Context: an optimization exercise on an open-source flow, tuned for small area, a short achievable clock period and few clock cycles per item. The choices shown serve that exercise and are no tape-out recipe. In this exercise RTL edits were held to simulation tests only and were not proved equivalent to the original. The series may have gaps, and a smaller design here may also do less where the tests do not look.

## flow/design.v in outline (module list and top-level ports)
// module circ: 4582 lines
// module fa: 6 lines
// module cellp: 8 lines
// module celln: 8 lines
// module ha: 6 lines
module circ(clk, reset, pushin, Xin, Rin, pushout, Yout);
  // ...
==> flow/run.sh <==
#!/bin/bash
# synth_recipe.tcl (not shown) runs the flow's synth.tcl, then flattens the netlist and writes it again
# the make line also repeats each setting of config.mk as NAME=value (left out here)
make -C /OpenROAD-flow-scripts/flow DESIGN_CONFIG=/design/flow/config.mk WORK_HOME=/design/flow/orfs CLKGATE_MAP_FILE= SYNTH_SCRIPT=/design/flow/synth_recipe.tcl finish
==> flow/config.mk <==
export PLATFORM = sky130hd
export DESIGN_NAME = circ
export DESIGN_NICKNAME = circ
export VERILOG_FILES = /design/flow/design.v
export SDC_FILE = /design/flow/constraint.sdc
export NUM_CORES = 4
export LEC_CHECK = 0
export ABC_AREA = 1
export CAP_MARGIN = 20
export CORE_MARGIN = 2
export CORE_UTILIZATION = 65
export SLEW_MARGIN = 20
export SYNTH_HIERARCHICAL = 1
export SYNTH_MINIMUM_KEEP_SIZE = 0
==> flow/constraint.sdc <==
create_clock -name core_clock -period 80.0 [get_ports {clk}]
set_input_delay 16.0000 -clock core_clock [delete_from_list [all_inputs] [get_ports {clk}]]
set_output_delay 16.0000 -clock core_clock [all_outputs]
set_load 0.01 [all_outputs]
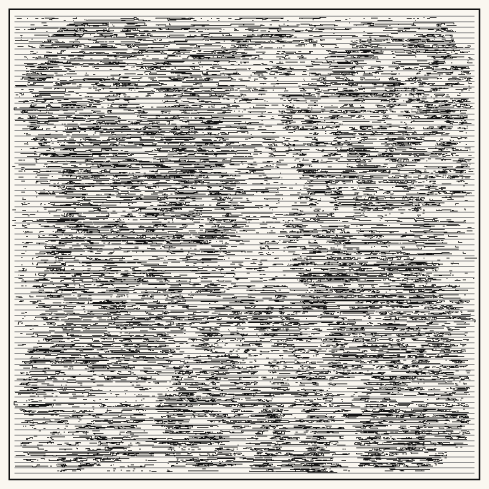
Fig. 1. Met1 routing (run 1).
Scale: 2 px per um. Supply wires on this layer in grey.
longest straight run: 80.0 um
nets with wire on the layer: 4759
main direction: horizontal
share of all routed wire: 40%
wire length on this layer: 35.6 mm
vias post-DR: 27.5k
DRT Wirelength: 88500 um
GR Util met1: 42.3%

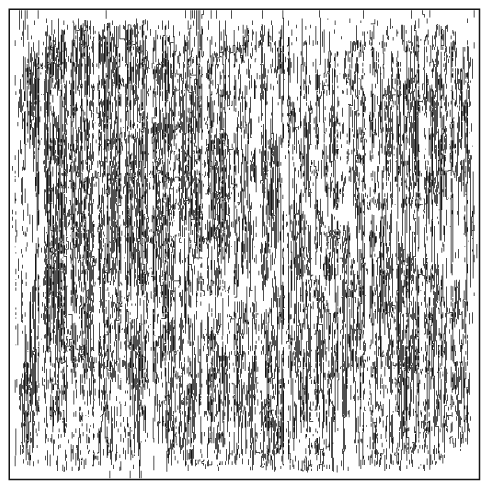
Fig. 2. The metal 2 layer (run 1).
Scale: 2 px per um.
nets with wire on the layer: 4241
longest straight run: 66.0 um
wire length on this layer: 42.4 mm
share of all routed wire: 48%
main direction: vertical
met2 usage: 57.9%

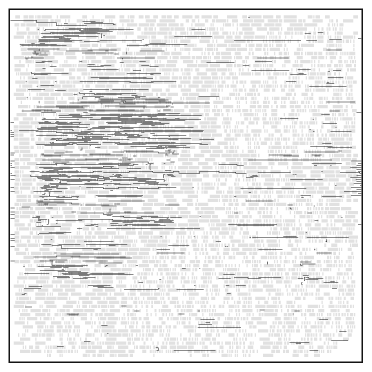
Fig. 3. Signal wires on met3 (run 1).
Scale: 1.5 px per um.
longest straight run: 95.2 um
main direction: horizontal
met3 usage: 7.30%

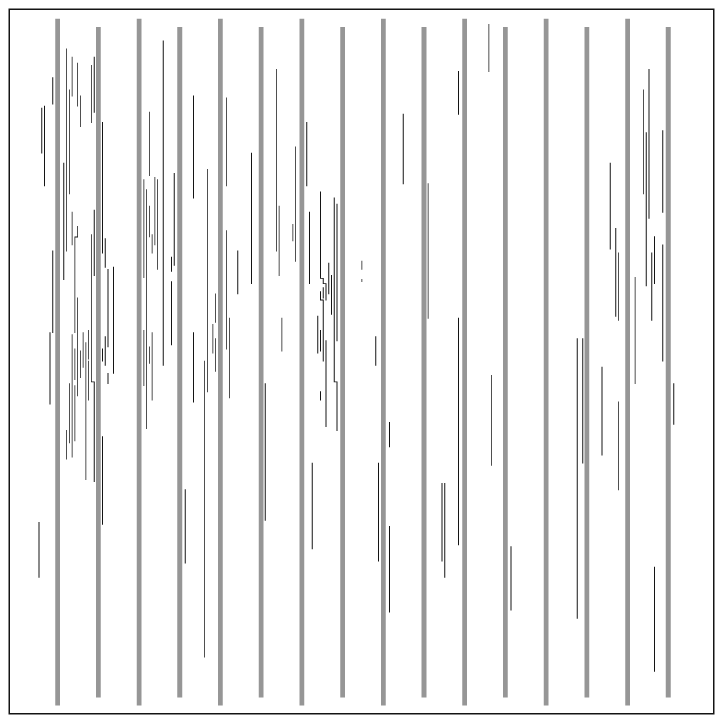
Fig. 4. Met4 routing (run 1).
Scale: 3 px per um. Supply wires on this layer in grey.
share of all routed wire: 3.6%
nets with wire on the layer: 67

==> flow_summary_export.csv, run 1 <==
group,metric,value,unit
status,status,"finished clean",
setup_path,slowest_delay,0.53,ns
route,vias_per_cell,5.70,
layout,register_area,0.00451,sq mm
sta,drv_slew,0,
sta,grt_setup_unrepaired,"no",
clocking,clk_path_buf_depth,3,
die,dieHeight,234,um
global_route,top_usage_layer,"met2",
sta,fin_setup_tns,0,ns
yosys,ys_types,63,
setup_path,critPathLaunchType,"flop",
place,placed_cell_area,0.0359,sq mm
setup_path,crit_type,"reg2out",
route,route.top_layer_used,"met5",
setup_path,crit_cells,1,
route,drc_errors,0,
route,dr_wl_met2,42400,um
sta,min_period,17.41,ns
clocking,cts_resized,0,
die,core.rowCount,84,
setup_path,cp_top_family,"buffers and inverters",
global_route,grt_overflow,0,
clocking,cts_tree,"built",
yosys,ys_warn_count,7,
clocking,cts-root-buf,"clkbuf_16",
die,dieArea,0.0549,sq mm
sta,finalHoldViolCount,0,
setup_path,end_kind,"output port",
yosys,synth_edf_count,0,
die,io_pins,76,
setup_path,worst_ep_required_time,64.00,ns
place,gp_congestion,0.932,
route,dr.pass1.iters,6,
clocking,cts_buffers,26,
min_path,hold_path_class,"reg2reg",
die,core,0.0526,sq mm
route,ant_nets,0,
die,die_w,234,um
sta,finalSetupViolCount,0,
layout,nFillCells,4326,
route,dr.first_iter.drc_count,1719,
sta,tightestPinTransition,0.982,ns
yosys,synth_mux_area_share,0.145,%
setup_path,crit_slowest_cell,"clkdlybuf4s50_1",
sta,max_freq,57.4,MHz
clocking,cts.sinks,224,
setup_path,cp.arrival,1.41,ns
layout,multi_input_area,0.0275,sq mm
sta,finClkSkew,0.0347,ns
place,io_buffer_count,75,
global_route,grt_max_degree,35,
clocking,htreeDepth,1,
die,initial_utilization,65.6,%
clocking,worstSkewPairLatency,0.59,ns
route,met1Wirelength,35600,um
clocking,ctsHoldBuffers,0,
yosys,yosysSeqAreaShare,13.1,%
yosys,synthCells,4111,
global_route,grt_pass1_wl,145000,um
yosys,async_flop_share,2.23,%
place,hpwlAfterDp,67000,um
yosys,ys_seq_elements,224,
setup_path,critPathBufInv,1,
setup_path,crit_chain,"clkdlybuf4s50_1",
yosys,synth_compound_area_share,8.29,%
sta,max_slew_margin,34.5,%
setup_path,worstPathMaxFanout,1,
yosys,synth.avg_cell_area,8.39,sq um
sta,fin_crit_sh,21.8,%
clocking,post_cts_buffers,0,
Testbench counts for the RTL of run 1, summed over its fixed seeds: cycles 160,040, items 160,000.
[run 1: cell type report]
class                           instances  share of cell area (%)
Inverter                              510                    5.20
Clock buffer                           28                    1.84
Sequential cell                       224                    12.2
Timing Repair Buffer                  127                    3.10
Tap cell                              688                    2.34
Clock inverter                         19                   0.720
Multi-Input combinational cell       3236                    74.5
Antenna cell                            2                  0.0136
[run 1: metrics by stage]
| step | setup slack (ns) | util [%] | std cells |
|---|---|---|---|
| after floorplan | 63.62 | - | 4111 |
| after global placement | 63.18 | 68.3 | 4785 |
| after detailed placement | 63.16 | 68.3 | 4785 |
| after CTS | 62.55 | 70.1 | 4832 |
| after global routing | 62.51 | 70.1 | 4833 |
| final | 62.59 | 70.1 | 4834 |
[run 1: layout by cell type (no fill, tap or decap), drive strengths merged, types with 8 or more instances in the layout]
cell,Yosys,routed
o21bai,22,22
xnor2,67,67
fa,574,574
clkbuf,117,28
nor2,372,372
nand4,12,12
buf,24,52
a21oi,163,163
nand2,942,942
ha,387,387
a31oi,9,9
a211oi,14,14
clkdlybuf4s50,0,75
xor2,115,115
a21o,13,13
dfxtp,219,219
inv,508,513
nor3,40,40
clkinv,2,9
nand3,161,161
o21ai,266,266
or2,29,29
nand3b,8,8
[run 1: synth_stat cells, types with 4 or more instances]
cell      count  area, sq um
o21ai_1      15         75.1
nand2_4      11          124
o21ai_0     247         1240
xor2_1      114          998
ha_1        387         4840
a21oi_1     157          786
a211oi_1     14          105
nand4_1      12         75.1
a21o_1       13         97.6
nand3b_1      8         60.1
nor2_1      368         1380
dfrtp_1       5          125
buf_4         4         30.0
nand2_1     890         3340
xnor2_1      67          587
and2_1        4         25.0
buf_2        11         55.1
a31oi_1       7         43.8
o31ai_1       5         37.5
nor2_2        4         25.0
nor3_1       40          200
or2_2        27          169
o21bai_1     22          165
inv_1       504         1890
nand3_2      17          170
buf_6         6         67.6
o21ai_2       4         35.0
dfxtp_1     219         4380
fa_1        574        11500
nand3_1     143          716
nand2_2      41          257
clkbuf_1    117          439
a21oi_2       6         52.6
mux2i_1       5         50.1
[run 1: worst reg2reg max path: cells and delay by family (launching register included)]
family	cells	cell delay (ns)
buffers and inverters	13	3.37
adder cells (fa/ha/maj)	8	2.79
AND/OR/NAND/NOR	31	3.76
AO/OA/AOI/OAI	25	4.85
flip-flops	1	0.50
Fig. 5: run 1, congestion heat map
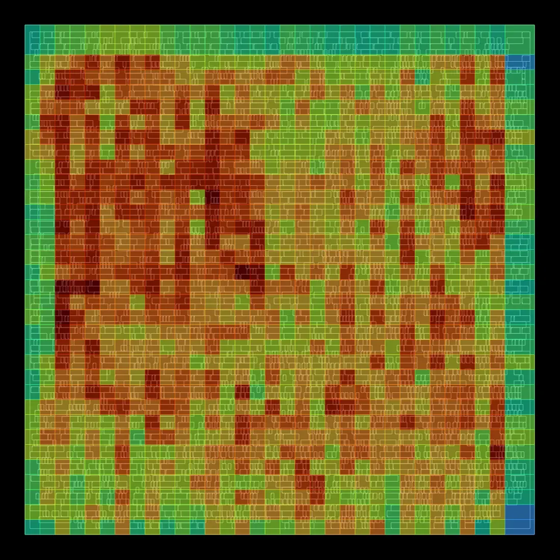

==> inputs of run 2 (changes only) <==
--- a/flow/config.mk
+++ b/flow/config.mk
@@ -11,2 +11,4 @@
 export CORE_UTILIZATION = 65
+export CTS_CLUSTER_DIAMETER = 80
+export CTS_CLUSTER_SIZE = 40
 export SLEW_MARGIN = 20
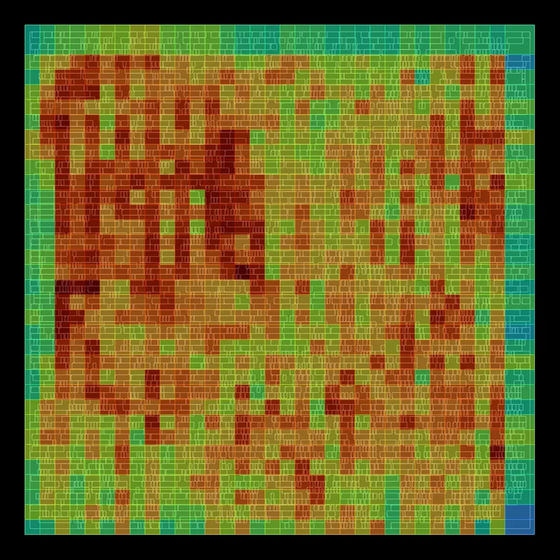
Fig. 6. Congestion heat map (run 2).
Total Routing Usage GR: 33.4%
Util after Layout: 69.5%

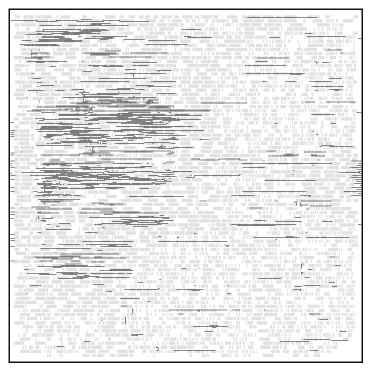
Fig. 7. Signal wires on met3 (run 2).
Scale: 1.5 px per um.
main direction: horizontal
share of all routed wire: 8.3%
longest straight run: 95.2 um
wire length on this layer: 7300 um
nets with wire on the layer: 299
vias post-DR: 27.5k
DRT Wirelength: 87900 um
met3 usage: 7.06%

==> flow_summary_export.csv, run 2 <==
group,metric,value,unit
sta,max_slew_margin,34.6,%
sta,min_period,17.43,ns
sta,finClkSkew,0.0451,ns
die,dieHeight,234,um
setup_path,worstPathMaxFanout,1,
sta,hold_ws,0.335,ns
yosys,synth_edf_count,0,
die,core,0.0526,sq mm
die,io_pins,76,
route,ant_nets,0,
yosys,async_flop_share,2.23,%
min_path,hold_path_class,"reg2reg",
clocking,cts.sinks,224,
route,drc_errors,0,
clocking,cts_tree,"built",
clocking,ctsHoldBuffers,0,
min_path,min_path_cells,0,
yosys,synthCells,4111,
setup_path,end_kind,"output port",
sta,drv_slew,0,
yosys,ys_top_cells_by_count,"890 x nand2_1, 574 x fa_1, 504 x inv_1, 387 x ha_1, 368 x nor2_1",
yosys,synth_top_area_share,33.3,%
clocking,cts_resized,0,
sta,fin_crit_sh,21.8,%
setup_path,cp.arrival,1.43,ns
setup_path,crit_slowest_cell,"clkdlybuf4s50_1",
die,core.rowCount,84,
route,vias_per_cell,5.70,
sta,max_freq,57.4,MHz
setup_path,crit_type,"reg2out",
die,die_w,234,um
layout,largest_reg_flops,38,
global_route,grt_pass1_wl,144000,um
setup_path,reg2reg_depth,77,
yosys,yosysSeqAreaShare,13.1,%
route,wl_per_cell,18.2,um
place,placed_cell_area,0.0359,sq mm
global_route,antenna_found_initial,5,
clocking,htreeDepth,1,
layout,finalNetCount,5129,
route,dr.first_iter.drc_count,1757,
clocking,post_cts_buffers,0,
layout,nFillCells,4383,
global_route,grt_pass1_vias,28200,
layout,final_area,0.0365,sq mm
route,dr.pass1.iters,5,
place,io_buffer_count,75,
sta,finalHoldViolCount,0,
place,gp_congestion,0.932,
place,place_ws,63.16,ns
layout,final_cell_mix,"890 x nand2_1, 574 x fa_1, 504 x inv_1",
global_route,grt_overflow,0,
layout,layout-drive-gt1-share,4.96,%
place,hpwlAfterDp,67000,um
layout,multi_input_area,0.0275,sq mm
setup_path,crit_chain,"clkdlybuf4s50_1",
yosys,ys_types,63,
clocking,clk_pin_slew_worst_paths,0.10,ns
sta,finalWorstSetupSlack,62.57,ns
yosys,yosysMostFrequentCell,"nand2_1",
setup_path,slowest_delay,0.53,ns
layout,register_area,0.00451,sq mm
layout,fin_cells,4818,
setup_path,critPathBufInv,1,
clocking,worstSkewPairLatency,0.56,ns
yosys,synthFlopType,"dfxtp_1",
setup_path,cp_top_family,"buffers and inverters",
layout,syn2layout_area_growth,5.95,%
yosys,ys_warn_count,7,
setup_path,crit_cells,1,
setup_path,critPathLaunchType,"flop",
yosys,ys_seq_elements,224,
place,placedCellCount,4785,
yosys,synth_area_leaders,"fa_1 33%, ha_1 14%, dfxtp_1 13%",
global_route,grt_max_degree,35,
die,dieArea,0.0549,sq mm
clocking,cts-root-buf,"clkbuf_16",
sta,tightestPinTransition,0.980,ns
sta,finalSetupViolCount,0,
yosys,syn_area,0.0345,sq mm
die,initial_utilization,65.6,%
setup_path,worst_ep_required_time,64.00,ns
sta,fin_setup_tns,0,ns
setup_path,worst-r2r-setup-slack,64.64,ns
clocking,clk_path_buf_depth,3,
yosys,synth.avg_cell_area,8.39,sq um
yosys,synth_top_cell_by_area,"fa_1",
clocking,cts_buffers,18,
sta,grt_setup_unrepaired,"no",
status,status,"finished clean",
layout,layout_commonest_cell,"nand2_1",
run,cap_violations,0,
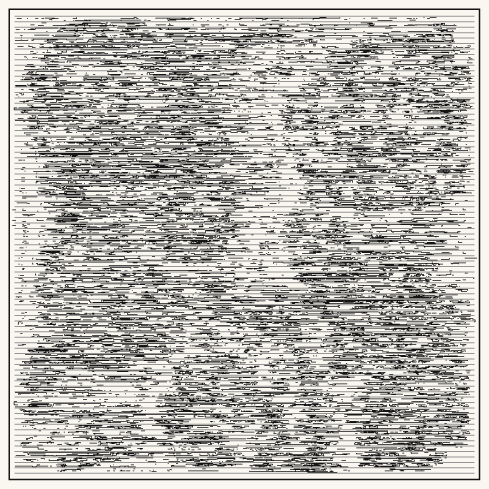
Fig. 8. Met1 routing (run 2).
Scale: 2 px per um. Supply wires on this layer in grey.
main direction: horizontal
wire length on this layer: 35.3 mm
share of all routed wire: 40%
nets with wire on the layer: 4749
GR Util met1: 42.2%

-- run 2: cell count changes in the layout (fill, tap and decap cells not counted) --
cell	previous run	this run
clkinv_2	4	1
clkinvlp_4	2	1
inv_6	4	0
inv_16	0	1
clkbuf_1	0	2
clkbuf_8	2	1
bufinv_16	5	0
clkinv_4	2	1
inv_12	0	2
clkbuf_16	26	18
clkinv_8	1	2
clkinv_16	0	2
diode_2	2	1
-- run 2: cells by family (layout without fill, tap and decap cells) --
family,count (synthesis),in the layout,synth area share (%)
AND/OR/NAND/NOR,1574,1574,19.2
adder cells (fa/ha/maj),961,961,47.4
buffers and inverters,651,669,7.31
AO/OA/AOI/OAI,514,514,8.29
flip-flops,224,224,13.1
XOR/XNOR,182,182,4.64
multiplexers,5,5,0.145
other,0,1,0
-- run 2: cell type report --
type / count / area share (%)
Sequential cell: 224 / 12.3
Antenna cell: 1 / 0.00685
Timing Repair Buffer: 127 / 3.12
Clock buffer: 21 / 1.29
Tap cell: 688 / 2.36
Clock inverter: 11 / 0.486
Inverter: 510 / 5.25
Multi-Input combinational cell: 3236 / 75.2
-- run 2: worst reg2reg max path, delay by kind of cell (launching register included) --
family          cells  cell delay [ns]
compound gates     25             4.85
flops               1             0.51
buf+inv            13             3.36
fa+ha+maj           8             2.80
simple gates       31             3.75
-- run 2: layer usage --
metal / up-vias / routed length [um] / GRT usage [%]
li1: 13000 / - / -
met1: 13100 / 35300 / 42.2
met2: 1099 / 42100 / 57.3
met3: 248 / 7300 / 7.06
met4: 8 / 3120 / 11.0
met5: - / 44 / 0
Fig. 9: run 2, the metal 2 layer
Scale: 2 px per um.
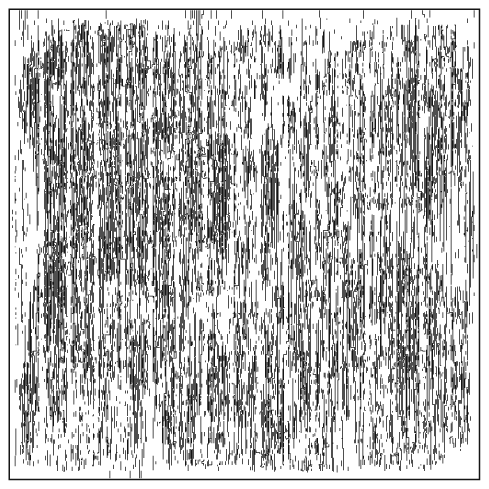

==> inputs of run 3 (changes only) <==
==> flow/flow/run.sh (new file) <==
#!/bin/bash
# Own flow: the standard layout (standard.sh, unchanged synthesis and steps),
# except that the port buffers that ORFS's buffer_ports inserts on every input
# and output are sky130_fd_sc_hd__buf_2 cells instead of the default choice.
# All of make's output goes to standard.log in the work folder; each ORFS step
# keeps its own log under orfs/logs/.
set -euo pipefail
export BUFFER_PORTS_ARGS="-buffer_cell sky130_fd_sc_hd__buf_2"
bash standard.sh finish > standard.log 2>&1
==> flow/standard.sh (new file) <==
#!/bin/bash
# synth_recipe.tcl (not shown) runs the flow's synth.tcl, then flattens the netlist and writes it again
# the make line also repeats each setting of config.mk as NAME=value (left out here)
make -C /OpenROAD-flow-scripts/flow DESIGN_CONFIG=/design/flow/config.mk WORK_HOME=/design/flow/orfs CLKGATE_MAP_FILE= SYNTH_SCRIPT=/design/flow/synth_recipe.tcl "${@:-finish}"
--- a/flow/config.mk
+++ b/flow/config.mk
@@ -11,4 +11,2 @@
 export CORE_UTILIZATION = 65
-export CTS_CLUSTER_DIAMETER = 80
-export CTS_CLUSTER_SIZE = 40
 export SLEW_MARGIN = 20
removed: flow/run.sh
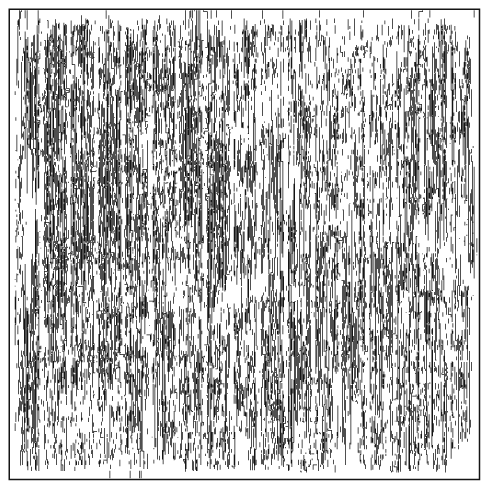
Fig. 10. The metal 2 layer (run 3).
Scale: 2 px per um.
nets with wire on the layer: 4269
wire length on this layer: 43.3 mm
longest straight run: 80.6 um
share of all routed wire: 48%
DRT Wirelength: 89600 um
vias post-DR: 27.6k
met2 usage: 58.1%

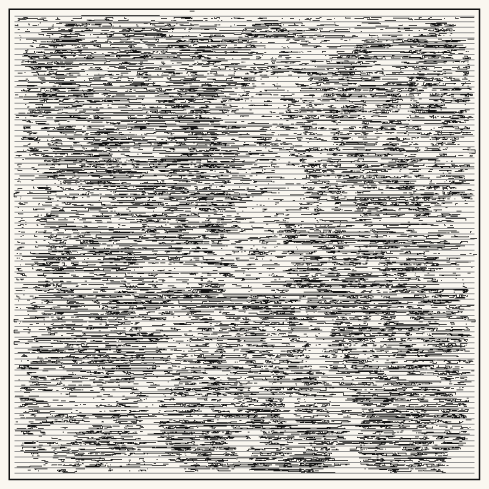
Fig. 11. Met1 routing (run 3).
Scale: 2 px per um. Supply wires on this layer in grey.
share of all routed wire: 40%
wire length on this layer: 35.9 mm
longest straight run: 95.2 um
GR Util met1: 41.3%

==> flow_summary_export.csv, run 3 <==
group,metric,value,unit
status,status,"finished clean",
yosys,synthCells,4111,
setup_path,worst-r2r-setup-slack,64.50,ns
route,vias_per_cell,5.70,
clocking,cts.sinks,224,
clocking,post_cts_buffers,0,
sta,finClkSkew,0.0345,ns
global_route,grt_pass1_vias,28000,
place,place_ws,63.53,ns
clocking,cts_buffers,27,
sta,max_slew_margin,32.5,%
layout,final_cell_mix,"890 x nand2_1, 574 x fa_1, 504 x inv_1",
setup_path,critPathLaunchType,"flop",
setup_path,worst_ep_required_time,64.00,ns
setup_path,reg2reg_depth,77,
setup_path,cp.arrival,1.06,ns
yosys,yosysSeqAreaShare,13.1,%
sta,finalSetupViolCount,0,
setup_path,critPathBufInv,1,
yosys,ys_warn_count,7,
run,cap_violations,0,
setup_path,crit_cells,1,
clocking,htreeDepth,1,
yosys,ys_top_cells_by_count,"890 x nand2_1, 574 x fa_1, 504 x inv_1, 387 x ha_1, 368 x nor2_1",
yosys,synth.avg_cell_area,8.39,sq um
yosys,ys_types,63,
layout,largest_reg_flops,38,
yosys,synth_edf_count,0,
sta,drv_slew,0,
clocking,cts-root-buf,"clkbuf_16",
die,core.rowCount,84,
yosys,ys_seq_elements,224,
yosys,synthFlopType,"dfxtp_1",
layout,nFillCells,4515,
global_route,antenna_found_initial,4,
layout,final_util,69.4,%
setup_path,crit_type,"reg2out",
setup_path,slowest_delay,0.36,ns
route,wl_per_cell,18.5,um
clocking,worstSkewPairLatency,0.60,ns
clocking,cts_resized,0,
place,io_buffer_count,75,
yosys,yosysMostFrequentCell,"nand2_1",
layout,layout_commonest_cell,"nand2_1",
layout,syn2layout_area_growth,5.81,%
global_route,grt_usage,33.4,%
setup_path,crit_chain,"buf_2",
yosys,synth_top_cell_by_area,"fa_1",
yosys,async_flop_share,2.23,%
yosys,synth_area_leaders,"fa_1 33%, ha_1 14%, dfxtp_1 13%",
yosys,synth_top_area_share,33.3,%
layout,finalNetCount,5137,
route,dr.pass1.iters,5,
die,dieHeight,234,um
sta,max_freq,58.6,MHz
sta,grt_setup_unrepaired,"no",
route,ant_nets,0,
global_route,grt_overflow,0,
setup_path,worstPathMaxFanout,1,
global_route,grt_pass1_wl,143000,um
global_route,grt_max_degree,35,
die,core,0.0526,sq mm
die,dieArea,0.0549,sq mm
route,dr.first_iter.drc_count,1592,
sta,fin_setup_tns,0,ns
sta,fin_crit_sh,21.3,%
clocking,clk_pin_slew_worst_paths,0.06,ns
clocking,cts_tree,"built",
die,initial_utilization,65.6,%
sta,finalHoldViolCount,0,
die,die_w,234,um
layout,register_area,0.00451,sq mm
yosys,syn_area,0.0345,sq mm
clocking,clk_path_buf_depth,3,
place,hpwlAfterDp,67100,um
place,gp_congestion,0.907,
setup_path,cp_top_family,"flip-flops",
sta,tightestPinTransition,1.01,ns
layout,layout-drive-gt1-share,7.16,%
setup_path,end_kind,"output port",
min_path,min_path_cells,0,
min_path,hold_path_class,"reg2reg",
sta,finalWorstSetupSlack,62.94,ns
setup_path,crit_slowest_cell,"dfrtp_1",
route,drc_errors,0,
die,io_pins,76,
clocking,ctsHoldBuffers,0,
sta,min_period,17.06,ns
layout,multi_input_area,0.0275,sq mm
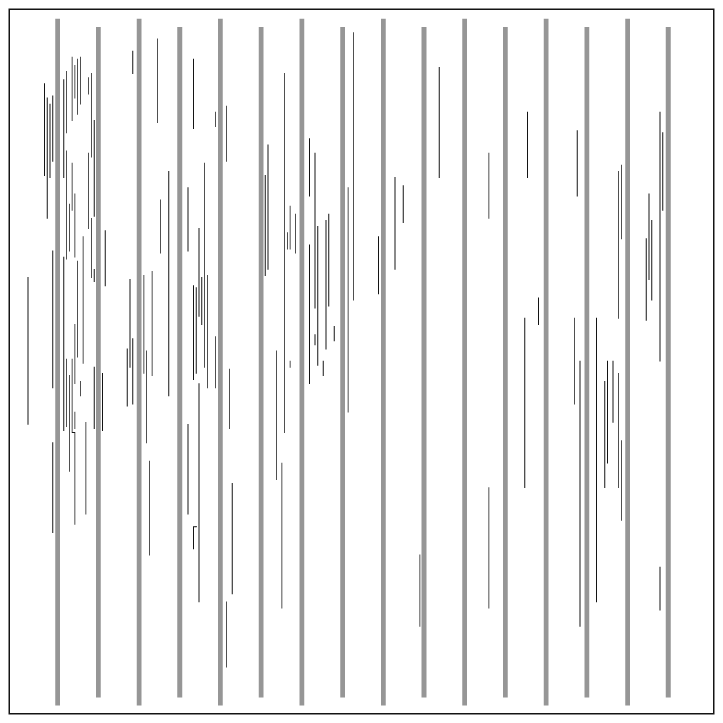
Fig. 12. Met4 routing (run 3).
Scale: 3 px per um. Supply wires on this layer in grey.
wire length on this layer: 3410 um
share of all routed wire: 3.8%

==> run 3: per-stage QoR <==
step / instances / area, sq um / hold slack, ns
finish: 4837 / 36500 / 0.323
global route: 4835 / 36500 / 0.331
CTS: 4834 / 36500 / 0.323
detailed placement: 4784 / 35500 / 0.312
global placement: 4784 / 35500 / 0.310
floorplan: 4111 / 34500 / 0.310
==> run 3: final cells by class <==
type	instances	area share, %
diodes	3	0.0206
clock buffers	33	2.00
clock inverters	17	0.686
inverters	510	5.25
multi-input cells	3236	75.3
flip-flops and latches	224	12.4
well taps	688	2.36
repair buffers	126	2.08
==> run 3: routing by layer <==
layer	part of all wire, %	vias up	global-route usage [%]
met5	0.022	-	0
met4	3.8	4	11.8
met3	7.9	248	6.69
met2	48	1049	58.1
met1	40	13300	41.3
li1	-	13000	-
==> run 3: logic make-up (layout without fill, tap and decap cells) <==
| logic type | Yosys count | count (layout) | synth area share, % |
|---|---|---|---|
| other | 0 | 3 | 0 |
| multiplexers | 5 | 5 | 0.145 |
| XOR/XNOR | 182 | 182 | 4.64 |
| AO/OA/AOI/OAI | 514 | 514 | 8.29 |
| flip-flops | 224 | 224 | 13.1 |
| adder cells (fa/ha/maj) | 961 | 961 | 47.4 |
| buffers and inverters | 651 | 686 | 7.31 |
| AND/OR/NAND/NOR | 1574 | 1574 | 19.2 |
Fig. 13: run 3, congestion heat map
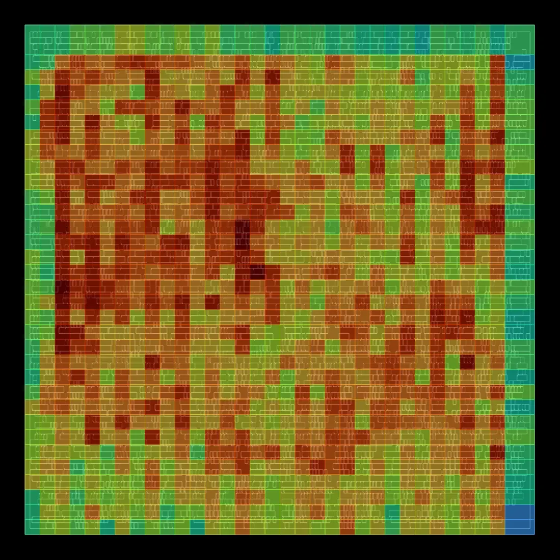

==> inputs of run 4 (changes only) <==
--- a/flow/config.mk
+++ b/flow/config.mk
@@ -11,2 +11,4 @@
 export CORE_UTILIZATION = 65
+export CTS_CLUSTER_DIAMETER = 100
+export CTS_CLUSTER_SIZE = 30
 export SLEW_MARGIN = 20
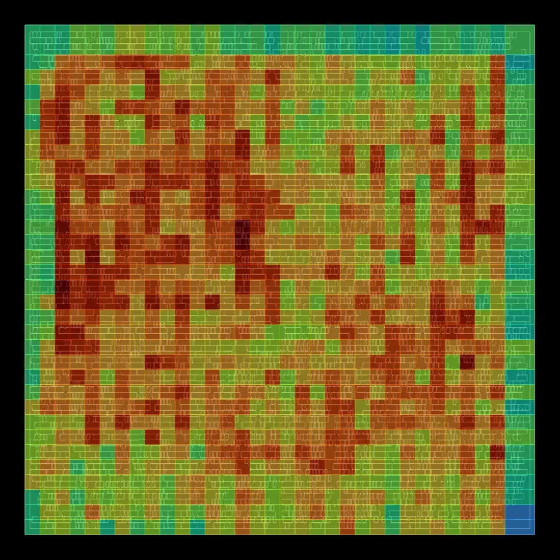
Fig. 14. Congestion heat map (run 4).
Most Crowded Layer GR: met2
GR Util met1: 41.5%
Total Routing Usage GR: 33.2%
wire length per cell: 18.4 um

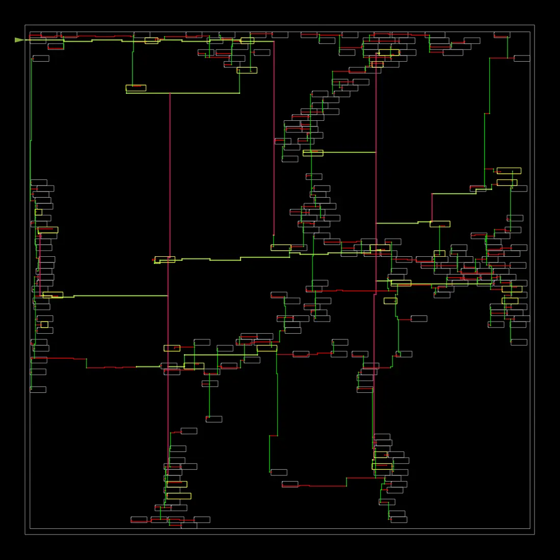
Fig. 15. The clock network (run 4).
Worst-Skew Late Latency: 0.54 ns
Clock Buffer Count: 19
sequential cells: 224

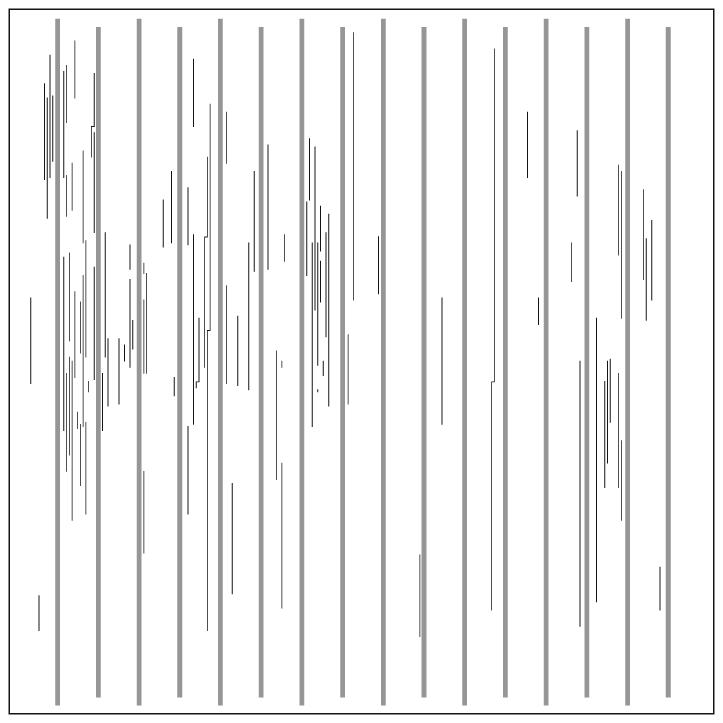
Fig. 16. Met4 routing (run 4).
Scale: 3 px per um. Supply wires on this layer in grey.
share of all routed wire: 3.5%
nets with wire on the layer: 61
longest straight run: 111 um
vias post-DR: 27.4k
DRT Wirelength: 88700 um

==> flow_summary_export.csv, run 4 <==
group,metric,value,unit
status,status,"finished clean",
yosys,synth_top_area_share,33.3,%
yosys,synthFlopType,"dfxtp_1",
yosys,ys_top_cells_by_count,"890 x nand2_1, 574 x fa_1, 504 x inv_1, 387 x ha_1, 368 x nor2_1",
min_path,min_path_cells,0,
sta,max_freq,58.7,MHz
layout,final_cell_mix,"890 x nand2_1, 574 x fa_1, 504 x inv_1",
yosys,syn_area,0.0345,sq mm
clocking,cts.sinks,224,
yosys,yosysSeqAreaShare,13.1,%
layout,register_area,0.00451,sq mm
setup_path,cp.arrival,1.04,ns
layout,finalNetCount,5127,
sta,finalWorstSetupSlack,62.96,ns
yosys,synth.avg_cell_area,8.39,sq um
yosys,synth_compound_area_share,8.29,%
clocking,clk_pin_slew_worst_paths,0.11,ns
sta,finClkSkew,0.0310,ns
place,place_ws,63.53,ns
yosys,synthCells,4111,
layout,layout-drive-gt1-share,6.76,%
yosys,synth_top_cell_by_area,"fa_1",
setup_path,end_kind,"output port",
clocking,clk_path_buf_depth,3,
sta,fin_setup_tns,0,ns
setup_path,crit_slowest_cell,"dfrtp_1",
global_route,grt_max_degree,35,
yosys,synth_mux_area_share,0.145,%
layout,layout_commonest_cell,"nand2_1",
place,io_buffer_count,75,
layout,multi_input_area,0.0275,sq mm
yosys,async_flop_share,2.23,%
sta,finalHoldViolCount,0,
die,dieHeight,234,um
layout,fin_cells,4815,
global_route,grt_overflow,0,
place,gp_congestion,0.907,
die,die_w,234,um
route,dr.pass1.iters,5,
yosys,synth_edf_count,0,
clocking,htreeDepth,1,
clocking,cts-root-buf,"clkbuf_16",
yosys,yosys.area_share.simple,19.2,%
sta,min_period,17.04,ns
setup_path,crit_chain,"buf_2",
setup_path,worstPathMaxFanout,1,
setup_path,critPathBufInv,1,
setup_path,crit_cells,1,
clocking,cts_tree,"built",
die,dieArea,0.0549,sq mm
clocking,cts_buffers,17,
run,cap_violations,0,
global_route,grt_pass1_wl,143000,um
route,ant_nets,0,
sta,fin_crit_sh,21.3,%
clocking,cts_resized,0,
sta,drv_slew,0,
place,placed_cell_area,0.0355,sq mm
yosys,ys_seq_elements,224,
clocking,ctsHoldBuffers,0,
setup_path,cp_top_family,"flip-flops",
min_path,hold_path_class,"reg2reg",
sta,max_slew_margin,32.7,%
route,drc_errors,0,
sta,grt_setup_unrepaired,"no",
setup_path,slowest_delay,0.37,ns
setup_path,crit_type,"reg2out",
global_route,grt_pass1_vias,27700,
place,hpwlAfterDp,67100,um
clocking,post_cts_buffers,0,
yosys,synth_area_leaders,"fa_1 33%, ha_1 14%, dfxtp_1 13%",
setup_path,reg2reg_depth,77,
route,dr.first_iter.drc_count,1651,
place,placedCellCount,4784,
yosys,ys_types,63,
layout,nFillCells,4574,
sta,finalSetupViolCount,0,
global_route,antenna_found_initial,4,
die,io_pins,76,
yosys,ys_warn_count,7,
die,initial_utilization,65.6,%
layout,largest_reg_flops,38,
yosys,synthAdderAreaFrac,47.4,%
die,core.rowCount,84,
setup_path,critPathLaunchType,"flop",
setup_path,worst_ep_required_time,64.00,ns
route,vias_per_cell,5.69,
layout,syn2layout_area_growth,4.81,%
yosys,synth-xor-area-share,4.64,%
setup_path,worst-r2r-setup-slack,64.57,ns
yosys,yosysMostFrequentCell,"nand2_1",
sta,tightestPinTransition,1.01,ns
die,core,0.0526,sq mm
layout,final_area,0.0361,sq mm
yosys,synth_top_family_by_area,"adder cells",
run 4: cell families after synthesis:
family,count (synthesis)
buffers and inverters,651
AO/OA/AOI/OAI,514
adder cells (fa/ha/maj),961
XOR/XNOR,182
AND/OR/NAND/NOR,1574
multiplexers,5
flip-flops,224
run 4: final cells by class:
class / count / area share (%)
Multi-Input combinational cell: 3236 / 76.0
Antenna cell: 2 / 0.0138
Tap cell: 688 / 2.38
Clock inverter: 10 / 0.505
Sequential cell: 224 / 12.5
Clock buffer: 19 / 1.25
Timing Repair Buffer: 126 / 2.10
Inverter: 510 / 5.30
run 4: routing by layer:
metal / vias up / track usage (%) / wire length, um
li1: 13000 / - / -
met1: 13200 / 41.5 / 35300
met2: 1036 / 57.9 / 42800
met3: 219 / 6.42 / 7390
met4: 6 / 11.1 / 3140
met5: - / 0 / 34
run 4: per-stage QoR:
stage                     util [%]  hold slack, ns
after floorplan                  -           0.310
after global placement        67.6           0.310
after detailed placement      67.6           0.312
after CTS                     68.8           0.331
after global routing          68.8           0.331
final                         68.8           0.328
Fig. 17: run 4, the metal 2 layer
Scale: 2 px per um.
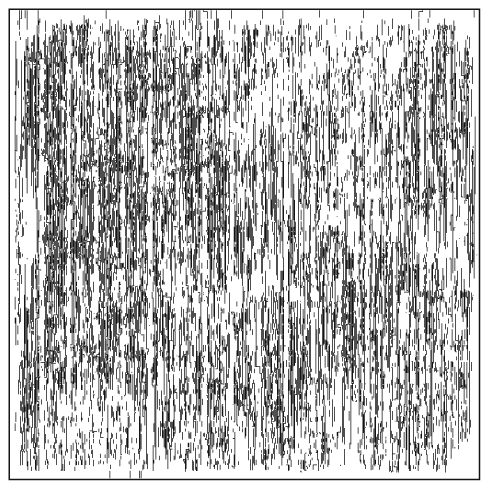

## Run 5: large edit since run 4, in outline
flow/design.v: 4610 -> 4405 lines; modules unchanged: 4
  circ: edited, 4582 -> 4372 lines
  xo: new, 5 lines
==> module xo as of run 5 <==
module xo(a, b, y);
  input a, b;
  output y;
  assign y = a ^ b;
endmodule
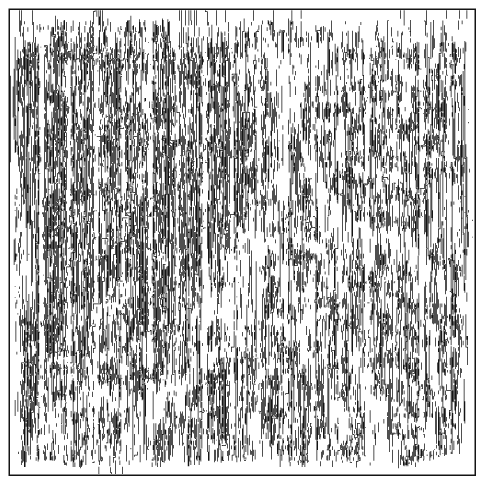
Fig. 18. The metal 2 layer (run 5).
Scale: 2 px per um.
main direction: vertical
share of all routed wire: 49%
nets with wire on the layer: 4291
met2 usage: 60.3%
vias post-DR: 27.6k
DRT Wirelength: 89200 um

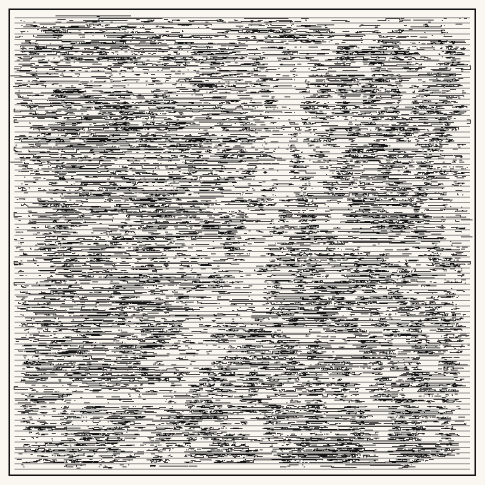
Fig. 19. Met1 routing (run 5).
Scale: 2 px per um. Supply wires on this layer in grey.
longest straight run: 53.4 um
wire length on this layer: 34.2 mm
nets with wire on the layer: 4706
share of all routed wire: 38%
main direction: horizontal
GR Util met1: 40.9%

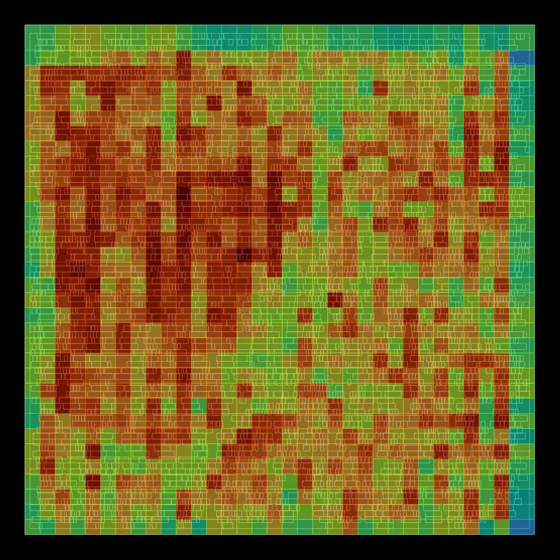
Fig. 20. Congestion heat map (run 5).
met3 usage: 5.40%
wire length per cell: 19.1 um
Util after Layout: 68.8%
Total Routing Usage GR: 33.9%

==> flow_summary_export.csv, run 5 <==
group,metric,value,unit
status,status,"finished clean",
yosys,ys_warn_count,7,
route,drc_errors,0,
clocking,ctsHoldBuffers,0,
yosys,synth.avg_cell_area,8.51,sq um
layout,largest_reg_flops,38,
layout,register_area,0.00451,sq mm
layout,layout-drive-gt1-share,6.13,%
clocking,worstSkewPairLatency,0.54,ns
setup_path,crit_chain,"buf_2",
sta,finClkSkew,0.0270,ns
clocking,cts_buffers,15,
setup_path,end_kind,"output port",
die,core,0.0514,sq mm
place,gp_congestion,0.918,
min_path,hold_path_class,"reg2reg",
setup_path,cp_top_family,"flip-flops",
yosys,ys_types,53,
die,die_w,232,um
yosys,synthCells,3982,
setup_path,reg2reg_depth,84,
global_route,grt_pass1_vias,28900,
route,dr.pass1.iters,7,
yosys,synth_area_leaders,"fa_1 30%, ha_1 20%, dfxtp_1 13%",
clocking,post_cts_buffers,0,
yosys,synth_edf_count,0,
sta,hold_ws,0.331,ns
yosys,ys_top_cells_by_count,"1000 x nand2_1, 536 x ha_1, 508 x fa_1, 495 x nor2_1, 329 x inv_1",
layout,multi_input_area,0.0274,sq mm
global_route,antenna_found_initial,1,
route,dr.first_iter.drc_count,1968,
setup_path,critPathLaunchType,"flop",
yosys,synth_top_area_share,30.0,%
route,ant_nets,0,
sta,fin_setup_tns,0,ns
place,hpwlAfterDp,66800,um
sta,finalHoldViolCount,0,
setup_path,crit_slowest_cell,"dfrtp_1",
layout,syn2layout_area_growth,4.37,%
setup_path,worst-r2r-setup-slack,63.25,ns
setup_path,critPathBufInv,1,
sta,finalSetupViolCount,0,
die,dieHeight,232,um
die,io_pins,76,
sta,fin_crit_sh,21.3,%
yosys,ys_seq_elements,224,
route,vias_per_cell,5.89,
setup_path,crit_type,"reg2out",
yosys,synthFlopType,"dfxtp_1",
sta,tightestPinTransition,0.983,ns
sta,max_freq,58.7,MHz
clocking,clk_pin_slew_worst_paths,0.10,ns
yosys,yosysMostFrequentCell,"nand2_1",
die,core.rowCount,83,
setup_path,crit_cells,1,
layout,final_cell_mix,"1000 x nand2_1, 536 x ha_1, 508 x fa_1",
clocking,cts-root-buf,"clkbuf_16",
layout,nFillCells,4142,
setup_path,cp.arrival,1.04,ns
clocking,cts_resized,0,
yosys,synth_top_cell_by_area,"fa_1",
die,dieArea,0.0540,sq mm
layout,final_area,0.0354,sq mm
setup_path,worst_ep_required_time,64.00,ns
clocking,cts_tree,"built",
setup_path,slowest_delay,0.38,ns
sta,drv_slew,0,
setup_path,worstPathMaxFanout,1,
sta,max_slew_margin,34.4,%
clocking,htreeDepth,1,
global_route,grt_pass1_wl,145000,um
global_route,grt_overflow,0,
layout,layout_commonest_cell,"nand2_1",
run,cap_violations,0,
place,placed_cell_area,0.0348,sq mm
clocking,cts.sinks,224,
place,io_buffer_count,75,
yosys,syn_area,0.0339,sq mm
clocking,clk_path_buf_depth,3,
sta,grt_setup_unrepaired,"no",
yosys,async_flop_share,2.23,%
min_path,min_path_cells,0,
yosys,yosysSeqAreaShare,13.3,%
layout,finalNetCount,5082,
die,initial_utilization,65.9,%
global_route,grt_max_degree,34,
sta,min_period,17.04,ns
Testbench counts for the RTL of run 5, summed over its fixed seeds: cycles 160,040, items 160,000.
-- run 5: changes by cell type in the layout (fill, tap and decap cells not counted), moves of 66 or more --
cell     before   now
fa_1        574   508
ha_1        387   536
inv_1       504   329
nand2_1     890  1000
nor2_1      368   495
o21ai_0     247   100
-- run 5: final cells by class --
class	count	share of cell area, %
multi-input combinational	3280	77.6
clock buffer	15	1.06
tap	680	2.41
sequential	224	12.8
timing repair buffer	125	2.12
inverter	341	3.63
clock inverter	11	0.442
antenna	1	0.00708
-- run 5: cells by family after synthesis --
group,Yosys count,share of synthesized area (%)
AOI/OAI and AO/OA,350,6.12
xor gates and xnor gates,165,4.27
adders and majority gates,1044,49.8
buffers and inverters,480,5.74
DFF,224,13.3
muxes,4,0.118
other,1,0.0111
and+or+nand+nor,1714,20.6
-- run 5: per-layer routing --
layer	vias to the layer above	share of wire [%]	GRT usage [%]	routed length, um
met3	282	8.1	5.40	7220
met2	1199	49	60.3	43900
met1	13400	38	40.9	34200
met5	-	0	0	0
met4	0	4.3	13.4	3850
li1	12700	-	-	-
-- run 5: worst reg2reg max path, delay by kind of cell, from the launching register on --
family,cells,cell delay [ns]
buf+inv,8,1.43
simple gates,38,5.87
fa+ha+maj,8,2.73
flops,1,0.67
compound gates,30,6.03
-- run 5: through the flow --
stage | worst slack (ns) | instances | utilization [%]
floorplan | 63.62 | 3984 | -
global placement | 63.54 | 4650 | 67.7
detailed placement | 63.30 | 4650 | 67.7
CTS | 62.93 | 4676 | 68.8
global route | 61.31 | 4676 | 68.8
finish | 62.96 | 4677 | 68.8
Fig. 21: run 5, met4 routing
Scale: 3 px per um. Supply wires on this layer in grey.
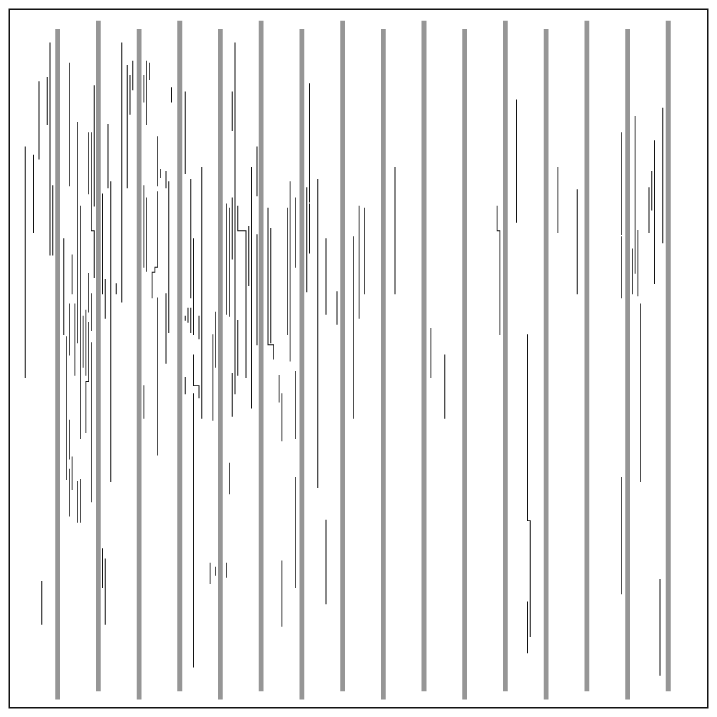

==> inputs of run 6 (changes only) <==
--- a/flow/design.v
+++ b/flow/design.v
@@ -2211,9 +2211,4 @@
   wire [4:0] q4 = {q3, s4};
-  reg [5:0] RR4;
-  reg [4:0] QN4;
-  always @(posedge clk) begin RR4 <= r4; QN4 <= ~q4; end
-  reg [37:0] DD4;
-  always @(posedge clk) DD4 <= dsum[37:0];
-  wire [7:0] t5 = {RR4, DD4[37:36]};
-  wire [7:0] T5 = {1'b0, (~QN4), 2'b01};
+  wire [7:0] t5 = {r4, dsum[37:36]};
+  wire [7:0] T5 = {1'b0, q4, 2'b01};
   wire [7:0] nb5 = ~T5;
@@ -2269,5 +2264,10 @@
   wire [6:0] r5 = s5 ? df5[6:0] : t5[6:0];
-  wire [5:0] q5 = {(~QN4), s5};
-  wire [8:0] t6 = {r5, DD4[35:34]};
-  wire [8:0] T6 = {1'b0, q5, 2'b01};
+  wire [5:0] q5 = {q4, s5};
+  reg [6:0] RR5;
+  reg [5:0] QN5;
+  always @(posedge clk) begin RR5 <= r5; QN5 <= ~q5; end
+  reg [35:0] DD5;
+  always @(posedge clk) DD5 <= dsum[35:0];
+  wire [8:0] t6 = {RR5, DD5[35:34]};
+  wire [8:0] T6 = {1'b0, (~QN5), 2'b01};
   wire [8:0] nb6 = ~T6;
@@ -2328,4 +2328,4 @@
   wire [7:0] r6 = s6 ? df6[7:0] : t6[7:0];
-  wire [6:0] q6 = {q5, s6};
-  wire [9:0] t7 = {r6, DD4[33:32]};
+  wire [6:0] q6 = {(~QN5), s6};
+  wire [9:0] t7 = {r6, DD5[33:32]};
   wire [9:0] T7 = {1'b0, q6, 2'b01};
@@ -2395,3 +2395,3 @@
   wire [7:0] q7 = {q6, s7};
-  wire [10:0] t8 = {r7, DD4[31:30]};
+  wire [10:0] t8 = {r7, DD5[31:30]};
   wire [10:0] T8 = {1'b0, q7, 2'b01};
@@ -2466,3 +2466,3 @@
   wire [8:0] q8 = {q7, s8};
-  wire [11:0] t9 = {r8, DD4[29:28]};
+  wire [11:0] t9 = {r8, DD5[29:28]};
   wire [11:0] T9 = {1'b0, q8, 2'b01};
@@ -2546,3 +2546,3 @@
   wire [9:0] q9 = {q8, s9};
-  wire [12:0] t10 = {r9, DD4[27:26]};
+  wire [12:0] t10 = {r9, DD5[27:26]};
   wire [12:0] T10 = {1'b0, q9, 2'b01};
@@ -2631,3 +2631,3 @@
   wire [10:0] q10 = {q9, s10};
-  wire [13:0] t11 = {r10, DD4[25:24]};
+  wire [13:0] t11 = {r10, DD5[25:24]};
   wire [13:0] T11 = {1'b0, q10, 2'b01};
@@ -2723,3 +2723,3 @@
   wire [11:0] q11 = {q10, s11};
-  wire [14:0] t12 = {r11, DD4[23:22]};
+  wire [14:0] t12 = {r11, DD5[23:22]};
   wire [14:0] T12 = {1'b0, q11, 2'b01};
@@ -2824,3 +2824,3 @@
   reg [21:0] DD12;
-  always @(posedge clk) DD12 <= DD4[21:0];
+  always @(posedge clk) DD12 <= DD5[21:0];
   wire [15:0] t13 = {RR12, DD12[21:20]};
--- a/flow/config.mk
+++ b/flow/config.mk
@@ -11,4 +11,4 @@
 export CORE_UTILIZATION = 65
-export CTS_CLUSTER_DIAMETER = 100
-export CTS_CLUSTER_SIZE = 30
+export CTS_CLUSTER_DIAMETER = 120
+export CTS_CLUSTER_SIZE = 34
 export SLEW_MARGIN = 20
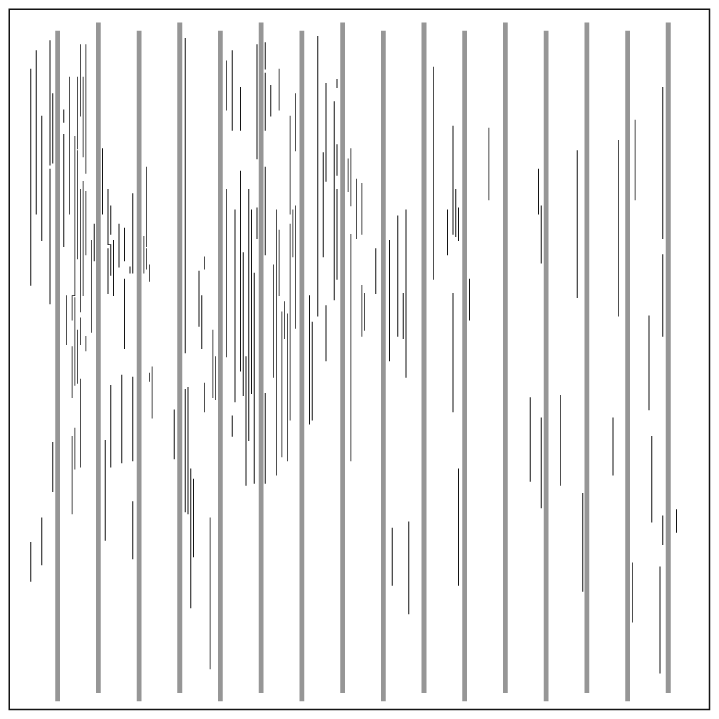
Fig. 22. Met4 routing (run 6).
Scale: 3 px per um. Supply wires on this layer in grey.
longest straight run: 105 um
wire length on this layer: 4400 um
nets with wire on the layer: 100
main direction: vertical
vias post-DR: 28.0k
DRT Wirelength: 89200 um

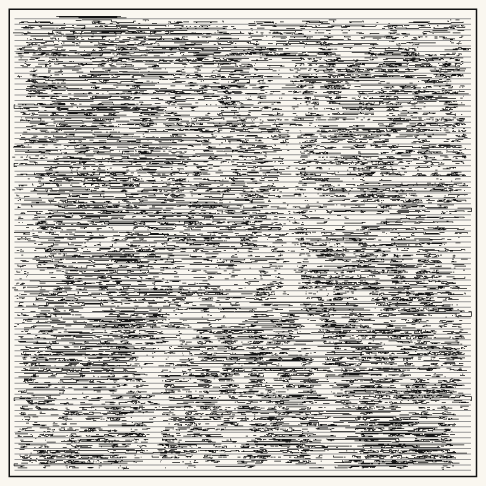
Fig. 23. Met1 routing (run 6).
Scale: 2 px per um. Supply wires on this layer in grey.
wire length on this layer: 33.4 mm
longest straight run: 52.4 um
nets with wire on the layer: 4724
main direction: horizontal
GR Util met1: 39.5%

==> flow_summary_export.csv, run 6 <==
group,metric,value,unit
min_path,hold_path_class,"reg2reg",
clocking,cts_buffers,14,
layout,layout-drive-gt1-share,5.98,%
layout,largest_reg_flops,36,
yosys,ys_warn_count,7,
clocking,cts.sinks,224,
route,dr.pass1.iters,6,
yosys,synthFlopType,"dfxtp_1",
clocking,cts-root-buf,"clkbuf_16",
yosys,synthCells,4019,
setup_path,cp_top_family,"flip-flops",
die,core.rowCount,83,
yosys,synth_top_area_share,29.9,%
global_route,grt_usage,33.9,%
layout,layout_commonest_cell,"nand2_1",
route,vias_per_cell,5.94,
yosys,synth_top_cell_by_area,"fa_1",
setup_path,worst-r2r-setup-slack,65.23,ns
global_route,grt_pass1_wl,146000,um
sta,tightestPinTransition,0.976,ns
sta,fin_setup_tns,0,ns
min_path,min_path_cells,0,
route,dr.first_iter.drc_count,1805,
yosys,synth.avg_cell_area,8.47,sq um
status,status,"finished clean",
yosys,async_flop_share,2.23,%
setup_path,crit_cells,1,
clocking,ctsHoldBuffers,0,
clocking,cts_tree,"built",
global_route,grt_max_degree,35,
setup_path,critPathLaunchType,"flop",
yosys,ys_top_cells_by_count,"998 x nand2_1, 536 x ha_1, 508 x fa_1, 486 x nor2_1, 342 x inv_1",
die,io_pins,76,
setup_path,worst_ep_required_time,64.00,ns
clocking,worstSkewPairLatency,0.55,ns
clocking,post_cts_buffers,0,
sta,finClkSkew,0.0351,ns
layout,finalNetCount,5114,
layout,final_cell_mix,"998 x nand2_1, 536 x ha_1, 508 x fa_1",
route,drc_errors,0,
die,dieHeight,233,um
global_route,grt_pass1_vias,29800,
place,placed_cell_area,0.0350,sq mm
setup_path,worstPathMaxFanout,1,
yosys,synth_area_leaders,"fa_1 30%, ha_1 20%, dfxtp_1 13%",
die,die_w,233,um
place,gp_congestion,0.893,
route,wl_per_cell,18.9,um
sta,max_slew_margin,34.7,%
global_route,grt_overflow,0,
yosys,yosysSeqAreaShare,13.2,%
global_route,antenna_found_initial,1,
setup_path,crit_type,"reg2out",
clocking,clk_pin_slew_worst_paths,0.11,ns
die,initial_utilization,66.1,%
sta,min_period,17.04,ns
setup_path,reg2reg_depth,62,
yosys,ys_seq_elements,224,
yosys,ys_types,52,
clocking,clk_path_buf_depth,3,
place,io_buffer_count,75,
setup_path,slowest_delay,0.37,ns
clocking,cts_resized,0,
sta,fin_crit_sh,21.3,%
setup_path,cp.arrival,1.04,ns
setup_path,crit_slowest_cell,"dfrtp_1",
route,ant_nets,0,
sta,drv_slew,0,
run,cap_violations,0,
sta,max_freq,58.7,MHz
die,core,0.0515,sq mm
sta,grt_setup_unrepaired,"no",
sta,finalHoldViolCount,0,
yosys,synth_edf_count,0,
die,dieArea,0.0542,sq mm
layout,syn2layout_area_growth,4.48,%
clocking,htreeDepth,1,
setup_path,end_kind,"output port",
setup_path,critPathBufInv,1,
sta,finalSetupViolCount,0,
layout,final_area,0.0356,sq mm
yosys,yosysMostFrequentCell,"nand2_1",
place,hpwlAfterDp,66900,um
yosys,syn_area,0.0341,sq mm
setup_path,crit_chain,"buf_2",
sta,hold_ws,0.336,ns
Testbench counts for the RTL of run 6, summed over its fixed seeds: cycles 160,040, items 160,000.
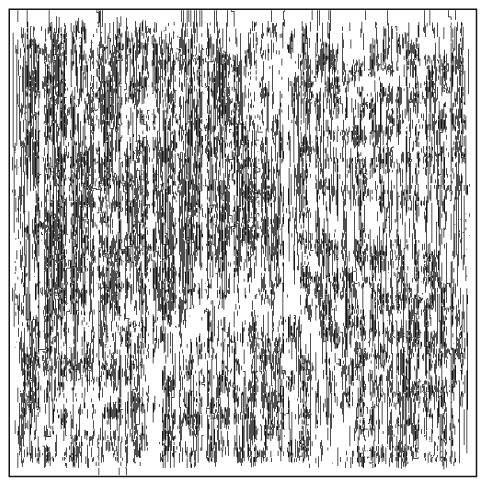
Fig. 24. The metal 2 layer (run 6).
Scale: 2 px per um.
wire length on this layer: 44.4 mm
share of all routed wire: 50%
nets with wire on the layer: 4331
met2 usage: 60.9%

[run 6: stage by stage]
step                      utilization, %  setup slack (ns)  instances
final                               69.1             62.96       4708
after global placement              68.0             63.54       4683
after CTS                           69.1             62.93       4707
after floorplan                        -             63.62       4021
after detailed placement            68.0             63.54       4683
after global routing                69.1             62.92       4707
[run 6: worst register-to-register path: cells and delay by family (launching register included)]
family,cells,cell delay (ns)
AO/OA/AOI/OAI,16,3.30
AND/OR/NAND/NOR,21,2.62
XOR/XNOR,2,0.53
flip-flops,1,0.79
multiplexers,2,0.60
buffers and inverters,7,1.00
adder cells (fa/ha/maj),14,5.85
[run 6: kinds of logic (layout without fill, tap and decap cells)]
kind of cell,count (synthesis),in the layout,share of synthesized area (%)
XOR/XNOR,165,165,4.24
AO/OA/AOI/OAI,346,346,6.11
other,1,4,0.0110
adder cells (fa/ha/maj),1044,1044,49.6
buffers and inverters,495,501,5.81
AND/OR/NAND/NOR,1740,1740,20.9
multiplexers,4,4,0.118
flip-flops,224,224,13.2
[run 6: per-layer routing]
metal	GRT usage, %	up-vias	share of wire [%]	wire length (um)
li1	-	12800	-	-
met1	39.5	13500	37	33400
met2	60.9	1281	50	44400
met3	5.02	329	7.8	6970
met4	16.4	0	4.9	4400
met5	0	-	0	0
[run 6: cell type report]
type | instances | area (sq um)
clock inverters | 9 | 190
clock buffers | 15 | 375
well taps | 680 | 851
fillers | 4206 | 15900
multi-input cells | 3302 | 27600
inverters | 351 | 1320
diodes | 1 | 2.50
flip-flops and latches | 224 | 4510
repair buffers | 126 | 758
Fig. 25: run 6, signal wires on met3
Scale: 1.5 px per um.
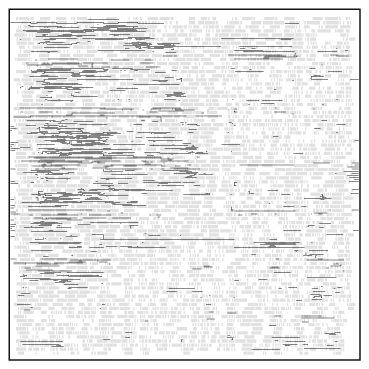

==> inputs of run 7 (changes only) <==
--- a/flow/config.mk
+++ b/flow/config.mk
@@ -11,4 +11,4 @@
 export CORE_UTILIZATION = 65
-export CTS_CLUSTER_DIAMETER = 120
-export CTS_CLUSTER_SIZE = 34
+export CTS_CLUSTER_DIAMETER = 100
+export CTS_CLUSTER_SIZE = 30
 export SLEW_MARGIN = 20
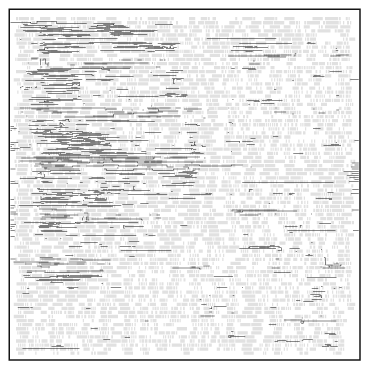
Fig. 26. Signal wires on met3 (run 7).
Scale: 1.5 px per um.
main direction: horizontal
longest straight run: 84.6 um
wire length on this layer: 6650 um
share of all routed wire: 7.5%
DRT Wirelength: 89000 um
met3 usage: 5.27%
vias post-DR: 27.9k

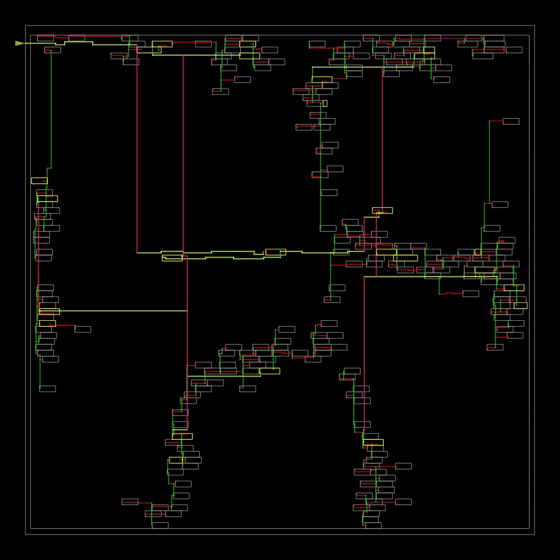
Fig. 27. The clock network (run 7).
CTS Buf Count: 15
Clock Buffer Count: 16

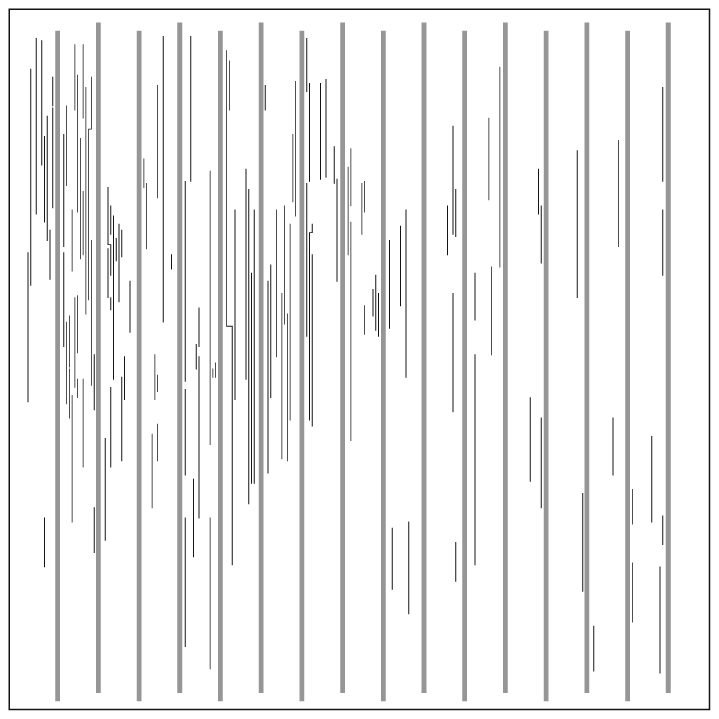
Fig. 28. Met4 routing (run 7).
Scale: 3 px per um. Supply wires on this layer in grey.
main direction: vertical
wire length on this layer: 4450 um
share of all routed wire: 5.0%
longest straight run: 105 um

==> flow_summary_export.csv, run 7 <==
group,metric,value,unit
die,dieHeight,233,um
sta,tightestPinTransition,1.02,ns
clocking,post_cts_buffers,0,
route,dr.pass1.iters,8,
min_path,min_path_cells,0,
clocking,clk_pin_slew_worst_paths,0.09,ns
place,hpwlAfterDp,66900,um
yosys,synthCells,4019,
sta,max_slew_margin,32.0,%
die,core,0.0515,sq mm
layout,multi_input_area,0.0276,sq mm
setup_path,worst-r2r-setup-slack,65.15,ns
setup_path,worstPathMaxFanout,1,
yosys,ys_seq_elements,224,
yosys,ys_warn_count,7,
clocking,worstSkewPairLatency,0.54,ns
sta,finClkSkew,0.0341,ns
global_route,grt_overflow,0,
sta,fin_setup_tns,0,ns
sta,max_freq,58.8,MHz
status,status,"finished clean",
layout,register_area,0.00451,sq mm
sta,drv_slew,0,
layout,nFillCells,4210,
sta,grt_setup_unrepaired,"no",
yosys,async_flop_share,2.23,%
route,wl_per_cell,18.9,um
setup_path,critPathBufInv,1,
sta,min_period,17.01,ns
global_route,grt_max_degree,35,
yosys,ys_top_cells_by_count,"998 x nand2_1, 536 x ha_1, 508 x fa_1, 486 x nor2_1, 342 x inv_1",
route,ant_nets,0,
yosys,synth_top_cell_by_area,"fa_1",
layout,largest_reg_flops,36,
global_route,grt_pass1_wl,145000,um
sta,finalHoldViolCount,0,
min_path,hold_path_class,"reg2reg",
global_route,grt_usage,33.7,%
place,io_buffer_count,75,
die,io_pins,76,
sta,fin_crit_sh,21.3,%
yosys,yosysSeqAreaShare,13.2,%
global_route,antenna_found_initial,1,
yosys,ys_types,52,
layout,layout-drive-gt1-share,6.01,%
setup_path,reg2reg_depth,61,
sta,finalWorstSetupSlack,62.99,ns
route,dr.first_iter.drc_count,1767,
layout,finalNetCount,5115,
run,cap_violations,0,
place,gp_congestion,0.893,
die,core.rowCount,83,
yosys,synth_area_leaders,"fa_1 30%, ha_1 20%, dfxtp_1 13%",
clocking,htreeDepth,1,
yosys,synthFlopType,"dfxtp_1",
yosys,syn_area,0.0341,sq mm
clocking,cts-root-buf,"clkbuf_16",
sta,hold_ws,0.335,ns
setup_path,critPathLaunchType,"flop",
die,dieArea,0.0542,sq mm
## run 7: per-stage QoR
step / util, % / area, sq um
2_1_floorplan: - / 34100
3_3_place_gp: 68.0 / 35000
3_5_place_dp: 68.0 / 35000
4_1_cts: 69.1 / 35600
5_1_grt: 69.1 / 35600
6_report: 69.1 / 35600
## run 7: layout make-up
type | instances | area share [%]
antenna | 1 | 0.00703
clock buffer | 16 | 1.09
clock inverter | 9 | 0.464
inverter | 351 | 3.71
multi-input combinational | 3302 | 77.5
sequential | 224 | 12.7
tap | 680 | 2.39
timing repair buffer | 126 | 2.13
## run 7: worst register-to-register path: cells and delay by family, from the launching register on
| family | cells | cell delay [ns] |
|---|---|---|
| compound gates | 22 | 6.22 |
| buf+inv | 3 | 0.52 |
| simple gates | 30 | 5.35 |
| flops | 1 | 0.62 |
| fa+ha+maj | 6 | 2.07 |
## run 7: logic make-up after synthesis
kind of cell,after synthesis,share of synthesized area (%)
and+or+nand+nor,1740,20.9
AOI/OAI and AO/OA,346,6.11
adders and majority gates,1044,49.6
muxes,4,0.118
xor gates and xnor gates,165,4.24
buffers and inverters,495,5.81
DFF,224,13.2
other,1,0.0110
## run 7: metal layers
layer | track usage [%] | vias up | wire length (um) | part of all wire [%]
li1 | - | 12900 | - | -
met1 | 39.1 | 13500 | 33500 | 38
met2 | 60.9 | 1191 | 44400 | 50
met3 | 5.27 | 307 | 6650 | 7.5
met4 | 15.5 | 0 | 4450 | 5.0
met5 | 0 | - | 0 | 0
==> inputs of run 8 (changes only) <==
--- a/flow/config.mk
+++ b/flow/config.mk
@@ -11,2 +11,3 @@
 export CORE_UTILIZATION = 65
+export CTS_BUF_LIST = sky130_fd_sc_hd__clkbuf_8 sky130_fd_sc_hd__clkbuf_16
 export CTS_CLUSTER_DIAMETER = 100
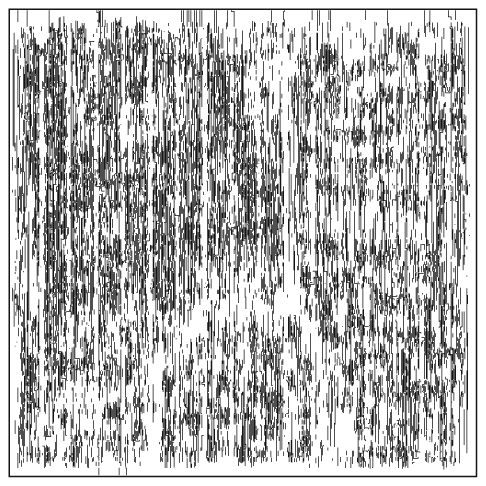
Fig. 29. The metal 2 layer (run 8).
Scale: 2 px per um.
main direction: vertical
longest straight run: 79.9 um
share of all routed wire: 50%
nets with wire on the layer: 4330
met2 usage: 60.9%

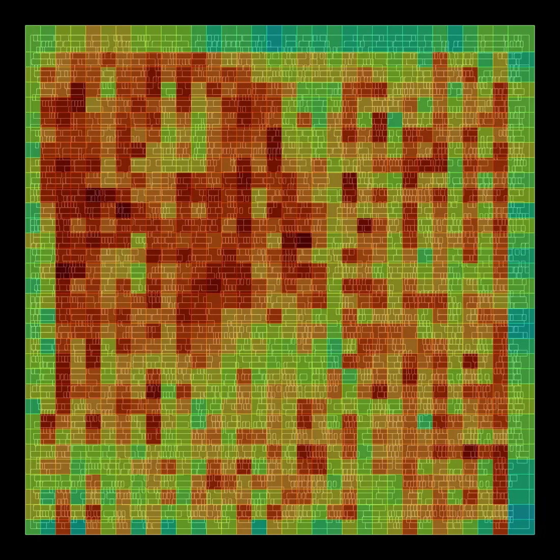
Fig. 30. Congestion heat map (run 8).
Total Routing Usage GR: 33.7%
wire length per cell: 18.9 um
Util after Layout: 69.1%
GR Util met1: 39.1%

==> flow_summary_export.csv, run 8 <==
group,metric,value,unit
status,status,"finished clean",
global_route,antenna_found_initial,1,
die,io_pins,76,
sta,grt_setup_unrepaired,"no",
clocking,clk_path_buf_depth,3,
yosys,synth_top_area_share,29.9,%
setup_path,cp_top_family,"flip-flops",
route,vias_per_cell,5.92,
setup_path,crit_chain,"buf_2",
place,gp_congestion,0.893,
yosys,ys_seq_elements,224,
route,dr_wl_met2,44400,um
global_route,grt_max_degree,35,
die,core.rowCount,83,
setup_path,worst-r2r-setup-slack,65.15,ns
sta,tightestPinTransition,1.02,ns
clocking,cts.sinks,224,
route,dr.first_iter.drc_count,1767,
route,drc_errors,0,
place,hpwlAfterDp,66900,um
clocking,clk_pin_slew_worst_paths,0.09,ns
route,vias,27900,
setup_path,reg2reg_depth,61,
setup_path,worst_ep_required_time,64.00,ns
route,wirelength,89000,um
layout,syn2layout_area_growth,4.45,%
yosys,ys_top_cells_by_count,"998 x nand2_1, 536 x ha_1, 508 x fa_1, 486 x nor2_1, 342 x inv_1",
die,dieHeight,233,um
yosys,syn_area,0.0341,sq mm
yosys,ys_warn_count,7,
route,met1Wirelength,33500,um
setup_path,end_kind,"output port",
setup_path,crit_cells,1,
setup_path,crit_slowest_cell,"dfrtp_1",
clocking,cts_buffers,15,
yosys,synth_top_cell_by_area,"fa_1",
route,dr.pass1.iters,8,
clocking,worstSkewPairLatency,0.54,ns
global_route,grt_pass1_wl,145000,um
yosys,yosysMostFrequentCell,"nand2_1",
die,initial_utilization,66.1,%
setup_path,critPathBufInv,1,
yosys,synth_edf_count,0,
setup_path,cp.arrival,1.01,ns
sta,fin_crit_sh,21.3,%
global_route,grt_overflow,0,
sta,max_slew_margin,32.0,%
yosys,ys_types,52,
layout,layout-drive-gt1-share,6.01,%
yosys,synthFlopType,"dfxtp_1",
layout,largest_reg_flops,36,
yosys,synth_area_leaders,"fa_1 30%, ha_1 20%, dfxtp_1 13%",
run,cap_violations,0,
sta,finalHoldViolCount,0,
global_route,grt_pass1_vias,29600,
clocking,cts_resized,0,
yosys,synth.avg_cell_area,8.47,sq um
clocking,cts-root-buf,"clkbuf_16",
clocking,cts_tree,"built",
route,ant_nets,0,
sta,min_period,17.01,ns
clocking,htreeDepth,1,
setup_path,critPathLaunchType,"flop",
setup_path,worstPathMaxFanout,1,
sta,drv_slew,0,
route,route.top_layer_used,"met4",
layout,final_cell_mix,"998 x nand2_1, 536 x ha_1, 508 x fa_1",
sta,finalSetupViolCount,0,
min_path,min_path_cells,0,
min_path,hold_path_class,"reg2reg",
sta,max_freq,58.8,MHz
die,dieArea,0.0542,sq mm
setup_path,slowest_delay,0.36,ns
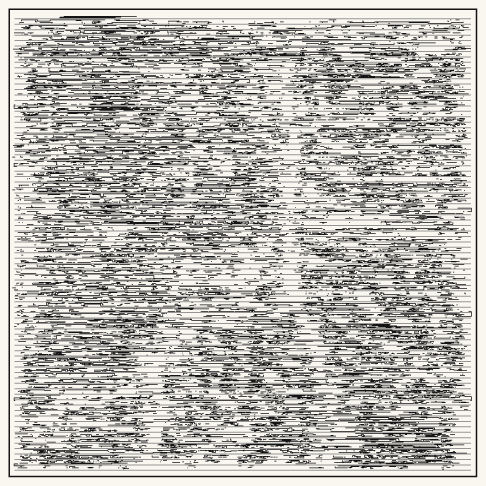
Fig. 31. Met1 routing (run 8).
Scale: 2 px per um. Supply wires on this layer in grey.
share of all routed wire: 38%
longest straight run: 50.6 um
nets with wire on the layer: 4734

[run 8: kinds of logic after synthesis]
family | share of synthesized area, %
AO/OA/AOI/OAI | 6.11
adder cells (fa/ha/maj) | 49.6
AND/OR/NAND/NOR | 20.9
flip-flops | 13.2
buffers and inverters | 5.81
multiplexers | 0.118
XOR/XNOR | 4.24
other | 0.0110
[run 8: cell type report]
cell class,instances,area (sq um)
clock buffers,16,389
fillers,4210,15900
well taps,680,851
multi-input cells,3302,27600
repair buffers,126,758
inverters,351,1320
flip-flops and latches,224,4510
diodes,1,2.50
clock inverters,9,165
[run 8: through the flow]
| step | instance area, sq um | hold slack [ns] | std cells | utilization, % | setup WS, ns |
|---|---|---|---|---|---|
| 2_1_floorplan | 34100 | 0.310 | 4021 | - | 63.62 |
| 4_1_cts | 35600 | 0.336 | 4708 | 69.1 | 62.97 |
| 3_5_place_dp | 35000 | 0.312 | 4683 | 68.0 | 63.54 |
| 5_1_grt | 35600 | 0.339 | 4708 | 69.1 | 62.96 |
| 3_3_place_gp | 35000 | 0.312 | 4683 | 68.0 | 63.54 |
| 6_report | 35600 | 0.335 | 4709 | 69.1 | 62.99 |
[run 8: layer usage]
metal / vias up / GRT usage, %
li1: 12900 / -
met1: 13500 / 39.1
met2: 1191 / 60.9
met3: 307 / 5.27
met4: 0 / 15.5
met5: - / 0
[run 8: worst reg2reg max path: cells and delay by family, from the launching register on]
kind	cells	cell delay [ns]
AO/OA/AOI/OAI	22	6.22
adder cells (fa/ha/maj)	6	2.07
buffers and inverters	3	0.52
flip-flops	1	0.62
AND/OR/NAND/NOR	30	5.35
==> inputs of run 9 (changes only) <==
==> flow/flow/run.sh (replaced) <==
#!/bin/bash
# Own flow: the standard layout (standard.sh: unchanged synthesis and steps),
# except that the port buffers that ORFS's buffer_ports inserts on every input
# and output are sky130_fd_sc_hd__buf_2 cells, and clock tree synthesis gets
# explicit arguments. All of make's output goes to standard.log in the work
# folder; each ORFS step keeps its own log under orfs/logs/.
set -euo pipefail
export BUFFER_PORTS_ARGS="-buffer_cell sky130_fd_sc_hd__buf_2"
export CTS_ARGS="-sink_clustering_enable -repair_clock_nets -sink_clustering_size 30 -sink_clustering_max_diameter 100 -distance_between_buffers 1000"
bash standard.sh finish > standard.log 2>&1
--- a/flow/config.mk
+++ b/flow/config.mk
@@ -11,3 +11,2 @@
 export CORE_UTILIZATION = 65
-export CTS_BUF_LIST = sky130_fd_sc_hd__clkbuf_8 sky130_fd_sc_hd__clkbuf_16
 export CTS_CLUSTER_DIAMETER = 100
==> flow_summary_export.csv, run 9 <==
group,metric,value,unit
yosys,synth_area_leaders,"fa_1 30%, ha_1 20%, dfxtp_1 13%",
sta,min_period,17.01,ns
global_route,grt_overflow,0,
clocking,clk_path_buf_depth,3,
yosys,async_flop_share,2.23,%
clocking,htreeDepth,1,
die,core,0.0515,sq mm
min_path,hold_path_class,"reg2reg",
route,drc_errors,0,
layout,finalNetCount,5115,
yosys,synthFlopType,"dfxtp_1",
clocking,post_cts_buffers,0,
clocking,cts_resized,0,
route,route.met3.wl,6650,um
route,vias_per_cell,5.92,
sta,finalSetupViolCount,0,
sta,max_freq,58.8,MHz
run,cap_violations,0,
yosys,syn_area,0.0341,sq mm
setup_path,worst_ep_required_time,64.00,ns
setup_path,worst-r2r-setup-slack,65.15,ns
place,gp_congestion,0.893,
yosys,synth_top_cell_by_area,"fa_1",
route,wirelength,89000,um
setup_path,critPathBufInv,1,
setup_path,crit_slowest_cell,"dfrtp_1",
die,initial_utilization,66.1,%
yosys,synth_edf_count,0,
layout,nFillCells,4210,
setup_path,critPathLaunchType,"flop",
clocking,worstSkewPairLatency,0.54,ns
route,ant_nets,0,
yosys,ys_seq_elements,224,
status,status,"finished clean",
yosys,ys_top_cells_by_count,"998 x nand2_1, 536 x ha_1, 508 x fa_1, 486 x nor2_1, 342 x inv_1",
layout,syn2layout_area_growth,4.45,%
yosys,synthCells,4019,
clocking,cts_tree,"built",
sta,drv_slew,0,
clocking,cts.sinks,224,
yosys,ys_types,52,
setup_path,reg2reg_depth,61,
sta,fin_setup_tns,0,ns
sta,grt_setup_unrepaired,"no",
sta,tightestPinTransition,1.02,ns
sta,finalHoldViolCount,0,
layout,fin_cells,4709,
min_path,min_path_cells,0,
sta,fin_crit_sh,21.3,%
route,vias,27900,
layout,largest_reg_flops,36,
yosys,yosysSeqAreaShare,13.2,%
clocking,cts_buffers,15,
sta,hold_ws,0.335,ns
layout,layout-drive-gt1-share,6.01,%
place,placedCellCount,4683,
global_route,grt_max_degree,35,
global_route,grt_usage,33.7,%
yosys,yosysMostFrequentCell,"nand2_1",
place,io_buffer_count,75,
die,core.rowCount,83,
setup_path,crit_type,"reg2out",
clocking,clk_pin_slew_worst_paths,0.09,ns
layout,final_cell_mix,"998 x nand2_1, 536 x ha_1, 508 x fa_1",
clocking,cts-root-buf,"clkbuf_16",
setup_path,slowest_delay,0.36,ns
layout,layout_commonest_cell,"nand2_1",
setup_path,cp_top_family,"flip-flops",
route,route.top_layer_used,"met4",
setup_path,worstPathMaxFanout,1,
global_route,grt_pass1_wl,145000,um
global_route,antenna_found_initial,1,
clocking,ctsHoldBuffers,0,
sta,finClkSkew,0.0341,ns
yosys,synth.avg_cell_area,8.47,sq um
place,hpwlAfterDp,66900,um
yosys,synth_top_area_share,29.9,%
route,wl_per_cell,18.9,um
die,die_w,233,um
yosys,ys_warn_count,7,
setup_path,crit_chain,"buf_2",
die,io_pins,76,
route,dr_wl_met2,44400,um
setup_path,cp.arrival,1.01,ns
die,dieArea,0.0542,sq mm
route,dr.pass1.iters,8,
route,met1Wirelength,33500,um
sta,max_slew_margin,32.0,%
setup_path,crit_cells,1,
global_route,grt_pass1_vias,29600,
setup_path,end_kind,"output port",
route,dr.first_iter.drc_count,1767,
die,dieHeight,233,um
-- run 9: metrics by stage --
step | area, sq um | util [%] | setup WS [ns]
5_1_grt | 35600 | 69.1 | 62.96
3_5_place_dp | 35000 | 68.0 | 63.54
4_1_cts | 35600 | 69.1 | 62.97
3_3_place_gp | 35000 | 68.0 | 63.54
2_1_floorplan | 34100 | - | 63.62
6_report | 35600 | 69.1 | 62.99
-- run 9: worst reg2reg max path: cells and delay by family, from the launching register on --
family          cells  cell delay, ns
simple gates       30            5.35
compound gates     22            6.22
flops               1            0.62
buf+inv             3            0.52
fa+ha+maj           6            2.07
-- run 9: per-layer routing --
layer	global-route usage [%]	vias to the layer above
li1	-	12900
met1	39.1	13500
met2	60.9	1191
met3	5.27	307
met4	15.5	0
met5	0	-
-- run 9: final cells by class --
class / count / area [sq um] / share of cell area (%)
inverters: 351 / 1320 / 3.71
multi-input cells: 3302 / 27600 / 77.5
clock inverters: 9 / 165 / 0.464
repair buffers: 126 / 758 / 2.13
well taps: 680 / 851 / 2.39
flip-flops and latches: 224 / 4510 / 12.7
clock buffers: 16 / 389 / 1.09
diodes: 1 / 2.50 / 0.00703
-- run 9: kinds of logic after synthesis --
kind of cell,after synthesis,share of synthesized area [%]
compound gates,346,6.11
buf+inv,495,5.81
flops,224,13.2
mux,4,0.118
fa+ha+maj,1044,49.6
other cells,1,0.0110
simple gates,1740,20.9
xor+xnor,165,4.24
==> inputs of run 10 (changes only) <==
--- a/flow/flow/run.sh
+++ b/flow/flow/run.sh
@@ -8,3 +8,3 @@
 export BUFFER_PORTS_ARGS="-buffer_cell sky130_fd_sc_hd__buf_2"
-export CTS_ARGS="-sink_clustering_enable -repair_clock_nets -sink_clustering_size 30 -sink_clustering_max_diameter 100 -distance_between_buffers 1000"
+export CTS_ARGS="-sink_clustering_enable -repair_clock_nets -sink_clustering_size 30 -sink_clustering_max_diameter 100 -sink_clustering_levels 1"
 bash standard.sh finish > standard.log 2>&1
==> flow_summary_export.csv, run 10 <==
group,metric,value,unit
yosys,ys_seq_elements,224,
sta,max_slew_margin,32.0,%
layout,layout_commonest_cell,"nand2_1",
die,core,0.0515,sq mm
yosys,yosysMostFrequentCell,"nand2_1",
layout,final_cell_mix,"998 x nand2_1, 536 x ha_1, 508 x fa_1",
clocking,clk_path_buf_depth,3,
run,cap_violations,0,
place,io_buffer_count,75,
clocking,clk_pin_slew_worst_paths,0.09,ns
global_route,grt_overflow,0,
setup_path,cp.arrival,1.01,ns
yosys,ys_warn_count,7,
sta,finClkSkew,0.0341,ns
global_route,antenna_found_initial,1,
yosys,synth_area_leaders,"fa_1 30%, ha_1 20%, dfxtp_1 13%",
setup_path,reg2reg_depth,61,
layout,syn2layout_area_growth,4.45,%
setup_path,crit_type,"reg2out",
clocking,htreeDepth,1,
yosys,synth.avg_cell_area,8.47,sq um
route,ant_nets,0,
sta,fin_setup_tns,0,ns
yosys,synthFlopType,"dfxtp_1",
yosys,ys_top_cells_by_count,"998 x nand2_1, 536 x ha_1, 508 x fa_1, 486 x nor2_1, 342 x inv_1",
global_route,grt_pass1_wl,145000,um
setup_path,worstPathMaxFanout,1,
setup_path,critPathBufInv,1,
sta,drv_slew,0,
route,vias,27900,
clocking,cts.sinks,224,
setup_path,worst_ep_required_time,64.00,ns
setup_path,crit_cells,1,
sta,tightestPinTransition,1.02,ns
yosys,syn_area,0.0341,sq mm
status,status,"finished clean",
layout,finalNetCount,5115,
global_route,grt_pass1_vias,29600,
sta,min_period,17.01,ns
route,wl_per_cell,18.9,um
clocking,cts_tree,"built",
yosys,synth_edf_count,0,
route,dr.first_iter.drc_count,1767,
sta,finalWorstSetupSlack,62.99,ns
setup_path,end_kind,"output port",
setup_path,slowest_delay,0.36,ns
die,io_pins,76,
yosys,synth_top_cell_by_area,"fa_1",
clocking,cts_buffers,15,
yosys,yosysSeqAreaShare,13.2,%
route,wirelength,89000,um
sta,finalSetupViolCount,0,
min_path,min_path_cells,0,
place,place_ws,63.54,ns
global_route,grt_max_degree,35,
layout,layout-drive-gt1-share,6.01,%
place,gp_congestion,0.893,
clocking,worstSkewPairLatency,0.54,ns
yosys,synthCells,4019,
die,initial_utilization,66.1,%
route,dr.pass1.iters,8,
yosys,ys_types,52,
setup_path,critPathLaunchType,"flop",
-- run 10: cell counts after synthesis --
Identical to the previous run, type by type.
-- run 10: routing by layer --
metal  up-vias  track usage (%)  share of wire (%)
met4         0             15.5                5.0
met1     13500             39.1                 38
li1      12900                -                  -
met3       307             5.27                7.5
met5         -                0                  0
met2      1191             60.9                 50
-- run 10: through the flow --
stage / instance area (sq um) / cells
detailed placement: 35000 / 4683
CTS: 35600 / 4708
global placement: 35000 / 4683
global route: 35600 / 4708
finish: 35600 / 4709
floorplan: 34100 / 4021
-- run 10: area by class of cell --
class,count,area [sq um]
Multi-Input combinational cell,3302,27600
Fill cell,4210,15900
Sequential cell,224,4510
Inverter,351,1320
Tap cell,680,851
Timing Repair Buffer,126,758
Clock buffer,16,389
Clock inverter,9,165
Antenna cell,1,2.50
-- run 10: cell families after synthesis --
logic type	Yosys count	synth area share, %
flip-flops	224	13.2
XOR/XNOR	165	4.24
other	1	0.0110
adder cells (fa/ha/maj)	1044	49.6
multiplexers	4	0.118
AO/OA/AOI/OAI	346	6.11
AND/OR/NAND/NOR	1740	20.9
buffers and inverters	495	5.81
==> inputs of run 11 (changes only) <==
--- a/flow/flow/run.sh
+++ b/flow/flow/run.sh
@@ -8,3 +8,3 @@
 export BUFFER_PORTS_ARGS="-buffer_cell sky130_fd_sc_hd__buf_2"
-export CTS_ARGS="-sink_clustering_enable -repair_clock_nets -sink_clustering_size 30 -sink_clustering_max_diameter 100 -sink_clustering_levels 1"
+export CTS_ARGS="-sink_clustering_enable -repair_clock_nets -sink_clustering_size 30 -sink_clustering_max_diameter 100 -dont_use_dummy_load"
 bash standard.sh finish > standard.log 2>&1
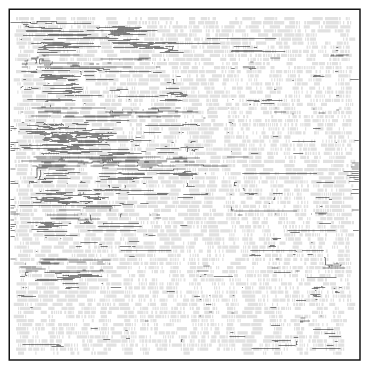
Fig. 32. Signal wires on met3 (run 11).
Scale: 1.5 px per um.
nets with wire on the layer: 307
main direction: horizontal
share of all routed wire: 7.1%
met3 usage: 5.29%
vias post-DR: 27.9k
DRT Wirelength: 89000 um

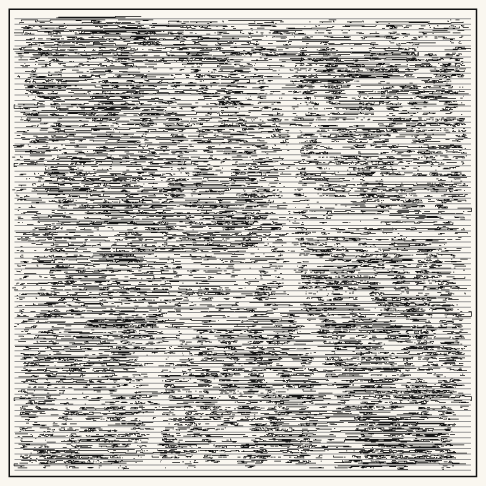
Fig. 33. Met1 routing (run 11).
Scale: 2 px per um. Supply wires on this layer in grey.
share of all routed wire: 38%
main direction: horizontal
GR Util met1: 39.0%

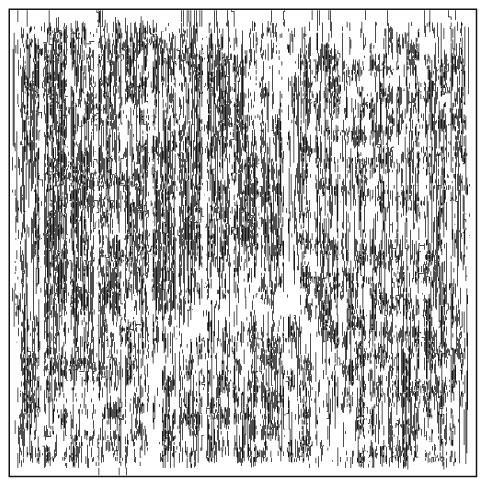
Fig. 34. The metal 2 layer (run 11).
Scale: 2 px per um.
wire length on this layer: 44.3 mm
longest straight run: 61.9 um
main direction: vertical
nets with wire on the layer: 4331
met2 usage: 60.9%

==> flow_summary_export.csv, run 11 <==
group,metric,value,unit
status,status,"finished clean",
clocking,cts-root-buf,"clkbuf_16",
setup_path,crit_chain,"buf_2",
clocking,worstSkewPairLatency,0.54,ns
clocking,cts_buffers,15,
layout,finalNetCount,5115,
place,hpwlAfterDp,66900,um
yosys,synth_top_cell_by_area,"fa_1",
global_route,grt_pass1_wl,145000,um
sta,drv_slew,0,
sta,grt_setup_unrepaired,"no",
yosys,synthFlopType,"dfxtp_1",
global_route,grt_pass1_vias,29600,
yosys,ys_warn_count,7,
setup_path,cp.arrival,0.99,ns
yosys,synthCells,4019,
place,io_buffer_count,75,
setup_path,cp_top_family,"flip-flops",
sta,finalSetupViolCount,0,
clocking,post_cts_buffers,0,
min_path,hold_path_class,"reg2reg",
yosys,synth-xor-area-share,4.24,%
die,dieHeight,233,um
global_route,grt_overflow,0,
route,dr.pass1.iters,5,
yosys,synth_top_area_share,29.9,%
sta,finClkSkew,0.0554,ns
yosys,yosysSeqAreaShare,13.2,%
layout,largest_reg_flops,36,
route,vias_per_cell,5.94,
sta,fin_setup_tns,0,ns
die,initial_utilization,66.1,%
sta,max_slew_margin,33.7,%
layout,final_cell_mix,"998 x nand2_1, 536 x ha_1, 508 x fa_1",
sta,min_period,16.99,ns
yosys,synth_compound_area_share,6.11,%
clocking,clk_pin_slew_worst_paths,0.09,ns
yosys,synth_edf_count,0,
setup_path,worstPathMaxFanout,1,
clocking,cts.sinks,224,
route,drc_errors,0,
setup_path,critPathBufInv,1,
yosys,synth_top_family_by_area,"adder cells",
route,wl_per_cell,18.9,um
global_route,antenna_found_initial,1,
die,core,0.0515,sq mm
setup_path,worst_ep_required_time,64.00,ns
setup_path,worst-r2r-setup-slack,65.10,ns
die,io_pins,76,
setup_path,crit_type,"reg2out",
setup_path,crit_slowest_cell,"dfrtp_1",
yosys,synth_mux_area_share,0.118,%
layout,layout-drive-gt1-share,5.77,%
clocking,cts_resized,0,
clocking,clk_path_buf_depth,3,
sta,finalHoldViolCount,0,
sta,tightestPinTransition,0.992,ns
clocking,htreeDepth,1,
yosys,ys_top_cells_by_count,"998 x nand2_1, 536 x ha_1, 508 x fa_1, 486 x nor2_1, 342 x inv_1",
yosys,yosysMostFrequentCell,"nand2_1",
yosys,async_flop_share,2.23,%
setup_path,slowest_delay,0.36,ns
die,die_w,233,um
setup_path,reg2reg_depth,61,
clocking,cts_tree,"built",
setup_path,crit_cells,1,
route,ant_nets,0,
setup_path,critPathLaunchType,"flop",
sta,max_freq,58.8,MHz
die,dieArea,0.0542,sq mm
yosys,syn_area,0.0341,sq mm
run,cap_violations,0,
yosys,yosys.area_share.simple,20.9,%
die,core.rowCount,83,
layout,syn2layout_area_growth,3.92,%
clocking,ctsHoldBuffers,0,
global_route,grt_usage,33.6,%
yosys,synthAdderAreaFrac,49.6,%
yosys,synth_area_leaders,"fa_1 30%, ha_1 20%, dfxtp_1 13%",
min_path,min_path_cells,0,
global_route,grt_max_degree,35,
route,dr.first_iter.drc_count,1783,
yosys,synth.avg_cell_area,8.47,sq um
yosys,ys_types,52,
setup_path,end_kind,"output port",
sta,fin_crit_sh,21.2,%
place,gp_congestion,0.893,
sta,hold_ws,0.333,ns
yosys,ys_seq_elements,224,
layout,layout_commonest_cell,"nand2_1",
## run 11: routing by layer
layer,vias to the layer above,global-route usage (%),share of wire (%)
met5,-,0,0
met4,0,15.3,4.9
met3,298,5.29,7.2
met2,1178,60.9,50
met1,13600,39.0,38
li1,12800,-,-
## run 11: cells by family (layout without fill, tap and decap cells)
| group | count (synthesis) | after routing |
|---|---|---|
| AO/OA/AOI/OAI | 346 | 346 |
| XOR/XNOR | 165 | 165 |
| adder cells (fa/ha/maj) | 1044 | 1044 |
| buffers and inverters | 495 | 492 |
| flip-flops | 224 | 224 |
| multiplexers | 4 | 4 |
| other | 1 | 4 |
| AND/OR/NAND/NOR | 1740 | 1740 |
## run 11: cell type report
class                      count  area [sq um]
fill                        4230         16100
tap                          680           851
antenna                        1          2.50
sequential                   224          4510
multi-input combinational   3302         27600
timing repair buffer         126           758
clock buffer                  15           375
inverter                     351          1320
## run 11: metrics by stage
stage               cells  util (%)  area [sq um]  setup slack, ns
finish               4699      68.7         35400            63.01
global route         4698      68.7         35400            62.96
CTS                  4698      68.7         35400            62.98
detailed placement   4683      68.0         35000            63.54
global placement     4683      68.0         35000            63.54
floorplan            4021         -         34100            63.62
Fig. 35: run 11, met4 routing
Scale: 3 px per um. Supply wires on this layer in grey.
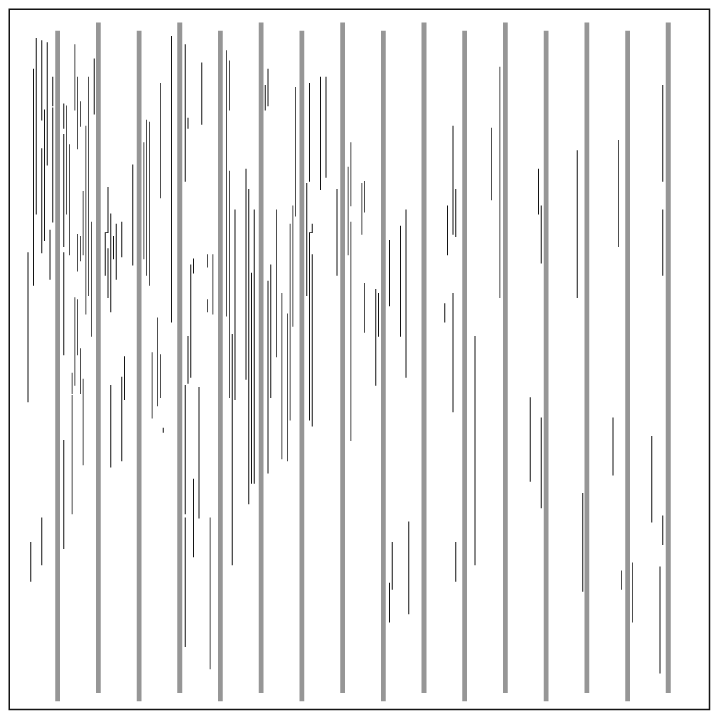

==> inputs of run 12 (changes only) <==
--- a/flow/design.v
+++ b/flow/design.v
@@ -5,7 +5,9 @@
   output [23:0] Yout;
-  reg [4:0] v;
+  reg [3:0] v;
+  reg vout;
   always @(posedge clk or posedge reset)
     if (reset) v <= 0;
-    else v <= {v[3:0], pushin};
-  assign pushout = v[4];
+    else v <= {v[2:0], pushin};
+  always @(posedge clk) vout <= v[3];
+  assign pushout = vout;
   reg [23:0] X, Rn;
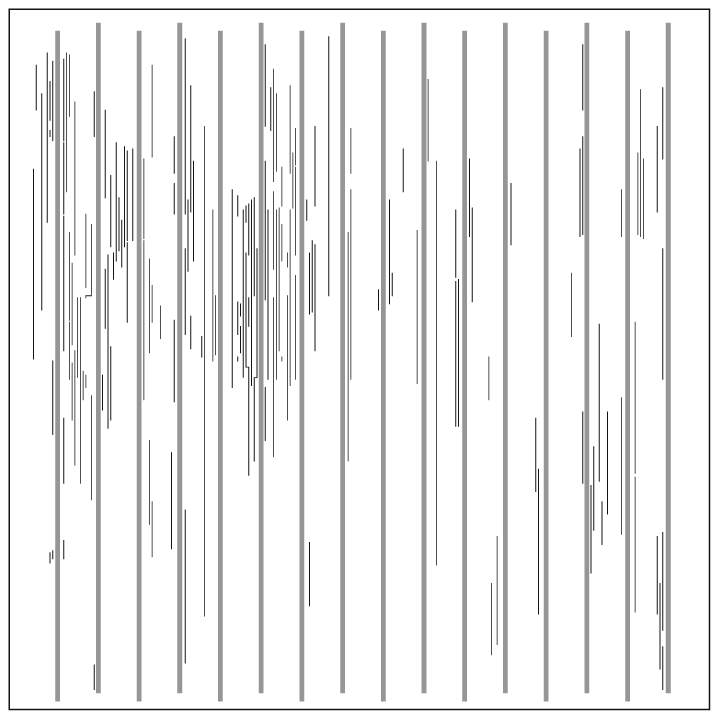
Fig. 36. Met4 routing (run 12).
Scale: 3 px per um. Supply wires on this layer in grey.
main direction: vertical
wire length on this layer: 4840 um
nets with wire on the layer: 103
share of all routed wire: 5.5%
vias post-DR: 27.9k
DRT Wirelength: 88500 um

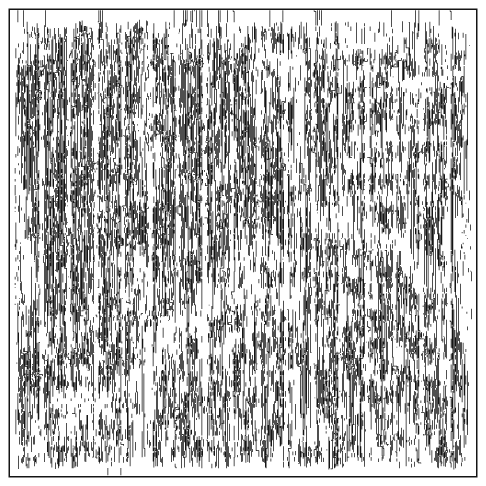
Fig. 37. The metal 2 layer (run 12).
Scale: 2 px per um.
main direction: vertical
wire length on this layer: 43.9 mm
longest straight run: 83.6 um
nets with wire on the layer: 4337
met2 usage: 60.2%

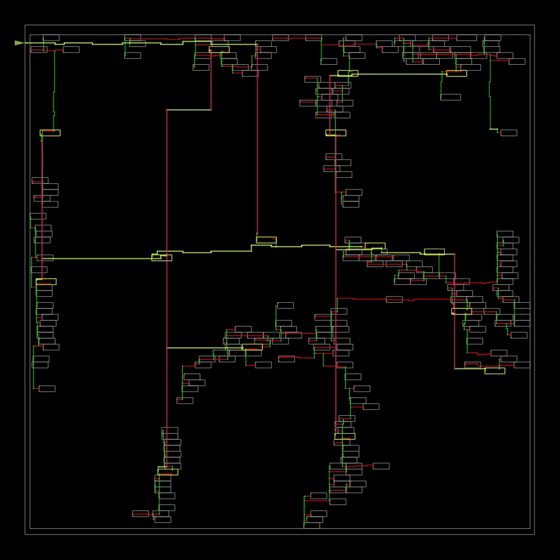
Fig. 38. The clock network (run 12).
Clock Buffer Count: 15
Clock Skew: 0.0664 ns
clk sink count: 224

==> flow_summary_export.csv, run 12 <==
group,metric,value,unit
setup_path,worst_ep_required_time,64.00,ns
sta,finalHoldViolCount,0,
sta,max_freq,58.9,MHz
yosys,ys_seq_elements,224,
layout,layout-drive-gt1-share,5.71,%
die,dieHeight,233,um
yosys,synthCells,4028,
yosys,synthFlopType,"dfxtp_1",
route,drc_errors,0,
route,wl_per_cell,18.8,um
clocking,worstSkewPairLatency,0.54,ns
clocking,ctsHoldBuffers,0,
setup_path,cp_top_family,"flip-flops",
sta,grt_setup_unrepaired,"no",
yosys,ys_types,53,
layout,layout_commonest_cell,"nand2_1",
route,dr.first_iter.drc_count,1552,
layout,register_area,0.00450,sq mm
die,core.rowCount,83,
layout,final_area,0.0354,sq mm
min_path,min_path_cells,0,
layout,finalNetCount,5125,
setup_path,crit_chain,"buf_2",
run,cap_violations,0,
global_route,grt_usage,33.4,%
route,ant_nets,0,
clocking,clk_path_buf_depth,3,
layout,multi_input_area,0.0276,sq mm
sta,tightestPinTransition,0.885,ns
route,vias_per_cell,5.92,
yosys,yosysSeqAreaShare,13.2,%
die,core,0.0516,sq mm
yosys,synth_top_cell_by_area,"fa_1",
yosys,synth_edf_count,0,
place,placed_cell_area,0.0350,sq mm
die,die_w,233,um
layout,final_cell_mix,"1020 x nand2_1, 536 x ha_1, 508 x fa_1",
clocking,post_cts_buffers,0,
setup_path,crit_slowest_cell,"dfxtp_1",
setup_path,end_kind,"output port",
global_route,grt_pass1_vias,29400,
clocking,cts_tree,"built",
layout,nFillCells,4169,
setup_path,worst-r2r-setup-slack,64.77,ns
setup_path,cp.arrival,0.97,ns
yosys,synth.avg_cell_area,8.46,sq um
yosys,yosysMostFrequentCell,"nand2_1",
sta,hold_ws,0.290,ns
die,io_pins,76,
clocking,htreeDepth,1,
layout,largest_reg_flops,36,
global_route,antenna_found_initial,1,
layout,final_util,68.6,%
clocking,cts_buffers,15,
route,dr.pass1.iters,6,
die,initial_utilization,66.0,%
sta,drv_slew,0,
sta,fin_setup_tns,0,ns
yosys,synth_area_leaders,"fa_1 30%, ha_1 20%, dfxtp_1 13%",
place,hpwlAfterDp,66900,um
clocking,cts_resized,0,
sta,min_period,16.97,ns
global_route,grt_max_degree,41,
place,gp_congestion,0.913,
setup_path,worstPathMaxFanout,1,
sta,max_slew_margin,40.8,%
yosys,ys_top_cells_by_count,"1020 x nand2_1, 536 x ha_1, 508 x fa_1, 485 x nor2_1, 337 x inv_1",
place,io_buffer_count,75,
global_route,grt_pass1_wl,143000,um
yosys,syn_area,0.0341,sq mm
setup_path,critPathBufInv,1,
sta,fin_crit_sh,21.2,%
yosys,async_flop_share,1.79,%
setup_path,reg2reg_depth,63,
layout,diodes,0,
setup_path,crit_type,"reg2out",
die,dieArea,0.0543,sq mm
setup_path,slowest_delay,0.32,ns
yosys,ys_warn_count,7,
status,status,"finished clean",
clocking,clk_pin_slew_worst_paths,0.10,ns
layout,syn2layout_area_growth,3.93,%
min_path,hold_path_class,"reg2reg",
sta,finalSetupViolCount,0,
setup_path,critPathLaunchType,"flop",
clocking,cts-root-buf,"clkbuf_16",
yosys,synth_top_area_share,29.8,%
global_route,grt_overflow,0,
setup_path,crit_cells,1,
Testbench counts for the RTL of run 12, summed over its fixed seeds: cycles 160,040, items 160,000.
run 12: layer usage:
layer	GRT usage [%]	routed length (um)
met5	0	14
met2	60.2	43900
met1	38.2	33300
met3	4.91	6380
met4	17.5	4840
run 12: logic make-up after synthesis:
family / count (synthesis) / synth area share (%)
buffers and inverters: 497 / 5.84
other: 1 / 0.0110
muxes: 4 / 0.118
AOI/OAI and AO/OA: 338 / 5.96
and+or+nand+nor: 1756 / 21.1
xor gates and xnor gates: 164 / 4.22
adders and majority gates: 1044 / 49.5
DFF: 224 / 13.2
run 12: final cells by class:
cell class / count / share of cell area (%)
Multi-Input combinational cell: 3309 / 77.9
Sequential cell: 224 / 12.7
Inverter: 353 / 3.74
Tap cell: 680 / 2.40
Timing Repair Buffer: 127 / 2.16
Clock buffer: 15 / 1.06
run 12: through the flow:
stage                     instances  setup slack [ns]
after global routing           4708             62.97
after floorplan                4030             63.67
final                          4708             63.03
after global placement         4693             63.60
after CTS                      4708             63.00
after detailed placement       4693             63.59

-- afterwards: timing with drivers on the ports --
The results above use ideal ports. As a check the final layouts listed here were re-extracted and re-timed, cells and wires unchanged. Step 1 sets driving cells, clkbuf_16 on the clock port and buf_2 on the other inputs (assumed; they add their load-dependent delay and slew). Step 2 also shifts input and output timing later by t, the mid clock arrival at the registers, as if the neighbouring blocks saw the same clock. Three values: ideal, step 1, step 2; two values: the first two.
run | t, ns | slack for setup (ns) | worst data-port slew with drivers (ns)
run 1 | 0.638 | 62.587 / 62.523 / 63.161 | 0.04
run 2 | 0.604 | 62.570 / 62.508 / 63.112 | 0.03
run 3 | 0.641 | 62.942 / 62.883 / 63.524 | 0.04
run 4 | 0.587 | 62.964 / 62.904 / 63.491 | 0.03
run 5 | 0.594 | 62.956 / 62.894 / 63.254 | 0.03
run 6 | 0.587 | 62.956 / 62.897 / 63.484 | 0.04
run 7 | 0.585 | 62.994 / 62.930 / 63.515 | 0.04
run 8 | 0.585 | 62.994 / 62.930 / 63.515 | 0.04
run 9 | 0.585 | 62.994 / 62.930 / 63.515 | 0.04
run 10 | 0.585 | 62.994 / 62.930 / 63.515 | 0.04
run 11 | 0.569 | 63.007 / 62.946 / 63.515 | 0.04
run 12 | 0.564 | 63.029 / 62.971 / 63.535 | 0.03
After both steps every run listed still meets setup and hold.
